What follows belongs to an exercise in optimizing a design on an open flow for small area and a short achievable clock period; a production flow would make more cautious choices. Where RTL was checked, it was by simulation tests only, not by an equivalence proof against the original. Some runs may be left out. An edit can pass the tests and still lose a function that they never use. No functional check of the RTL was part of run 4.

## flow/config.mk

```make
export PLATFORM = sky130hd
export DESIGN_NAME = processor
export DESIGN_NICKNAME = processor
export VERILOG_FILES = /design/flow/design.v
export SDC_FILE = /design/flow/constraint.sdc
export NUM_CORES = 4
export LEC_CHECK = 0
export CAP_MARGIN = 20
export CORE_MARGIN = 2
export CORE_UTILIZATION = 40
export PLACE_DENSITY = 0.6
export SLEW_MARGIN = 20
```

## flow/constraint.sdc

```tcl
create_clock -name core_clock -period 12.5 [get_ports {clk}]
set_input_delay 2.5000 -clock core_clock [delete_from_list [all_inputs] [get_ports {clk}]]
set_output_delay 2.5000 -clock core_clock [all_outputs]
set_load 0.01 [all_outputs]
```

## flow/run.sh

```bash
#!/bin/bash
# synth_recipe.tcl (not shown) runs the flow's synth.tcl, then flattens the netlist and writes it again
# the make line also repeats each setting of config.mk as NAME=value (left out here)
make -C /OpenROAD-flow-scripts/flow DESIGN_CONFIG=/design/flow/config.mk WORK_HOME=/design/flow/orfs CLKGATE_MAP_FILE= SYNTH_SCRIPT=/design/flow/synth_recipe.tcl finish
```

## flow/design.v

```verilog
module mem_registradores(
  input         clk,
  input         w,
  input  [4:0]  dst1,
  input  [4:0]  src1,
  input  [4:0]  src2,
  output [31:0] v1,
  output [31:0] v2,
  input  [31:0] t1);
reg [31:0] memory [31:0];
assign v1 = memory[src1];
assign v2 = memory[src2];
always @(posedge clk) begin
  if (w) begin
    memory[dst1] <= t1;
  end
end
endmodule
module alu(
  input [31:0] v1,
  input [31:0] v2,
  input [4:0]  op,
  output [31:0] alu_out);
reg [31:0] alu_out_reg;
assign alu_out = alu_out_reg;
always @(v1, v2, op) begin
  case(op)
    0: alu_out_reg = v1 + v2;
    1: alu_out_reg = v1 - v2;
    2: alu_out_reg = v1 * v2;
    3: alu_out_reg = v1 << v2;
    4: alu_out_reg = v1 & v2;
    5: alu_out_reg = v1 | v2;
    default: alu_out_reg = 32'd0;
  endcase
end
endmodule
module inst_decoder(
  input [31:0] instruction,
  output b,  
  output w,  
  output [4:0] op,  
  output i,  
  output [4:0] imm,  
  output [4:0] dst1,  
  output [4:0] src1,  
  output [4:0] src2);  
  assign op   = instruction[31:27];
  assign b    = instruction[26];
  assign w    = instruction[25];
  assign i    = instruction[24];
  assign dst1 = instruction[23:19];
  assign src1 = instruction[18:14];
  assign src2 = instruction[13:9];
  assign imm  = instruction[8:4];
endmodule
module processor(
  input clk,
  input rst,
  input [31:0] instruction,
  output [31:0] instruction_addr);
  wire b, w, i;
  wire [4:0] op;
  wire [4:0] imm;
  wire [4:0] dst1;
  wire [4:0] src1;
  wire [4:0] src2;
  wire [31:0] alu_out;
  wire [31:0] t1;
  wire [31:0] v1;
  wire [31:0] v2;
  assign t1 = i ? alu_out : imm;
  reg [31:0] pc;
  assign instruction_addr = pc;
  always @(posedge clk) begin
    if (rst)
      pc <= 0;
    else if (b)
      pc <= pc + t1;
    else
      pc <= pc + 1;
  end
  mem_registradores R(
    clk,
    w,
    dst1,
    src1,
    src2,
    v1,
    v2,
    t1);
  alu A(
    v1,
    v2,
    op,
    alu_out);
  inst_decoder D(
    instruction, 
    b, 
    w, 
    op, 
    i, 
    imm, 
    dst1, 
    src1, 
    src2);
  endmodule
```

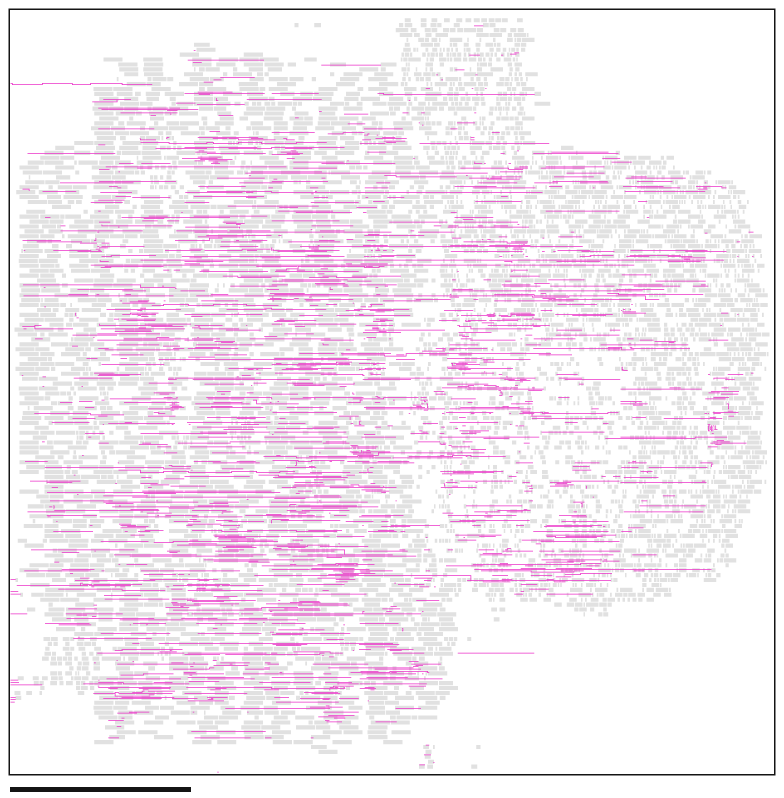
**Above:** run 1 (metal 3).
Scale bar: 100 um. Cells faint in the background.
longest straight run: 323 um
main direction: horizontal
wire length on this layer: 24.3 mm
Total Wirelength: 255000 um
met3 global-route usage: 0.0505
DR vias: 49200

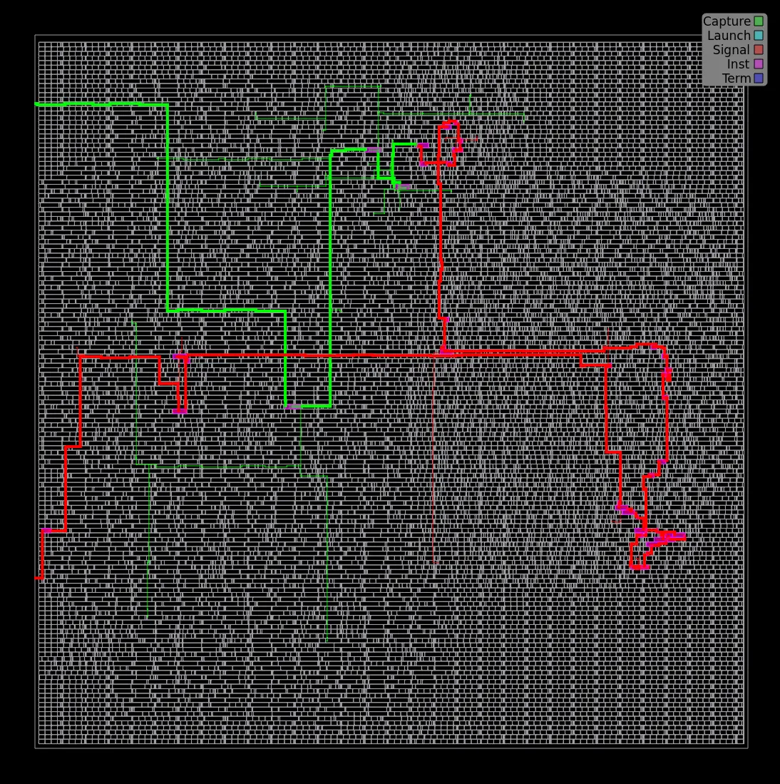
**Above:** run 1 (the worst timing path).
post-route insts no fill: 8258
fin crit period: 12.09 ns
Finished Core Util: 0.478

==> results_dict.tcl, run 1 <==
set metrics [dict create \
    outcome "complete, no violations" \
    nFillCells 15200 \
    drt_iter0_drc 6070 \
    clock-sinks 1056 \
    clkSlewWorstSetupHoldPaths_ns 0.06 \
    crit_required_ns 13.12 \
    seq_area_frac_synth 0.447 \
    first_pass_iters 6 \
    hpwl_um 179000 \
    gr-usage-all-layers 0.284 \
    ioPinCount 66 \
    die_x_um 423 \
    fin_nets 6483 \
    cts_max_level 3 \
    design_area_mm2 0.0833 \
    critPathArrivalTime_ns 12.70 \
    core_mm2 0.174 \
    post-place-cells 8064 \
    critPathSlowestCell "mux4_2" \
    synthCells 5223 \
    netlist_area_mm2 0.0703 \
    grt_first_pass_wirelength_um 364000 \
]
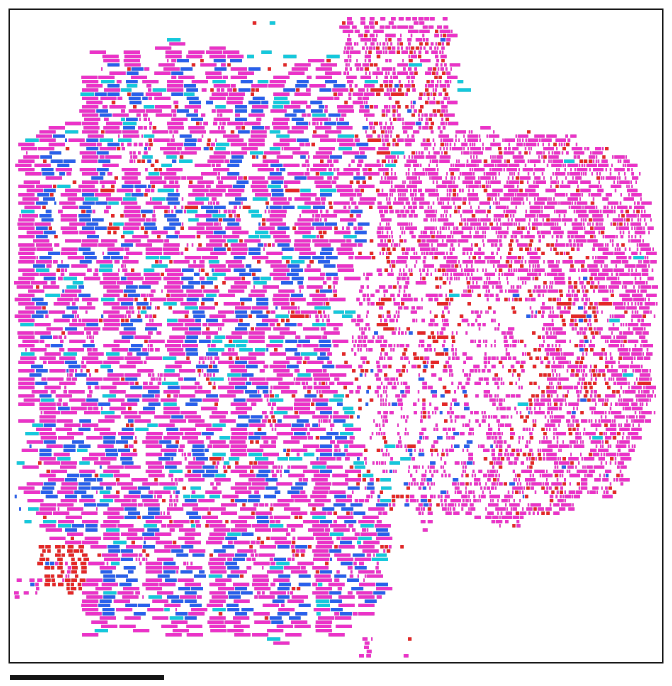
**Above:** run 1 (drive-strength map).
Scale bar: 100 um.
legend:
  drive 6 and up:
    colour: cyan
    cells: 216
    share: 3.6%
    most_used: clkbuf_16
  drive 2:
    colour: blue
    cells: 613
    share: 10%
    most_used: mux4_2
  drive 1 or less:
    colour: magenta
    cells: 4323
    share: 73%
    most_used: edfxtp_1
  drive 3 to 4:
    colour: red
    cells: 777
    share: 13%
    most_used: buf_4
Non-clk bufs: 836
Area Overhead vs Synth: 18.6%

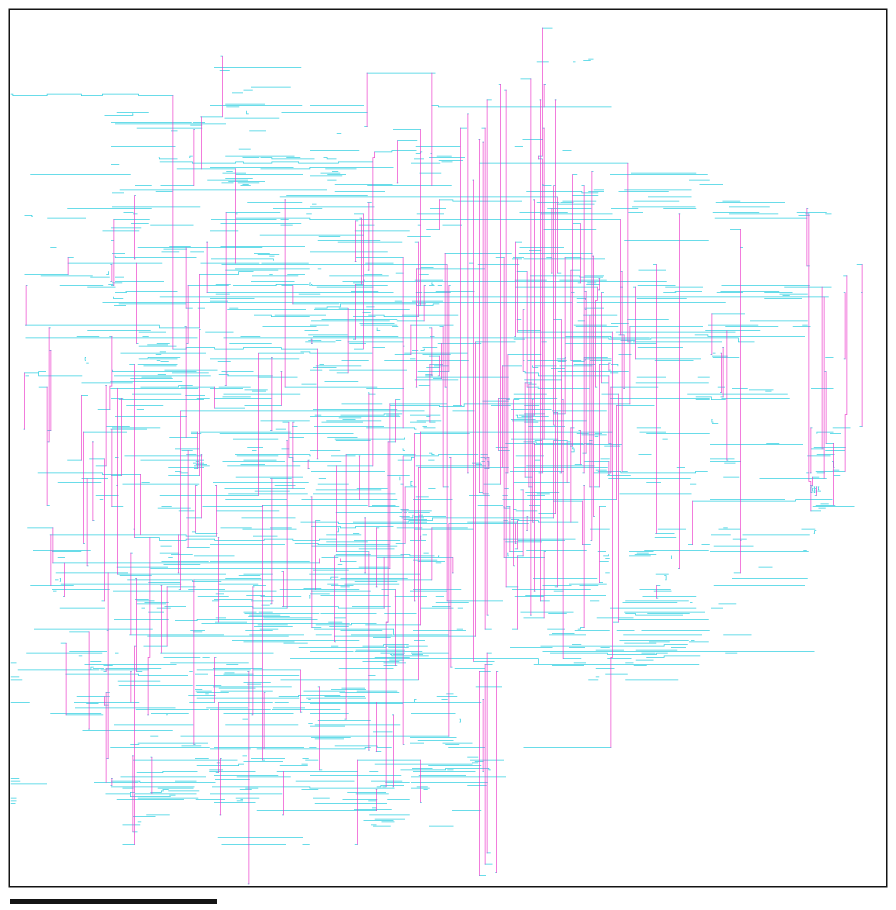
**Above:** run 1 (wiring by layer).
Scale bar: 100 um. Only two layers are drawn.
legend:
  met4:
    colour: magenta
    wire_length: 14600 um
  met3:
    colour: cyan
    wire_length: 24.3 mm

## run 1: worst max-delay path: cells and delay by family
family,cells,cell delay (ns)
AOI/OAI and AO/OA,13,3.09
adders and majority gates,10,3.92
muxes,3,1.28
xor gates and xnor gates,1,0.25
buffers and inverters,9,1.05
and+or+nand+nor,4,0.57
## run 1: cell usage after synthesis (85+ instances only)
library cell | number | area (um2)
a21oi_1 | 135 | 676
a22oi_1 | 103 | 773
and2_1 | 93 | 582
clkbuf_1 | 168 | 631
edfxtp_1 | 1024 | 30700
fa_1 | 410 | 8210
ha_1 | 188 | 2350
inv_1 | 527 | 1980
mux2i_1 | 283 | 2830
mux4_2 | 478 | 10800
nand2_1 | 424 | 1590
nor2_1 | 348 | 1310
o21ai_0 | 85 | 425
xnor2_1 | 107 | 937
## run 1: through the flow
stage	setup WS [ns]	hold WS, ns
floorplan	-0.216	0.629
global placement	-0.828	0.633
detailed placement	-0.882	0.643
CTS	0.151	0.681
global route	-0.00315	0.712
finish	0.411	0.677
## run 1: repair_timing
item | 4_1_cts | 5_1_grt
pin swaps | 0 | 2
endpoints found under the hold margin | 0 | 0
gates resized for setup | 1 | 16
gates cloned | 0 | 1
setup buffers | 0 | 7
setup endpoints to repair | 3 | 7
## run 1: sequential cells by signal, summed over array words and instances, names as in the netlist
signal / count
R.memory: 1024
pc: 32
## run 1: cell type report
cell class	count	area, um2	share of cell area
clock buffer	116	2610	0.0313
tap	2325	2910	0.0349
timing repair buffer	836	7530	0.0904
sequential	1056	31400	0.377
antenna	4	10.0	0.000120
inverter	536	2010	0.0242
clock inverter	66	682	0.00818
multi-input combinational	3319	36200	0.434
## run 1: final timing paths
path              depth (start not counted)  slack (ns)       startpoint      to
hold / removal                            2        0.68            pc[0]   pc[0]
setup reg to reg                         39        2.00  R.memory[15][2]  pc[28]
setup / recovery                         40        0.41  instruction[10]  pc[28]
hold reg to reg                           2        0.68            pc[0]   pc[0]
## run 1: routing by layer
layer,part of all wire,GRT usage,vias to the layer above,routed length [um]
li1,-,-,20400,-
met1,0.38,0.374,25500,97100
met2,0.47,0.454,2767,119000
met3,0.095,0.0505,544,24300
met4,0.057,0.142,4,14600
met5,0.000090,0,-,23
## run 1: cells by family after synthesis
family                   share of synthesized area
AND/OR/NAND/NOR                             0.0776
multiplexers                                 0.201
adder cells (fa/ha/maj)                      0.153
buffers and inverters                       0.0494
flip-flops                                   0.447
AO/OA/AOI/OAI                               0.0529
XOR/XNOR                                    0.0199
==> run 2: too many edits to list; what changed since run 1 <==
flow/design.v: 107 -> 835 lines; modules unchanged: 0
  processor: edited, 51 -> 835 lines
  removed: mem_registradores, alu, inst_decoder
--- a/flow/config.mk
+++ b/flow/config.mk
@@ -10,3 +10,4 @@
 export CORE_UTILIZATION = 40
 export PLACE_DENSITY = 0.6
+export SETUP_SLACK_MARGIN = 5
 export SLEW_MARGIN = 20
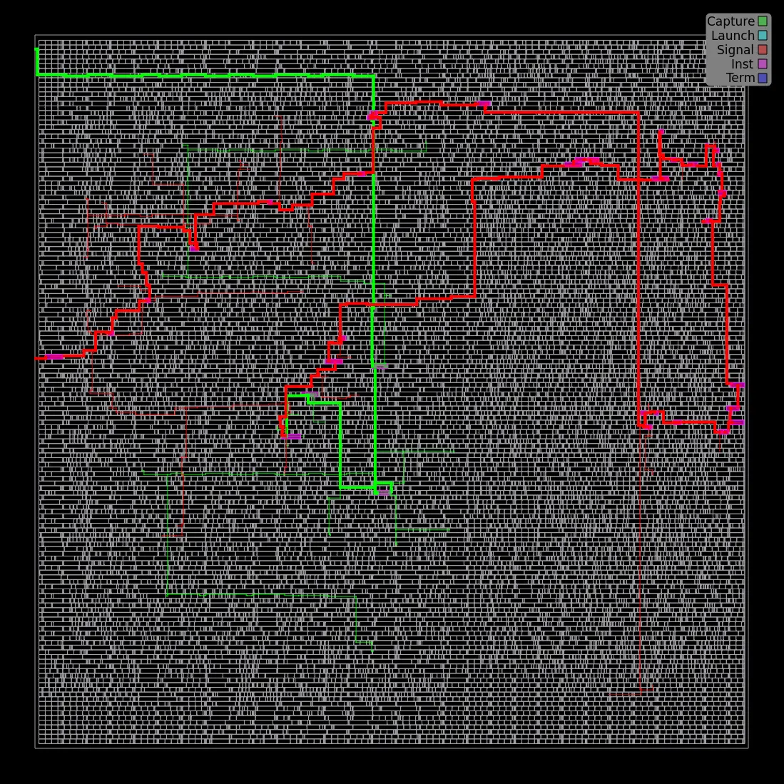
**Above:** run 2 (the worst timing path).
Worst Setup Slack, final: 2.16 ns
post-route insts no fill: 9951
Finished Core Util: 0.564

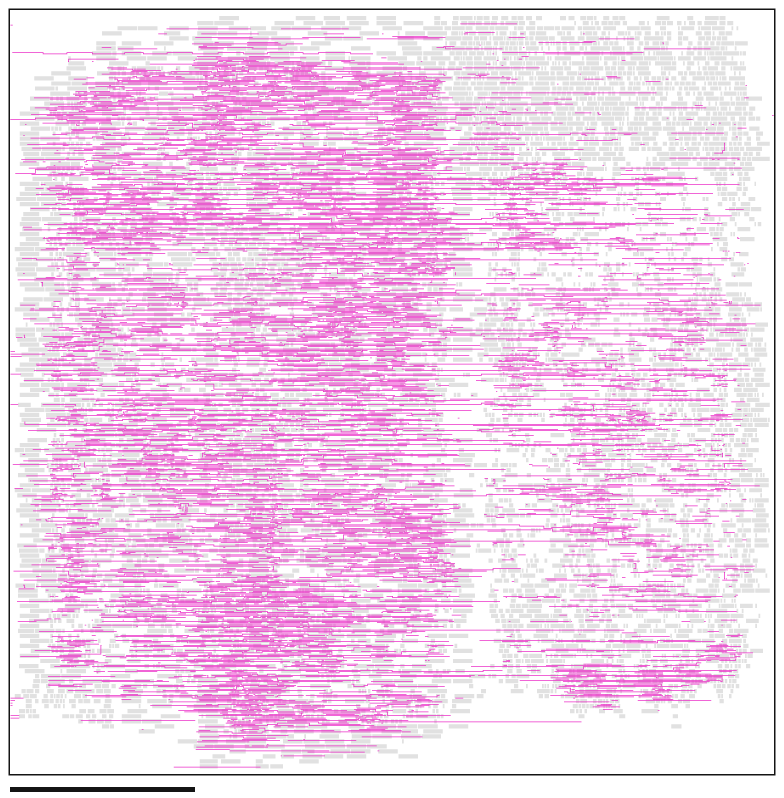
**Above:** run 2 (metal 3).
Scale bar: 100 um. Cells faint in the background.
longest straight run: 310 um
nets with wire on the layer: 1528
main direction: horizontal
wire length on this layer: 71.3 mm
share of all routed wire: 16%
DR vias: 72800
Total Wirelength: 446000 um
met3 global-route usage: 0.228

==> run 2 against run 1 <==
  * Still clean on timing, DRC and antenna
  * Utilization increased by 8.6 points
  * Clock skew up 0.035 ns
  * Register-to-register slack gained 2.1 ns
  * First-iteration DRC count up 120%
  * Clock-buffer cell count rose by 12
==> results_dict.tcl, run 2 <==
set metrics [dict create \
    outcome "complete, no violations" \
    critPathArrivalTime_ns 10.86 \
    multi_input_area_mm2 0.0376 \
    area_growth_pct 40.2 \
    cp-startpoint "instruction[16]" \
    grt_first_pass_wirelength_um 583000 \
    min_period_ns 10.34 \
    clock-sinks 1056 \
    ioPinCount 66 \
    die_x_um 414 \
    synth_top_area_cell "edfxtp_1" \
    drt_iter0_drc 13200 \
    synth_area_leaders "edfxtp_1 (46%), a22oi_1 (7.3%), fa_1 (6.5%)" \
    timing.rr.end "pc[31]" \
    reg2reg_slack_ns 4.10 \
    clkSlewWorstSetupHoldPaths_ns 0.06 \
    hold_path_depth 4 \
    core_mm2 0.167 \
    reg2reg_depth 36 \
    first_pass_iters 7 \
    hold_slack_ns 0.900 \
    synthCells 6526 \
    largest_registers "R.r: 1024 flops, pc: 32 flops" \
    dp_slack_ns 0.0525 \
]
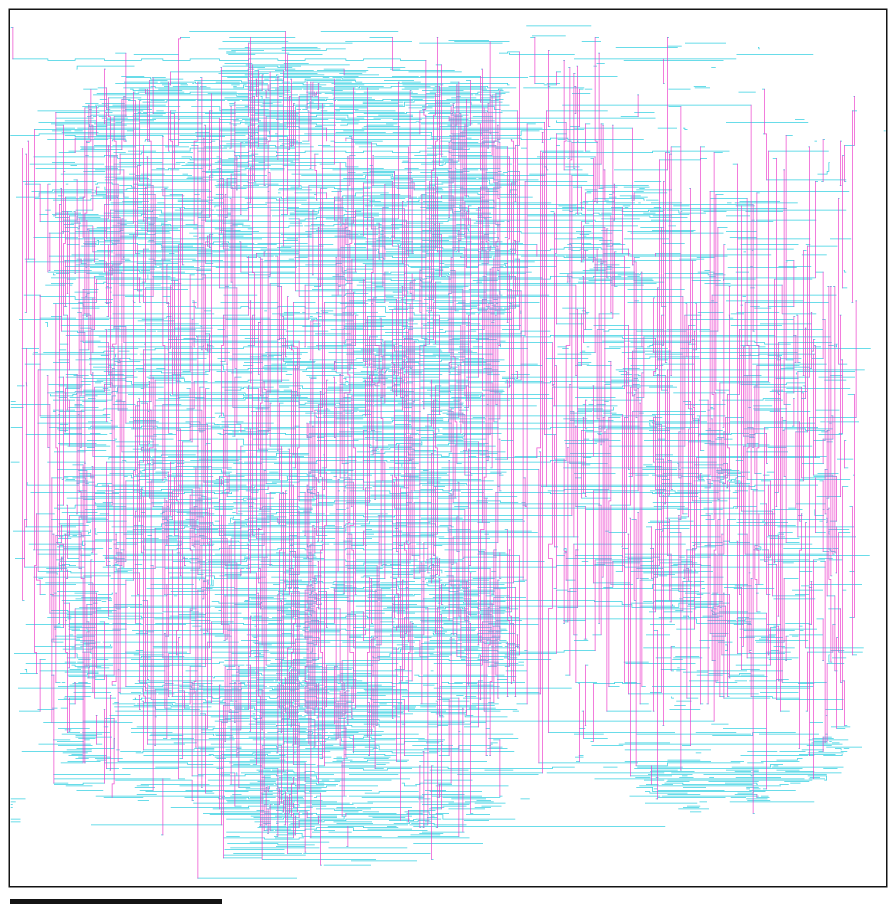
**Above:** run 2 (wiring by layer).
Scale bar: 100 um. Only two layers are drawn.
legend:
  met3:
    colour: cyan
    wire_length: 71.3 mm
  met4:
    colour: magenta
    wire_length: 53.2 mm
WL per Instance: 44.8 um
Total Routing Usage GR: 0.503

[run 2: changes by cell type in the layout (fill, tap and decap cells not counted), moves of 151 or more]
cell and change:
a22oi_1 +503, and3_1 +163, buf_12 +152, buf_4 +284
buf_6 +220, fa_1 -251, inv_1 -230, mux2i_1 -202
mux4_2 -477, nand3_1 +399, nand4_1 +162, o21ai_0 +151
[run 2: routing by layer]
metal,global-route usage,routed length (um),vias to the layer above,share of wire
li1,-,-,27300,-
met4,0.440,53200,26,0.12
met5,0.0144,659,-,0.0015
met3,0.228,71300,2565,0.16
met1,0.575,143000,35500,0.32
met2,0.705,178000,7461,0.40
[run 2: worst min path at each step]
stage	start	endpoint	slack [ns]
after detailed placement	pc[31]	pc[31]	0.90
final	pc[31]	pc[31]	0.90
after global routing	pc[31]	pc[31]	0.99
after floorplan	pc[31]	pc[31]	0.84
after CTS	pc[31]	pc[31]	0.94
after global placement	pc[31]	pc[31]	0.87
[run 2: metrics by stage]
stage | cell area [um2] | utilization | std cells
after floorplan | 68900 | - | 6526
after global routing | 94200 | 0.564 | 9934
after global placement | 78700 | 0.471 | 9143
final | 94200 | 0.564 | 9951
after detailed placement | 78700 | 0.471 | 9145
after CTS | 91200 | 0.546 | 9804
[run 2: cell families (layout without fill, tap and decap cells)]
logic type | after synthesis | in the layout | synth area share
other cells | 0 | 22 | 0
mux | 97 | 97 | 0.0153
compound gates | 1875 | 1876 | 0.192
fa+ha+maj | 360 | 360 | 0.0898
xor+xnor | 224 | 233 | 0.0304
simple gates | 1971 | 1973 | 0.149
buf+inv | 943 | 2130 | 0.0560
flops | 1056 | 1056 | 0.467
[run 2: worst max-delay path: cells and delay by family]
kind	cells	cell delay (ns)
AND/OR/NAND/NOR	5	1.09
AO/OA/AOI/OAI	13	2.68
adder cells (fa/ha/maj)	5	1.97
XOR/XNOR	2	0.39
buffers and inverters	14	2.18
[run 2: final cells by class]
class,count,area share
Timing Repair inverter,1,0.0000797
Clock inverter,74,0.00919
Tap cell,2204,0.0293
Timing Repair Buffer,1581,0.184
Clock buffer,128,0.0297
Sequential cell,1056,0.333
Inverter,346,0.0143
Antenna cell,22,0.000584
Multi-Input combinational cell,4539,0.400
[run 2: repair_timing]
action / in CTS / in global routing
endpoints found under the setup margin: 1056 / 1023
hold buffers: 0 / 0
resized for setup: 935 / 348
buffers inserted: 408 / 102
gates cloned: 49 / 22
endpoints found under the hold margin: 0 / 0
pin swaps: 270 / 207
**Run 2: drive-strength map**

Scale bar: 100 um.
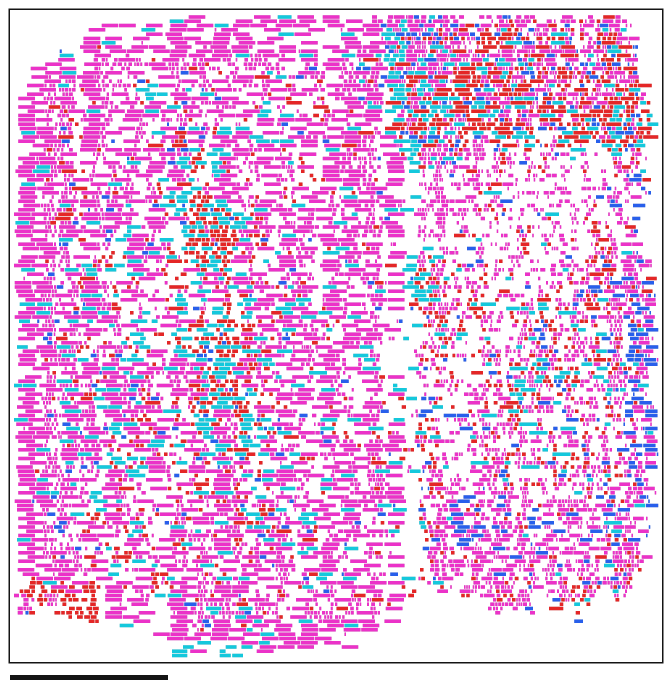

--- run 3 (diff from run 2) ---
--- a/flow/config.mk
+++ b/flow/config.mk
@@ -9,5 +9,4 @@
 export CORE_MARGIN = 2
 export CORE_UTILIZATION = 40
 export PLACE_DENSITY = 0.6
-export SETUP_SLACK_MARGIN = 5
 export SLEW_MARGIN = 20
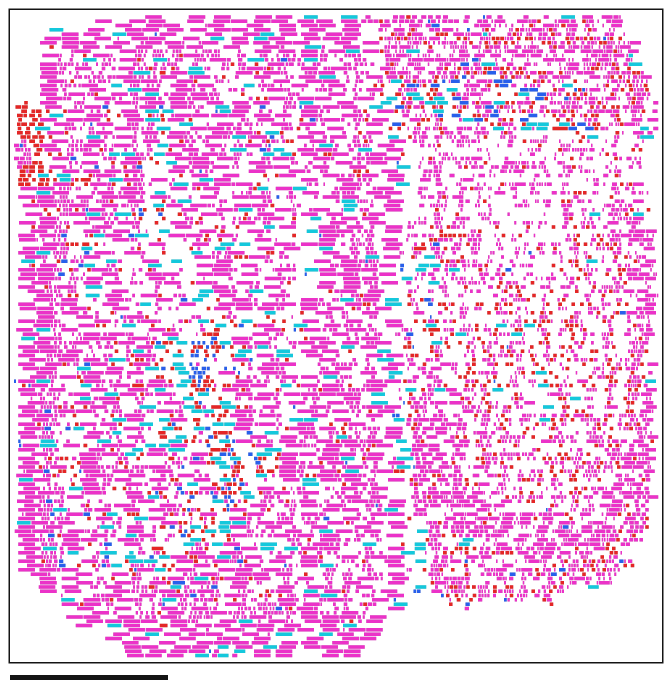
**Above:** run 3 (drive-strength map).
Scale bar: 100 um.
legend:
  drive 2:
    colour: blue
    cells: 207
    share: 2.8%
    most_used: nor2_2
  drive 3 to 4:
    colour: red
    cells: 1122
    share: 15%
    most_used: buf_4
  drive 6 and up:
    colour: cyan
    cells: 308
    share: 4.2%
    most_used: buf_12
  drive 1 or less:
    colour: magenta
    cells: 5763
    share: 78%
    most_used: edfxtp_1

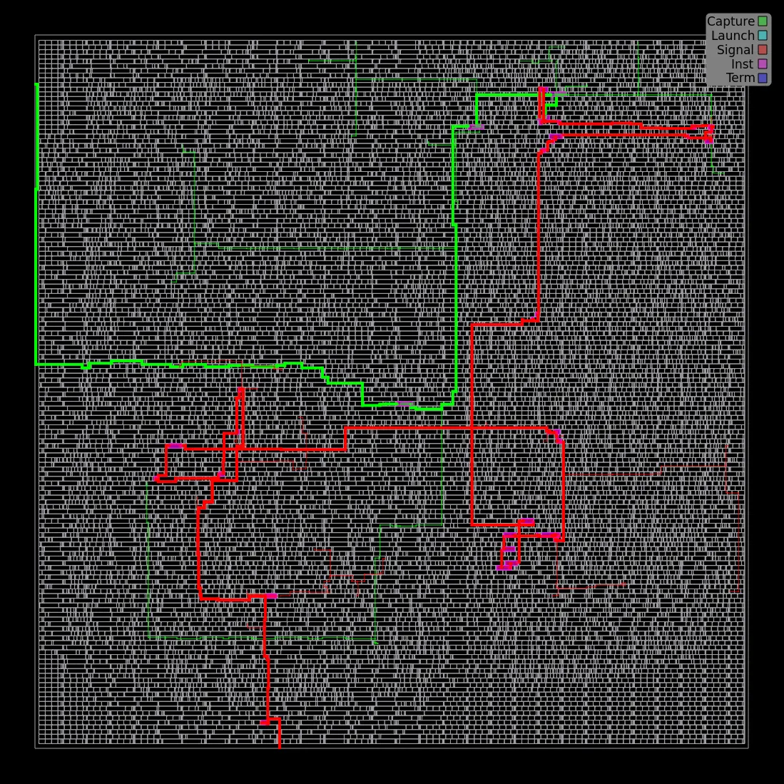
**Above:** run 3 (the worst timing path).
Worst Setup Slack, final: 0.333 ns
TNS Setup: 0 ns

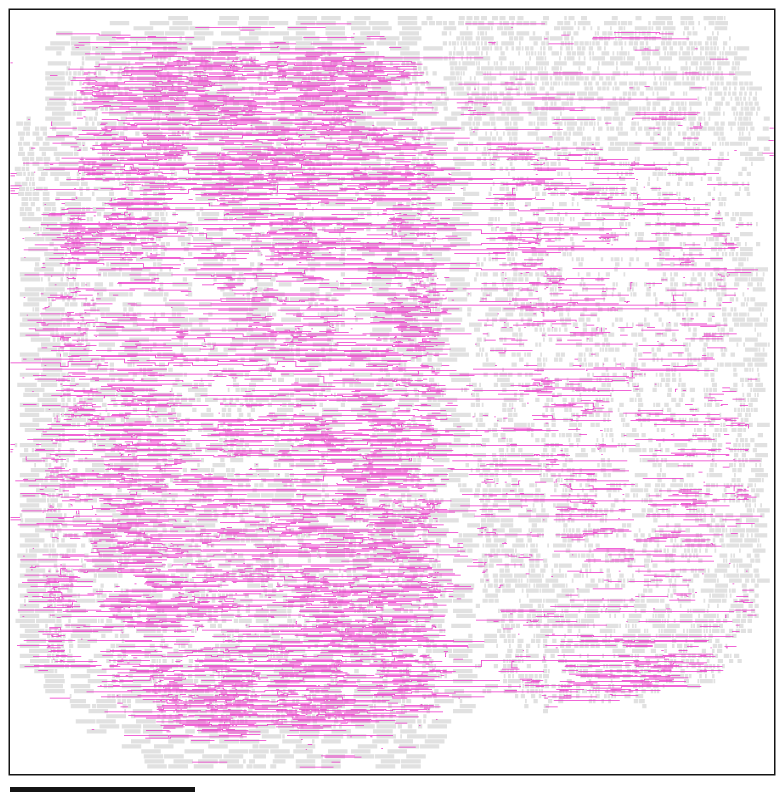
**Above:** run 3 (metal 3).
Scale bar: 100 um. Cells faint in the background.
nets with wire on the layer: 1322
longest straight run: 300 um
share of all routed wire: 14%
Total Wirelength: 418000 um
met3 global-route usage: 0.170

==> run 3 against run 2 <==
  * Final area decreased by 11%
  * Global-route usage decreased by 2.3 points
  * Final cell count decreased by 3.1%
  * Sequential cell count unchanged
  * Setup slack got worse by 1.8 ns
  * Synthesized cell count unchanged
  * Critical path depth decreased by 5
  * Largest cell class unchanged
==> results_dict.tcl, run 3 <==
set metrics [dict create \
    regMostFlops "R.r" \
    gr-usage-all-layers 0.479 \
    synth_common_cells "edfxtp_1 (1024), a22oi_1 (649), nand3_1 (490), clkbuf_1 (424), nand2_1 (421)" \
    ioPinCount 66 \
    dp_slack_ns -0.0843 \
    layout_common_cells "buf_4 (1034), edfxtp_1 (1024), a22oi_1 (649), nand3_1 (486), nand2_1 (416)" \
    cts_max_level 3 \
    outcome "complete, no violations" \
    clkSlewWorstSetupHoldPaths_ns 0.07 \
    worstSkewPairLatency_ns 0.82 \
    core_mm2 0.167 \
    die-area_mm2 0.171 \
    cts_hold_buf 0 \
    crit_required_ns 13.16 \
    synth_top_area_cell "edfxtp_1" \
    gp_congestion 1.07 \
    largest_reg_flops 1024 \
    multi_input_area_mm2 0.0330 \
    fin_nets 7651 \
    clock-sinks 1056 \
    synth_most_common_cell "edfxtp_1" \
    worstPathMaxFanout 20 \
    critPathArrivalTime_ns 12.83 \
    largest_registers "R.r: 1024 flops, pc: 32 flops" \
    seq_area_frac_synth 0.467 \
    drt_iter0_drc 12400 \
    synth_area_leaders "edfxtp_1 (46%), a22oi_1 (7.3%), fa_1 (6.5%)" \
    synthCells 6526 \
    syn-num-nets 6878 \
    tightestPinTransition_ns 1.36 \
    first_pass_iters 10 \
    netlist_area_mm2 0.0672 \
    nFillCells 15100 \
    die_x_um 414 \
    area_growth_pct 25.3 \
    die_y_um 414 \
    hpwl_um 294000 \
    grt_first_pass_wirelength_um 556000 \
    wl_per_cell_um 43.3 \
    seqCellArea_mm2 0.0314 \
    hold_path_class "reg2reg" \
    num_vias 69100 \
    min_period_ns 12.17 \
    synth_edf_count 1024 \
    synth_top_area_frac 0.458 \
]
-- run 3: cell counts after synthesis --
No cell type changed its count.
-- run 3: kinds of logic (layout without fill, tap and decap cells) --
logic type | after synthesis | count (layout) | share of synthesized area
xor+xnor | 224 | 224 | 0.0304
other cells | 0 | 40 | 0
flops | 1056 | 1056 | 0.467
simple gates | 1971 | 1971 | 0.149
compound gates | 1875 | 1875 | 0.192
buf+inv | 943 | 1817 | 0.0560
fa+ha+maj | 360 | 360 | 0.0898
mux | 97 | 97 | 0.0153
-- run 3: timing repair --
item	CTS	global route
resized for setup	0	2
endpoints found under the setup margin	0	33
buffers inserted	0	0
-- run 3: final timing paths --
check | start | cells past startpoint | to | slack (ns)
worst min-delay path | pc[0] | 4 | pc[1] | 0.90
worst max-delay path | instruction[13] | 34 | pc[31] | 0.33
worst max register to register | R[30].r[11] | 31 | pc[31] | 2.86
worst min register to register | pc[0] | 4 | pc[1] | 0.90
-- run 3: through the flow --
step           hold WS (ns)  cells  cell area [um2]   util
5_1_grt               0.956   9610            84100  0.504
3_5_place_dp          0.897   9387            80000  0.479
2_1_floorplan         0.836   6526            67200      -
4_1_cts               0.915   9604            84100  0.503
6_report              0.897   9644            84200  0.504
3_3_place_gp          0.863   9382            79900  0.478
-- run 3: final cells by class --
type,instances,share of cell area
inverter,346,0.0154
clock buffer,127,0.0347
clock inverter,90,0.0139
multi-input combinational,4527,0.392
antenna,40,0.00119
sequential,1056,0.373
tap,2204,0.0327
timing repair buffer,1254,0.137
-- run 3: worst max-delay path: cells and delay by family --
family	cells	cell delay (ns)
adders and majority gates	8	4.38
and+or+nand+nor	9	2.26
buffers and inverters	10	1.78
AOI/OAI and AO/OA	5	1.54
muxes	1	0.21
xor gates and xnor gates	1	0.12
-- run 3: per-layer routing --
metal / part of all wire / up-vias / global-route usage / routed length [um]
li1: - / 26600 / - / -
met1: 0.34 / 33600 / 0.573 / 141000
met2: 0.41 / 6726 / 0.690 / 171000
met3: 0.14 / 2139 / 0.170 / 59900
met4: 0.11 / 40 / 0.395 / 45400
met5: 0.0012 / - / 0.00848 / 485
**Run 3: wiring by layer**

Scale bar: 100 um. Only two layers are drawn.
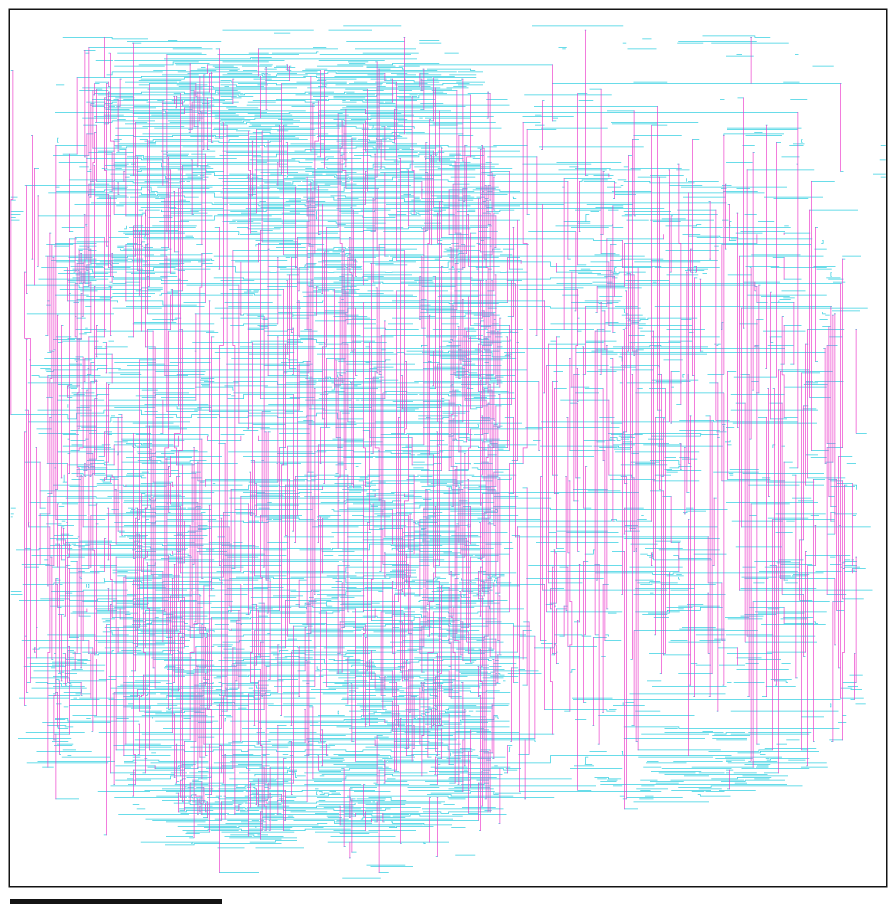

--- run 4: outline of the changes from run 3 ---
flow/design.v: 835 -> 993 lines; modules unchanged: 0
  booth_enc: new, 16 lines
  csa_tree: new, 893 lines
  add32: new, 7 lines
  next_pc: new, 12 lines
  xrow: new, 14 lines
  processor: edited, 835 -> 51 lines
==> module processor as of run 4 <==
module processor(
  input clk,
  input rst,
  input [31:0] instruction,
  output [31:0] instruction_addr);
  wire [4:0] op   = instruction[31:27];
  wire       br   = instruction[26];
  wire       w    = instruction[25];
  wire       i    = instruction[24];
  wire [4:0] dst  = instruction[23:19];
  wire [4:0] src1 = instruction[18:14];
  wire [4:0] src2 = instruction[13:9];
  wire [4:0] imm  = instruction[8:4];
  reg [31:0] pc;
  assign instruction_addr = pc;
  wire [31:0] t;
  reg [31:0] rf [0:31];
  always @(posedge clk)
    if (w) rf[dst] <= t;
  wire [31:0] a = rf[src1];
  wire [31:0] b = rf[src2];
  genvar g;
  wire op_add = (op == 5'd0);
  wire op_sub = (op == 5'd1);
  wire op_mul = (op == 5'd2);
  wire op_shl = (op == 5'd3);
  wire op_and = (op == 5'd4);
  wire op_or  = (op == 5'd5);
  wire s_mul = i & op_mul;
  wire s_as  = i & (op_add | op_sub);
  wire s_add = i & op_add;
  wire s_sub = i & op_sub;
  wire [31:0] X;
  xrow XR(.a(a), .b(b), .imm(imm), .s_as(s_as), .s_shl(i & op_shl),
          .s_and(i & op_and), .s_or(i & op_or), .s_imm(~i), .X(X));
  wire [31:0] Y = (b & {32{s_add}}) | (~b & {32{s_sub}});
  wire [15:0] bone, btwo, bneg;
  booth_enc BE(.b(b), .en(s_mul), .bone(bone), .btwo(btwo), .bneg(bneg));
  wire [31:0] ms, mc;
  csa_tree T(.a(a), .bone(bone), .btwo(btwo), .bneg(bneg), .X(X), .Y(Y),
             .s_sub(s_sub), .ms(ms), .mc(mc));
  add32 AT(.x(ms), .y(mc), .cin(1'b0), .s(t));
  wire [31:0] pcn;
  next_pc NP(.pc(pc), .ms(ms), .mc(mc), .br(br), .pcn(pcn));
  always @(posedge clk) begin
    if (rst)
      pc <= 32'd0;
    else
      pc <= pcn;
  end
endmodule
==> module next_pc as of run 4 <==
module next_pc(
  input  [31:0] pc,
  input  [31:0] ms,
  input  [31:0] mc,
  input         br,
  output [31:0] pcn);
  wire [31:0] Pp = ms & {32{br}};
  wire [31:0] Qp = mc & {32{br}};
  wire [31:0] x3 = pc ^ Pp ^ Qp;
  wire [31:0] y3 = (pc & Pp) | (Qp & (pc ^ Pp));
  assign pcn = x3 + {y3[30:0], ~br};
endmodule
==> module xrow as of run 4 <==
module xrow(
  input  [31:0] a,
  input  [31:0] b,
  input  [4:0]  imm,
  input         s_as,
  input         s_shl,
  input         s_and,
  input         s_or,
  input         s_imm,
  output [31:0] X);
  wire [31:0] shl = (|b[31:5]) ? 32'd0 : (a << b[4:0]);
  assign X = (a & {32{s_as}}) | (shl & {32{s_shl}}) | (a & b & {32{s_and}}) |
             ((a | b) & {32{s_or}}) | ({27'd0, imm} & {32{s_imm}});
endmodule
==> module add32 as of run 4 <==
module add32(
  input  [31:0] x,
  input  [31:0] y,
  input         cin,
  output [31:0] s);
  assign s = x + y + cin;
endmodule
==> module booth_enc as of run 4 <==
module booth_enc(
  input  [31:0] b,
  input         en,
  output [15:0] bone,
  output [15:0] btwo,
  output [15:0] bneg);
  wire [32:0] bx = {b, 1'b0};
  genvar g;
  generate
    for (g = 0; g < 16; g = g + 1) begin : BE
      assign bone[g] = en & (bx[2*g+1] ^ bx[2*g]);
      assign btwo[g] = en & ((bx[2*g+2] & ~bx[2*g+1] & ~bx[2*g]) | (~bx[2*g+2] & bx[2*g+1] & bx[2*g]));
      assign bneg[g] = en & bx[2*g+2];
    end
  endgenerate
endmodule
--- a/flow/config.mk
+++ b/flow/config.mk
@@ -8,5 +8,8 @@
 export CAP_MARGIN = 20
 export CORE_MARGIN = 2
-export CORE_UTILIZATION = 40
-export PLACE_DENSITY = 0.6
+export CORE_UTILIZATION = 60
+export PLACE_DENSITY = 0.72
+export SETUP_SLACK_MARGIN = 2.5
 export SLEW_MARGIN = 20
+export SYNTH_HIERARCHICAL = 1
+export SYNTH_MINIMUM_KEEP_SIZE = 0
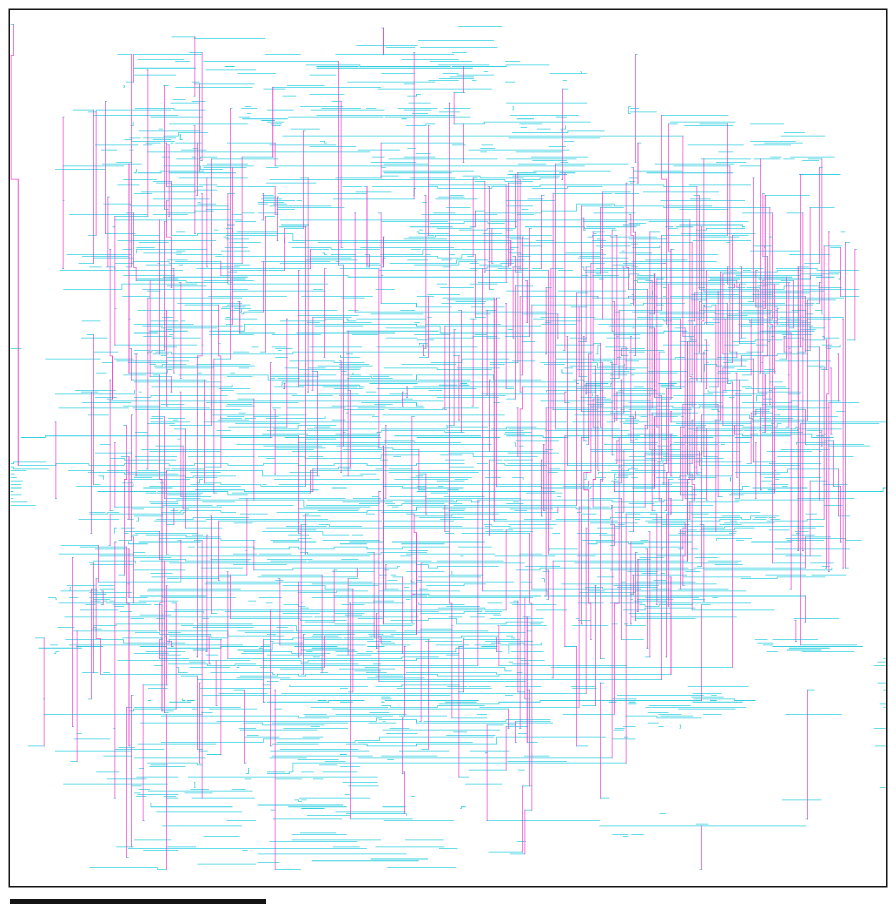
**Above:** run 4 (wiring by layer).
Scale bar: 100 um. Only two layers are drawn.
legend:
  met3:
    colour: cyan
    wire_length: 35.1 mm
  met4:
    colour: magenta
    wire_length: 18000 um

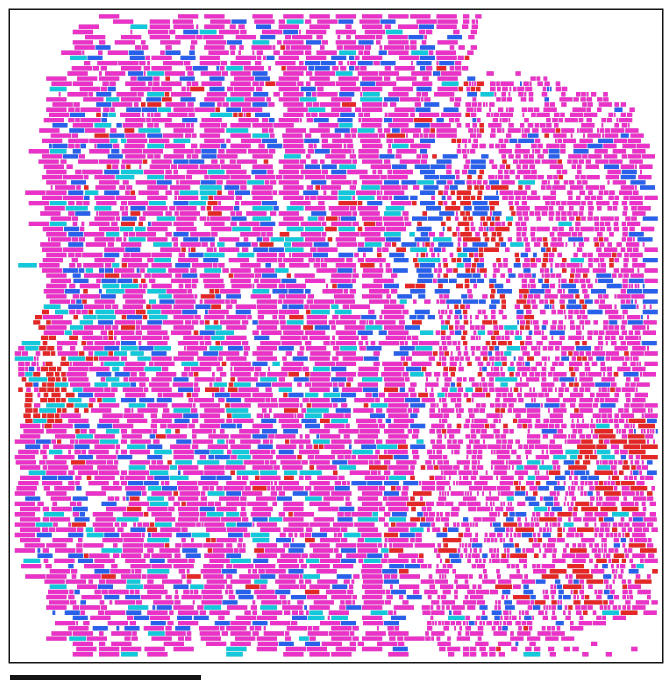
**Above:** run 4 (drive-strength map).
Scale bar: 100 um.
legend:
  drive 3 to 4:
    colour: red
    cells: 522
    share: 10%
    most_used: buf_4
  drive 1 or less:
    colour: magenta
    cells: 3752
    share: 72%
    most_used: edfxtp_1
  drive 2:
    colour: blue
    cells: 621
    share: 12%
    most_used: mux4_2
  drive 6 and up:
    colour: cyan
    cells: 289
    share: 5.6%
    most_used: clkbuf_16

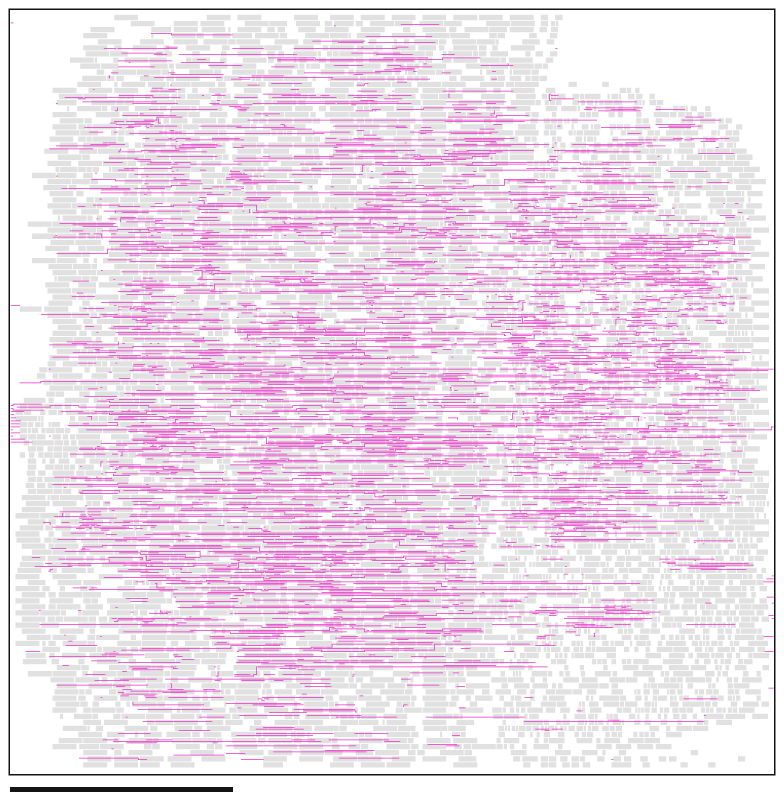
**Above:** run 4 (metal 3).
Scale bar: 100 um. Cells faint in the background.
wire length on this layer: 35.1 mm
main direction: horizontal
longest straight run: 160 um

==> run 4 against run 3 <==
  * Hold slack got worse by 0.039 ns
  * Register-to-register slack better by 1.3 ns
  * Utilization grew 20 points
  * Still clean on timing, DRC and antenna
  * Clock skew fell by 0.0024 ns
  * Sequential share of layout area increased by 1.6 points
  * Highest routed layer unchanged
  * Setup slack better by 1.9 ns
  * Critical path type unchanged
==> results_dict.tcl, run 4 <==
set metrics [dict create \
    outcome "complete, no violations" \
    wl_per_cell_um 36.1 \
    seqCellArea_mm2 0.0314 \
    gp_congestion 0.984 \
    fin_tns_setup_ns 0 \
    seq_area_frac_synth 0.458 \
    clock-sinks 1056 \
    die_y_um 342 \
    synthCells 4893 \
    crit_required_ns 13.02 \
    setup_slack_ns 2.24 \
    fmax_ghz 0.0975 \
    clkSlewWorstSetupHoldPaths_ns 0.07 \
    regMostFlops "rf" \
    wirelength_um 242000 \
    worstSkewPairLatency_ns 0.72 \
    cts_hold_buf 0 \
    die_x_um 342 \
    synth_most_common_cell "edfxtp_1" \
    synth_edf_count 1024 \
    drt_iter0_drc 7516 \
    hpwl_um 139000 \
    num_vias 49500 \
    dp_slack_ns 0.425 \
    synth_top_area_cell "edfxtp_1" \
    min_to "pc[0]" \
    nFillCells 7392 \
    hold_path_class "reg2reg" \
    netlist_area_mm2 0.0685 \
    worstPathMaxFanout 11 \
    timing.rr.end "rf[25][31]" \
    layout_common_cells "edfxtp_1 (1024), mux2i_1 (540), a22oi_1 (526), mux4_2 (356), buf_4 (321)" \
    largest_reg_flops 1024 \
    critPathArrivalTime_ns 10.78 \
    first_pass_iters 6 \
    area_growth_pct 17.6 \
    ioPinCount 66 \
    reg2reg_depth 23 \
    multi_input_area_mm2 0.0368 \
    tightestPinTransition_ns 1.17 \
    synth_top_area_frac 0.449 \
    fin_nets 5513 \
    synth_common_cells "edfxtp_1 (1024), mux2i_1 (545), a22oi_1 (542), mux4_2 (351), xnor2_1 (291)" \
    min_from "pc[0]" \
    die-area_mm2 0.117 \
    cts_max_level 3 \
    syn-num-nets 5308 \
    min_period_ns 10.26 \
    largest_registers "rf: 1024 flops, pc: 32 flops" \
    gr-usage-all-layers 0.408 \
    r2r_start "rf[24][5]" \
]
-- run 4: layout make-up --
type / count / area share
flip-flops and latches: 1056 / 0.389
clock inverters: 68 / 0.00844
clock buffers: 125 / 0.0335
diodes: 10 / 0.000310
inverters: 208 / 0.00979
repair buffers: 539 / 0.0786
well taps: 1512 / 0.0235
multi-input cells: 3188 / 0.457
-- run 4: metal layers --
layer  part of all wire  GRT usage
met2               0.45      0.627
met4              0.075      0.250
met3               0.15      0.127
met1               0.33      0.508
met5            0.00026          0
-- run 4: modules after synthesis, one instance, submodules excluded --
module,copies in the design,flip-flops and latches,cell area [um2]
processor,1,1056,48700
next_pc,1,0,2860
add32,1,0,1820
booth_enc,1,0,739
csa_tree,1,0,11900
xrow,1,0,2530
-- run 4: cells by family after synthesis --
family,after synthesis,synth area share
muxes,947,0.204
AOI/OAI and AO/OA,962,0.0991
adders and majority gates,381,0.101
buffers and inverters,669,0.0448
xor gates and xnor gates,382,0.0497
and+or+nand+nor,495,0.0426
DFF,1056,0.458
other,1,0.0000547
-- run 4: worst max-delay path by stage --
stage,cells after the start,to
after global routing,32,pc[31]
final,27,rf[25][31]
after detailed placement,23,rf[15][30]
after global placement,25,rf[15][29]
after floorplan,32,pc[31]
after CTS,29,pc[31]
-- run 4: timing repair --
item | CTS | global route
endpoints found under the setup margin | 692 | 498
pin swaps | 59 | 35
buffers inserted | 143 | 37
gates cloned | 45 | 11
resized for setup | 249 | 156
-- run 4: metrics by stage --
stage	instance area, um2	std cells	hold WS [ns]
global placement	72300	6267	0.846
CTS	79300	6648	0.869
global route	80600	6696	0.932
finish	80600	6706	0.858
detailed placement	72300	6267	0.849
floorplan	69800	4893	0.764
-- run 4: critical path, cell delays in order --
cell and delay [ns]:
buf_16 0.14, buf_12 0.14, buf_4 0.14, buf_16 0.16, mux4_2 0.52, mux4_2 0.52
mux2_8 0.38, mux4_2 0.53, mux2_2 0.31, a222oi_1 0.32, buf_4 0.18, o22ai_1 0.08
inv_1 0.15, fa_1 0.47, fa_2 0.41, fa_2 0.40, fa_1 0.49, fa_2 0.39
xnor2_2 0.16, xnor2_2 0.17, xnor3_1 0.34, xnor3_1 0.23, xnor3_2 0.41, xnor2_4 0.35
o21ai_4 0.13, nor2_4 0.37, a211o_4 0.34
**Run 4: the worst timing path**

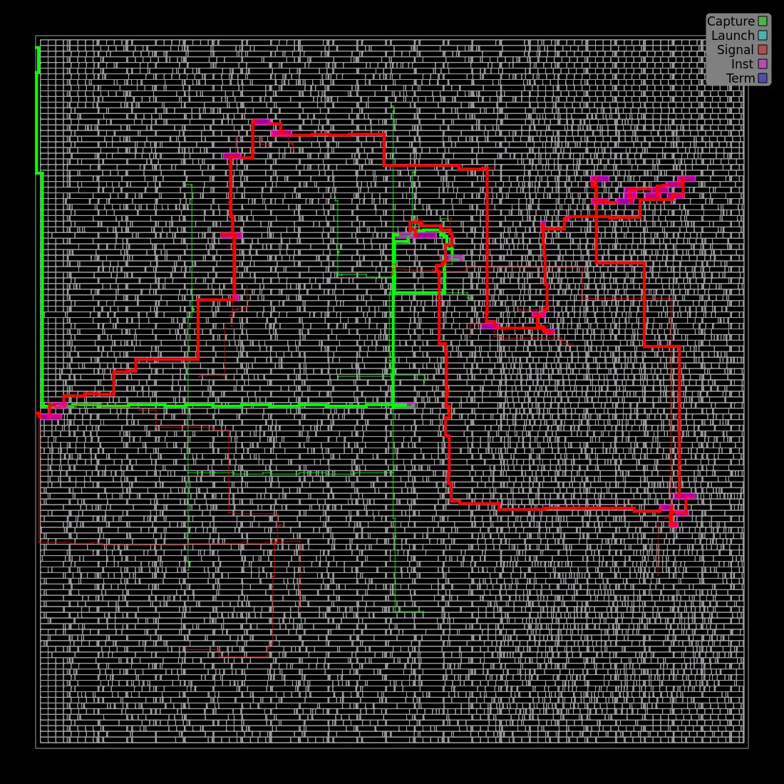

--- run 5 (diff from run 4) ---
--- a/flow/design.v
+++ b/flow/design.v
@@ -1,29 +1,52 @@
-module booth_enc(
-  input  [31:0] b,
-  input         en,
-  output [15:0] bone,
-  output [15:0] btwo,
-  output [15:0] bneg);
+module processor(
+  input clk,
+  input rst,
+  input [31:0] instruction,
+  output [31:0] instruction_addr);
+  wire [4:0] op   = instruction[31:27];
+  wire       br   = instruction[26];
+  wire       w    = instruction[25];
+  wire       i    = instruction[24];
+  wire [4:0] dst  = instruction[23:19];
+  wire [4:0] src1 = instruction[18:14];
+  wire [4:0] src2 = instruction[13:9];
+  wire [4:0] imm  = instruction[8:4];
+  reg [31:0] pc;
+  assign instruction_addr = pc;
+  wire [31:0] t;
+  reg [31:0] rf [0:31];
+  always @(posedge clk)
+    if (w) rf[dst] <= t;
+  wire [31:0] a = rf[src1];
+  wire [31:0] b = rf[src2];
+  wire op_add = (op == 5'd0);
+  wire op_sub = (op == 5'd1);
+  wire op_mul = (op == 5'd2);
+  wire op_shl = (op == 5'd3);
+  wire op_and = (op == 5'd4);
+  wire op_or  = (op == 5'd5);
+  wire s_mul = i & op_mul;
+  wire s_as  = i & (op_add | op_sub);
+  wire s_add = i & op_add;
+  wire s_sub = i & op_sub;
+  wire s_shl = i & op_shl;
+  wire s_and = i & op_and;
+  wire s_or  = i & op_or;
+  wire s_imm = ~i;
+  wire [31:0] shl = (|b[31:5]) ? 32'd0 : (a << b[4:0]);
+  wire [31:0] X = (a & {32{s_as}}) | (shl & {32{s_shl}}) | (a & b & {32{s_and}}) |
+                  ((a | b) & {32{s_or}}) | ({27'd0, imm} & {32{s_imm}});
+  wire [31:0] Y = (b & {32{s_add}}) | (~b & {32{s_sub}});
   wire [32:0] bx = {b, 1'b0};
+  wire [15:0] bone, btwo, bneg;
   genvar g;
   generate
     for (g = 0; g < 16; g = g + 1) begin : BE
-      assign bone[g] = en & (bx[2*g+1] ^ bx[2*g]);
-      assign btwo[g] = en & ((bx[2*g+2] & ~bx[2*g+1] & ~bx[2*g]) | (~bx[2*g+2] & bx[2*g+1] & bx[2*g]));
-      assign bneg[g] = en & bx[2*g+2];
+      assign bone[g] = s_mul & (bx[2*g+1] ^ bx[2*g]);
+      assign btwo[g] = s_mul & ((bx[2*g+2] & ~bx[2*g+1] & ~bx[2*g]) | (~bx[2*g+2] & bx[2*g+1] & bx[2*g]));
+      assign bneg[g] = s_mul & bx[2*g+2];
     end
   endgenerate
-endmodule
-module csa_tree(
-  input  [31:0] a,
-  input  [15:0] bone,
-  input  [15:0] btwo,
-  input  [15:0] bneg,
-  input  [31:0] X,
-  input  [31:0] Y,
-  input         s_sub,
-  output [31:0] ms,
-  output [31:0] mc);
   wire pp0_0 = ((bone[0] & a[0]) | (btwo[0] & 1'b0)) ^ bneg[0];
   wire pp0_1 = ((bone[0] & a[1]) | (btwo[0] & a[0])) ^ bneg[0];
   wire pp0_2 = ((bone[0] & a[2]) | (btwo[0] & a[1])) ^ bneg[0];
@@ -904,86 +927,14 @@
   wire fc303 = (fs301 & fc285) | (fs302 & (fs301 ^ fc285));
   wire hs304 = fc286 ^ fs303;
   wire hc304 = fc286 & fs303;
-  assign ms = {hc287, hc270, hc254, hc238, hc223, hc208, hc194, hc180, fs179, hc154, hc142, hc130, hc119, hc108, hc98, hc88, hc79, fs78, hc62, hc54, hc47, hc40, hc34, fs33, hc23, fs22, fs17, hs14, fs9, hs7, fs3, hs2};
-  assign mc = {hs304, hs287, hs270, hs254, hs238, hs223, hs208, hs194, hs180, hs167, hs154, hs142, hs130, hs119, hs108, hs98, hs88, hs79, hs70, hs62, hs54, hs47, hs40, hs34, hs28, hs23, hs18, fs13, hs10, fs6, hs4, X[0]};
-endmodule
-module add32(
-  input  [31:0] x,
-  input  [31:0] y,
-  input         cin,
-  output [31:0] s);
-  assign s = x + y + cin;
-endmodule
-module next_pc(
-  input  [31:0] pc,
-  input  [31:0] ms,
-  input  [31:0] mc,
-  input         br,
-  output [31:0] pcn);
+  wire [31:0] ms = {hc287, hc270, hc254, hc238, hc223, hc208, hc194, hc180, fs179, hc154, hc142, hc130, hc119, hc108, hc98, hc88, hc79, fs78, hc62, hc54, hc47, hc40, hc34, fs33, hc23, fs22, fs17, hs14, fs9, hs7, fs3, hs2};
+  wire [31:0] mc = {hs304, hs287, hs270, hs254, hs238, hs223, hs208, hs194, hs180, hs167, hs154, hs142, hs130, hs119, hs108, hs98, hs88, hs79, hs70, hs62, hs54, hs47, hs40, hs34, hs28, hs23, hs18, fs13, hs10, fs6, hs4, X[0]};
+  assign t = ms + mc;
   wire [31:0] Pp = ms & {32{br}};
   wire [31:0] Qp = mc & {32{br}};
   wire [31:0] x3 = pc ^ Pp ^ Qp;
   wire [31:0] y3 = (pc & Pp) | (Qp & (pc ^ Pp));
-  assign pcn = x3 + {y3[30:0], ~br};
-endmodule
-module xrow(
-  input  [31:0] a,
-  input  [31:0] b,
-  input  [4:0]  imm,
-  input         s_as,
-  input         s_shl,
-  input         s_and,
-  input         s_or,
-  input         s_imm,
-  output [31:0] X);
-  wire [31:0] shl = (|b[31:5]) ? 32'd0 : (a << b[4:0]);
-  assign X = (a & {32{s_as}}) | (shl & {32{s_shl}}) | (a & b & {32{s_and}}) |
-             ((a | b) & {32{s_or}}) | ({27'd0, imm} & {32{s_imm}});
-endmodule
-module processor(
-  input clk,
-  input rst,
-  input [31:0] instruction,
-  output [31:0] instruction_addr);
-  wire [4:0] op   = instruction[31:27];
-  wire       br   = instruction[26];
-  wire       w    = instruction[25];
-  wire       i    = instruction[24];
-  wire [4:0] dst  = instruction[23:19];
-  wire [4:0] src1 = instruction[18:14];
-  wire [4:0] src2 = instruction[13:9];
-  wire [4:0] imm  = instruction[8:4];
-  reg [31:0] pc;
-  assign instruction_addr = pc;
-  wire [31:0] t;
-  reg [31:0] rf [0:31];
-  always @(posedge clk)
-    if (w) rf[dst] <= t;
-  wire [31:0] a = rf[src1];
-  wire [31:0] b = rf[src2];
-  genvar g;
-  wire op_add = (op == 5'd0);
-  wire op_sub = (op == 5'd1);
-  wire op_mul = (op == 5'd2);
-  wire op_shl = (op == 5'd3);
-  wire op_and = (op == 5'd4);
-  wire op_or  = (op == 5'd5);
-  wire s_mul = i & op_mul;
-  wire s_as  = i & (op_add | op_sub);
-  wire s_add = i & op_add;
-  wire s_sub = i & op_sub;
-  wire [31:0] X;
-  xrow XR(.a(a), .b(b), .imm(imm), .s_as(s_as), .s_shl(i & op_shl),
-          .s_and(i & op_and), .s_or(i & op_or), .s_imm(~i), .X(X));
-  wire [31:0] Y = (b & {32{s_add}}) | (~b & {32{s_sub}});
-  wire [15:0] bone, btwo, bneg;
-  booth_enc BE(.b(b), .en(s_mul), .bone(bone), .btwo(btwo), .bneg(bneg));
-  wire [31:0] ms, mc;
-  csa_tree T(.a(a), .bone(bone), .btwo(btwo), .bneg(bneg), .X(X), .Y(Y),
-             .s_sub(s_sub), .ms(ms), .mc(mc));
-  add32 AT(.x(ms), .y(mc), .cin(1'b0), .s(t));
-  wire [31:0] pcn;
-  next_pc NP(.pc(pc), .ms(ms), .mc(mc), .br(br), .pcn(pcn));
+  wire [31:0] pcn = x3 + {y3[30:0], ~br};
   always @(posedge clk) begin
     if (rst)
       pc <= 32'd0;
--- a/flow/config.mk
+++ b/flow/config.mk
@@ -11,5 +11,3 @@
 export PLACE_DENSITY = 0.72
 export SETUP_SLACK_MARGIN = 2.5
 export SLEW_MARGIN = 20
-export SYNTH_HIERARCHICAL = 1
-export SYNTH_MINIMUM_KEEP_SIZE = 0
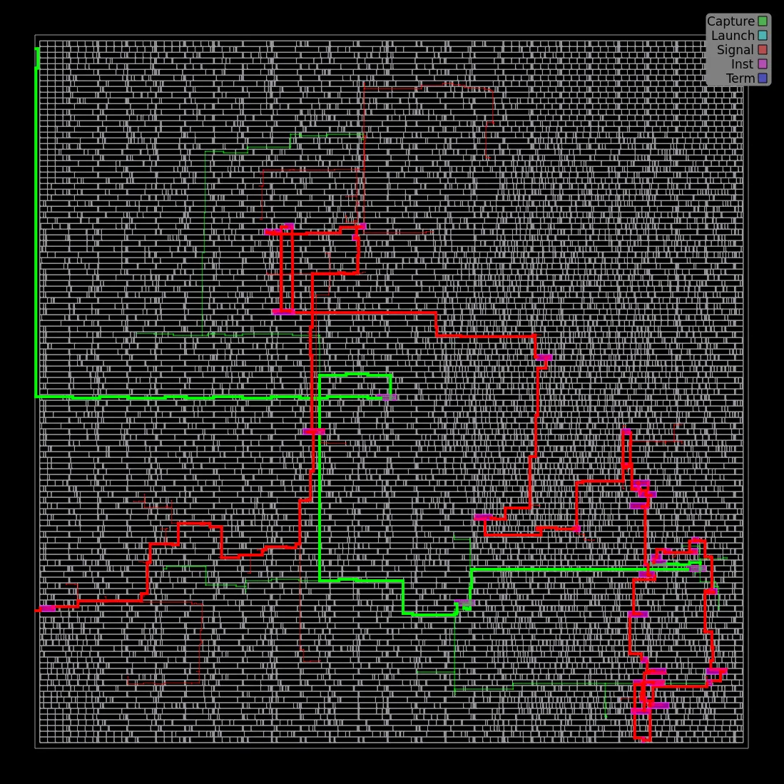
**Above:** run 5 (the worst timing path).
post-route insts no fill: 6857
Worst Setup Slack, final: 2.33 ns
Finished Core Util: 0.718
fin crit period: 10.17 ns

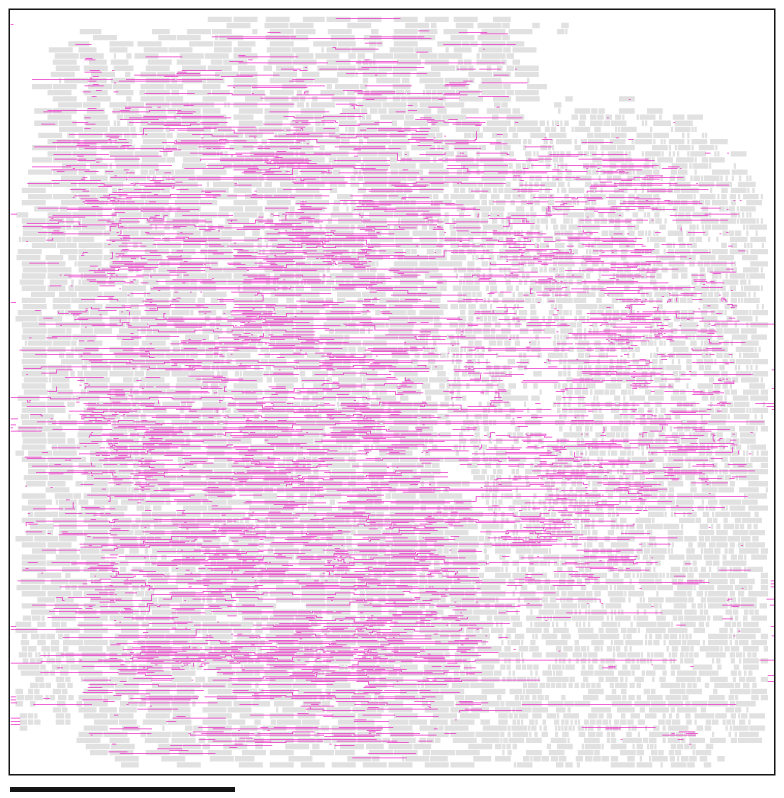
**Above:** run 5 (metal 3).
Scale bar: 100 um. Cells faint in the background.
nets with wire on the layer: 1034
longest straight run: 218 um
main direction: horizontal

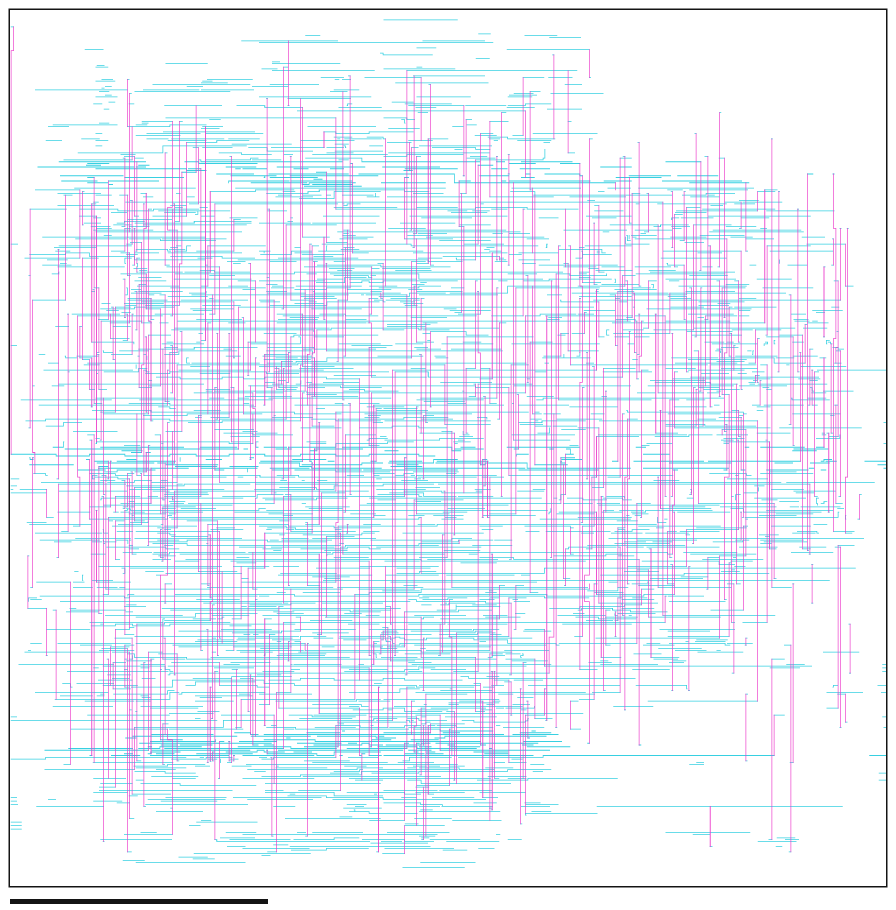
**Above:** run 5 (wiring by layer).
Scale bar: 100 um. Only two layers are drawn.
legend:
  met4:
    colour: magenta
    wire_length: 23.1 mm
  met3:
    colour: cyan
    wire_length: 38.2 mm
Total Routing Usage GR: 0.429
WL per Instance: 36.7 um

==> run 5 against run 4 <==
  * Final area fell by 0.15%
  * Setup slack improved by 0.083 ns
  * Register-to-register slack got worse by 0.12 ns
  * Global-route usage rose by 2.1 points
  * Critical endpoint is now pc[31]
  * Still clean on timing, DRC and antenna
  * Hold slack got worse by 0.14 ns
  * Die area fell by 1.1%
  * Clock skew fell by 0.014 ns
==> results_dict.tcl, run 5 <==
set metrics [dict create \
    outcome "complete, no violations" \
    gp_congestion 1.03 \
    worstPathMaxFanout 30 \
    async_flop_share 0 \
    cp-start-kind "primary input" \
    path_class "in2reg" \
    clkSlewWorstSetupHoldPaths_ns 0.06 \
    synth_top_area_cell "edfxtp_1" \
    die_y_um 340 \
    tightestPinTransition_ns 1.16 \
    crit_required_ns 13.07 \
    die_x_um 340 \
    num_vias 50400 \
    hold_path_class "reg2reg" \
    cts_max_level 3 \
    wirelength_um 252000 \
    first_pass_iters 8 \
    critPathArrivalTime_ns 10.75 \
    critPathSlowestCell "fa_2" \
    cts_hold_buf 0 \
    fin_nets 5700 \
    synth_most_common_cell "edfxtp_1" \
    yosysWarnings 1 \
    ioPinCount 66 \
    netlist_area_mm2 0.0678 \
    largest_reg_flops 1024 \
    nFillCells 7209 \
    grt_first_pass_wirelength_um 351000 \
    regMostFlops "rf" \
    grt_setup_unrepaired "true" \
    grt_max_degree 68 \
    num_rows 123 \
    final_common_cell "edfxtp_1" \
    slowest_delay_ns 0.57 \
    seq_area_frac_synth 0.463 \
    viasPerCell 7.35 \
    die-area_mm2 0.116 \
    grt_overflow 0 \
    synth_top_area_frac 0.454 \
    hpwl_um 154000 \
    syn-num-nets 5346 \
    worstSkewPairLatency_ns 0.72 \
    clock-sinks 1056 \
    layout_common_cells "edfxtp_1 (1024), mux4_2 (438), buf_4 (407), a22oi_1 (308), inv_1 (287)" \
    largest_registers "rf: 1024 flops, pc: 32 flops" \
    synth_common_cells "edfxtp_1 (1024), mux4_2 (438), a22oi_1 (343), inv_1 (306), fa_1 (289)" \
    area_growth_pct 18.8 \
    drt_iter0_drc 8429 \
    post-place-cells 6427 \
    drc 0 \
    synth_area_leaders "edfxtp_1 (45%), mux4_2 (15%), fa_1 (8.5%)" \
    fmax_ghz 0.0983 \
    fin_tns_setup_ns 0 \
    synthCells 4918 \
    core_mm2 0.112 \
    synth_edf_count 1024 \
]
run 5: cell count changes in the layout (fill, tap and decap cells not counted), sizes merged, moves of 31 or more:
cell    before  now
o22ai        8   40
inv        211  314
mux2i      545  240
nand2       91  181
o21ai       41  152
nor2        73  257
a22oi      542  345
nor4        42    3
buf        460  544
nor3        13   45
a221oi       4   35
mux4       356  439
run 5: layer usage:
layer  wire (um)  vias to the layer above  track usage
met5          78                        -            0
met4       23100                       10        0.298
met3       38200                     1288        0.145
met2      111000                     4615        0.644
met1       79300                    24900        0.527
li1            -                    19600            -
run 5: repair_timing:
| item | CTS | global route |
|---|---|---|
| pin swaps | 72 | 151 |
| endpoints found under the hold margin | 0 | 0 |
| setup buffers | 127 | 75 |
| gates resized for setup | 244 | 231 |
| cloned | 29 | 6 |
| endpoints found under the setup margin | 655 | 425 |
run 5: worst paths after layout:
kind	startpoint	to	slack, ns	cells after the start
max	instruction[13]	pc[31]	2.33	36
min	pc[0]	pc[1]	0.72	3
max reg2reg	rf[22][1]	pc[31]	4.06	30
min reg2reg	pc[0]	pc[1]	0.72	3
run 5: final cells by class:
type / count / area [um2] / share of cell area
timing repair buffer: 615 / 6670 / 0.0829
sequential: 1056 / 31400 / 0.390
clock buffer: 134 / 2760 / 0.0342
antenna: 2 / 5.00 / 0.0000622
tap: 1500 / 1880 / 0.0233
clock inverter: 56 / 596 / 0.00740
inverter: 316 / 1200 / 0.0149
multi-input combinational: 3178 / 36000 / 0.447
run 5: per-stage QoR:
step,instance area [um2],hold slack (ns),setup slack (ns)
4_1_cts,78800,0.734,2.47
3_3_place_gp,72300,0.709,0.559
5_1_grt,80500,0.767,2.22
2_1_floorplan,68900,0.711,2.04
6_report,80500,0.720,2.33
3_5_place_dp,72300,0.721,0.470
run 5: worst max-delay path, delay by kind of cell:
kind                       cells  cell delay, ns
buffers and inverters          9            1.34
adders and majority gates      7            3.05
muxes                          1            0.28
and+or+nand+nor                5            0.82
AOI/OAI and AO/OA             13            2.50
xor gates and xnor gates       1            0.20
run 5: cell families after synthesis:
group	count (synthesis)	synth area share
adders and majority gates	394	0.105
buffers and inverters	690	0.0469
DFF	1056	0.463
and+or+nand+nor	771	0.0558
AOI/OAI and AO/OA	943	0.0951
xor gates and xnor gates	357	0.0471
muxes	707	0.187

## afterwards: timing with drivers on the ports
No port has a modelled driver above. Below, the same layouts with a new extraction and two added sets of constraints. Step 1: set_driving_cell puts a clkbuf_16 on clk and a buf_2 on each other input, an assumption about the parent block. Step 2 times the ports against the registers' clock, not the clock port: input delays grow and output delays shrink by t, the midpoint of the rising clock arrivals with the driver on. Slacks: ideal / step 1 / step 2; pairs: ideal / step 1.
run	t, ns	setup WS [ns]	slew at the worst register clock pin (ns)	cell pins on the clock port's net
run 1	0.790	0.411 / 0.371 / -0.418	0.08 / 0.08	1
run 2	0.878	2.156 / 2.046 / 1.168	0.08 / 0.08	1
run 3	0.881	0.333 / 0.389 / -0.492	0.07 / 0.07	1
run 4	0.772	2.243 / 2.028 / 1.256	0.07 / 0.07	1
run 5	0.775	2.327 / 2.118 / 1.343	0.07 / 0.07	1
With both steps, setup timing fails in run 1 and run 3, where it was met with ideal ports. The setup slack of run 2, which loses most, moves by -0.110 ns with the drivers and by -0.988 ns with both steps.
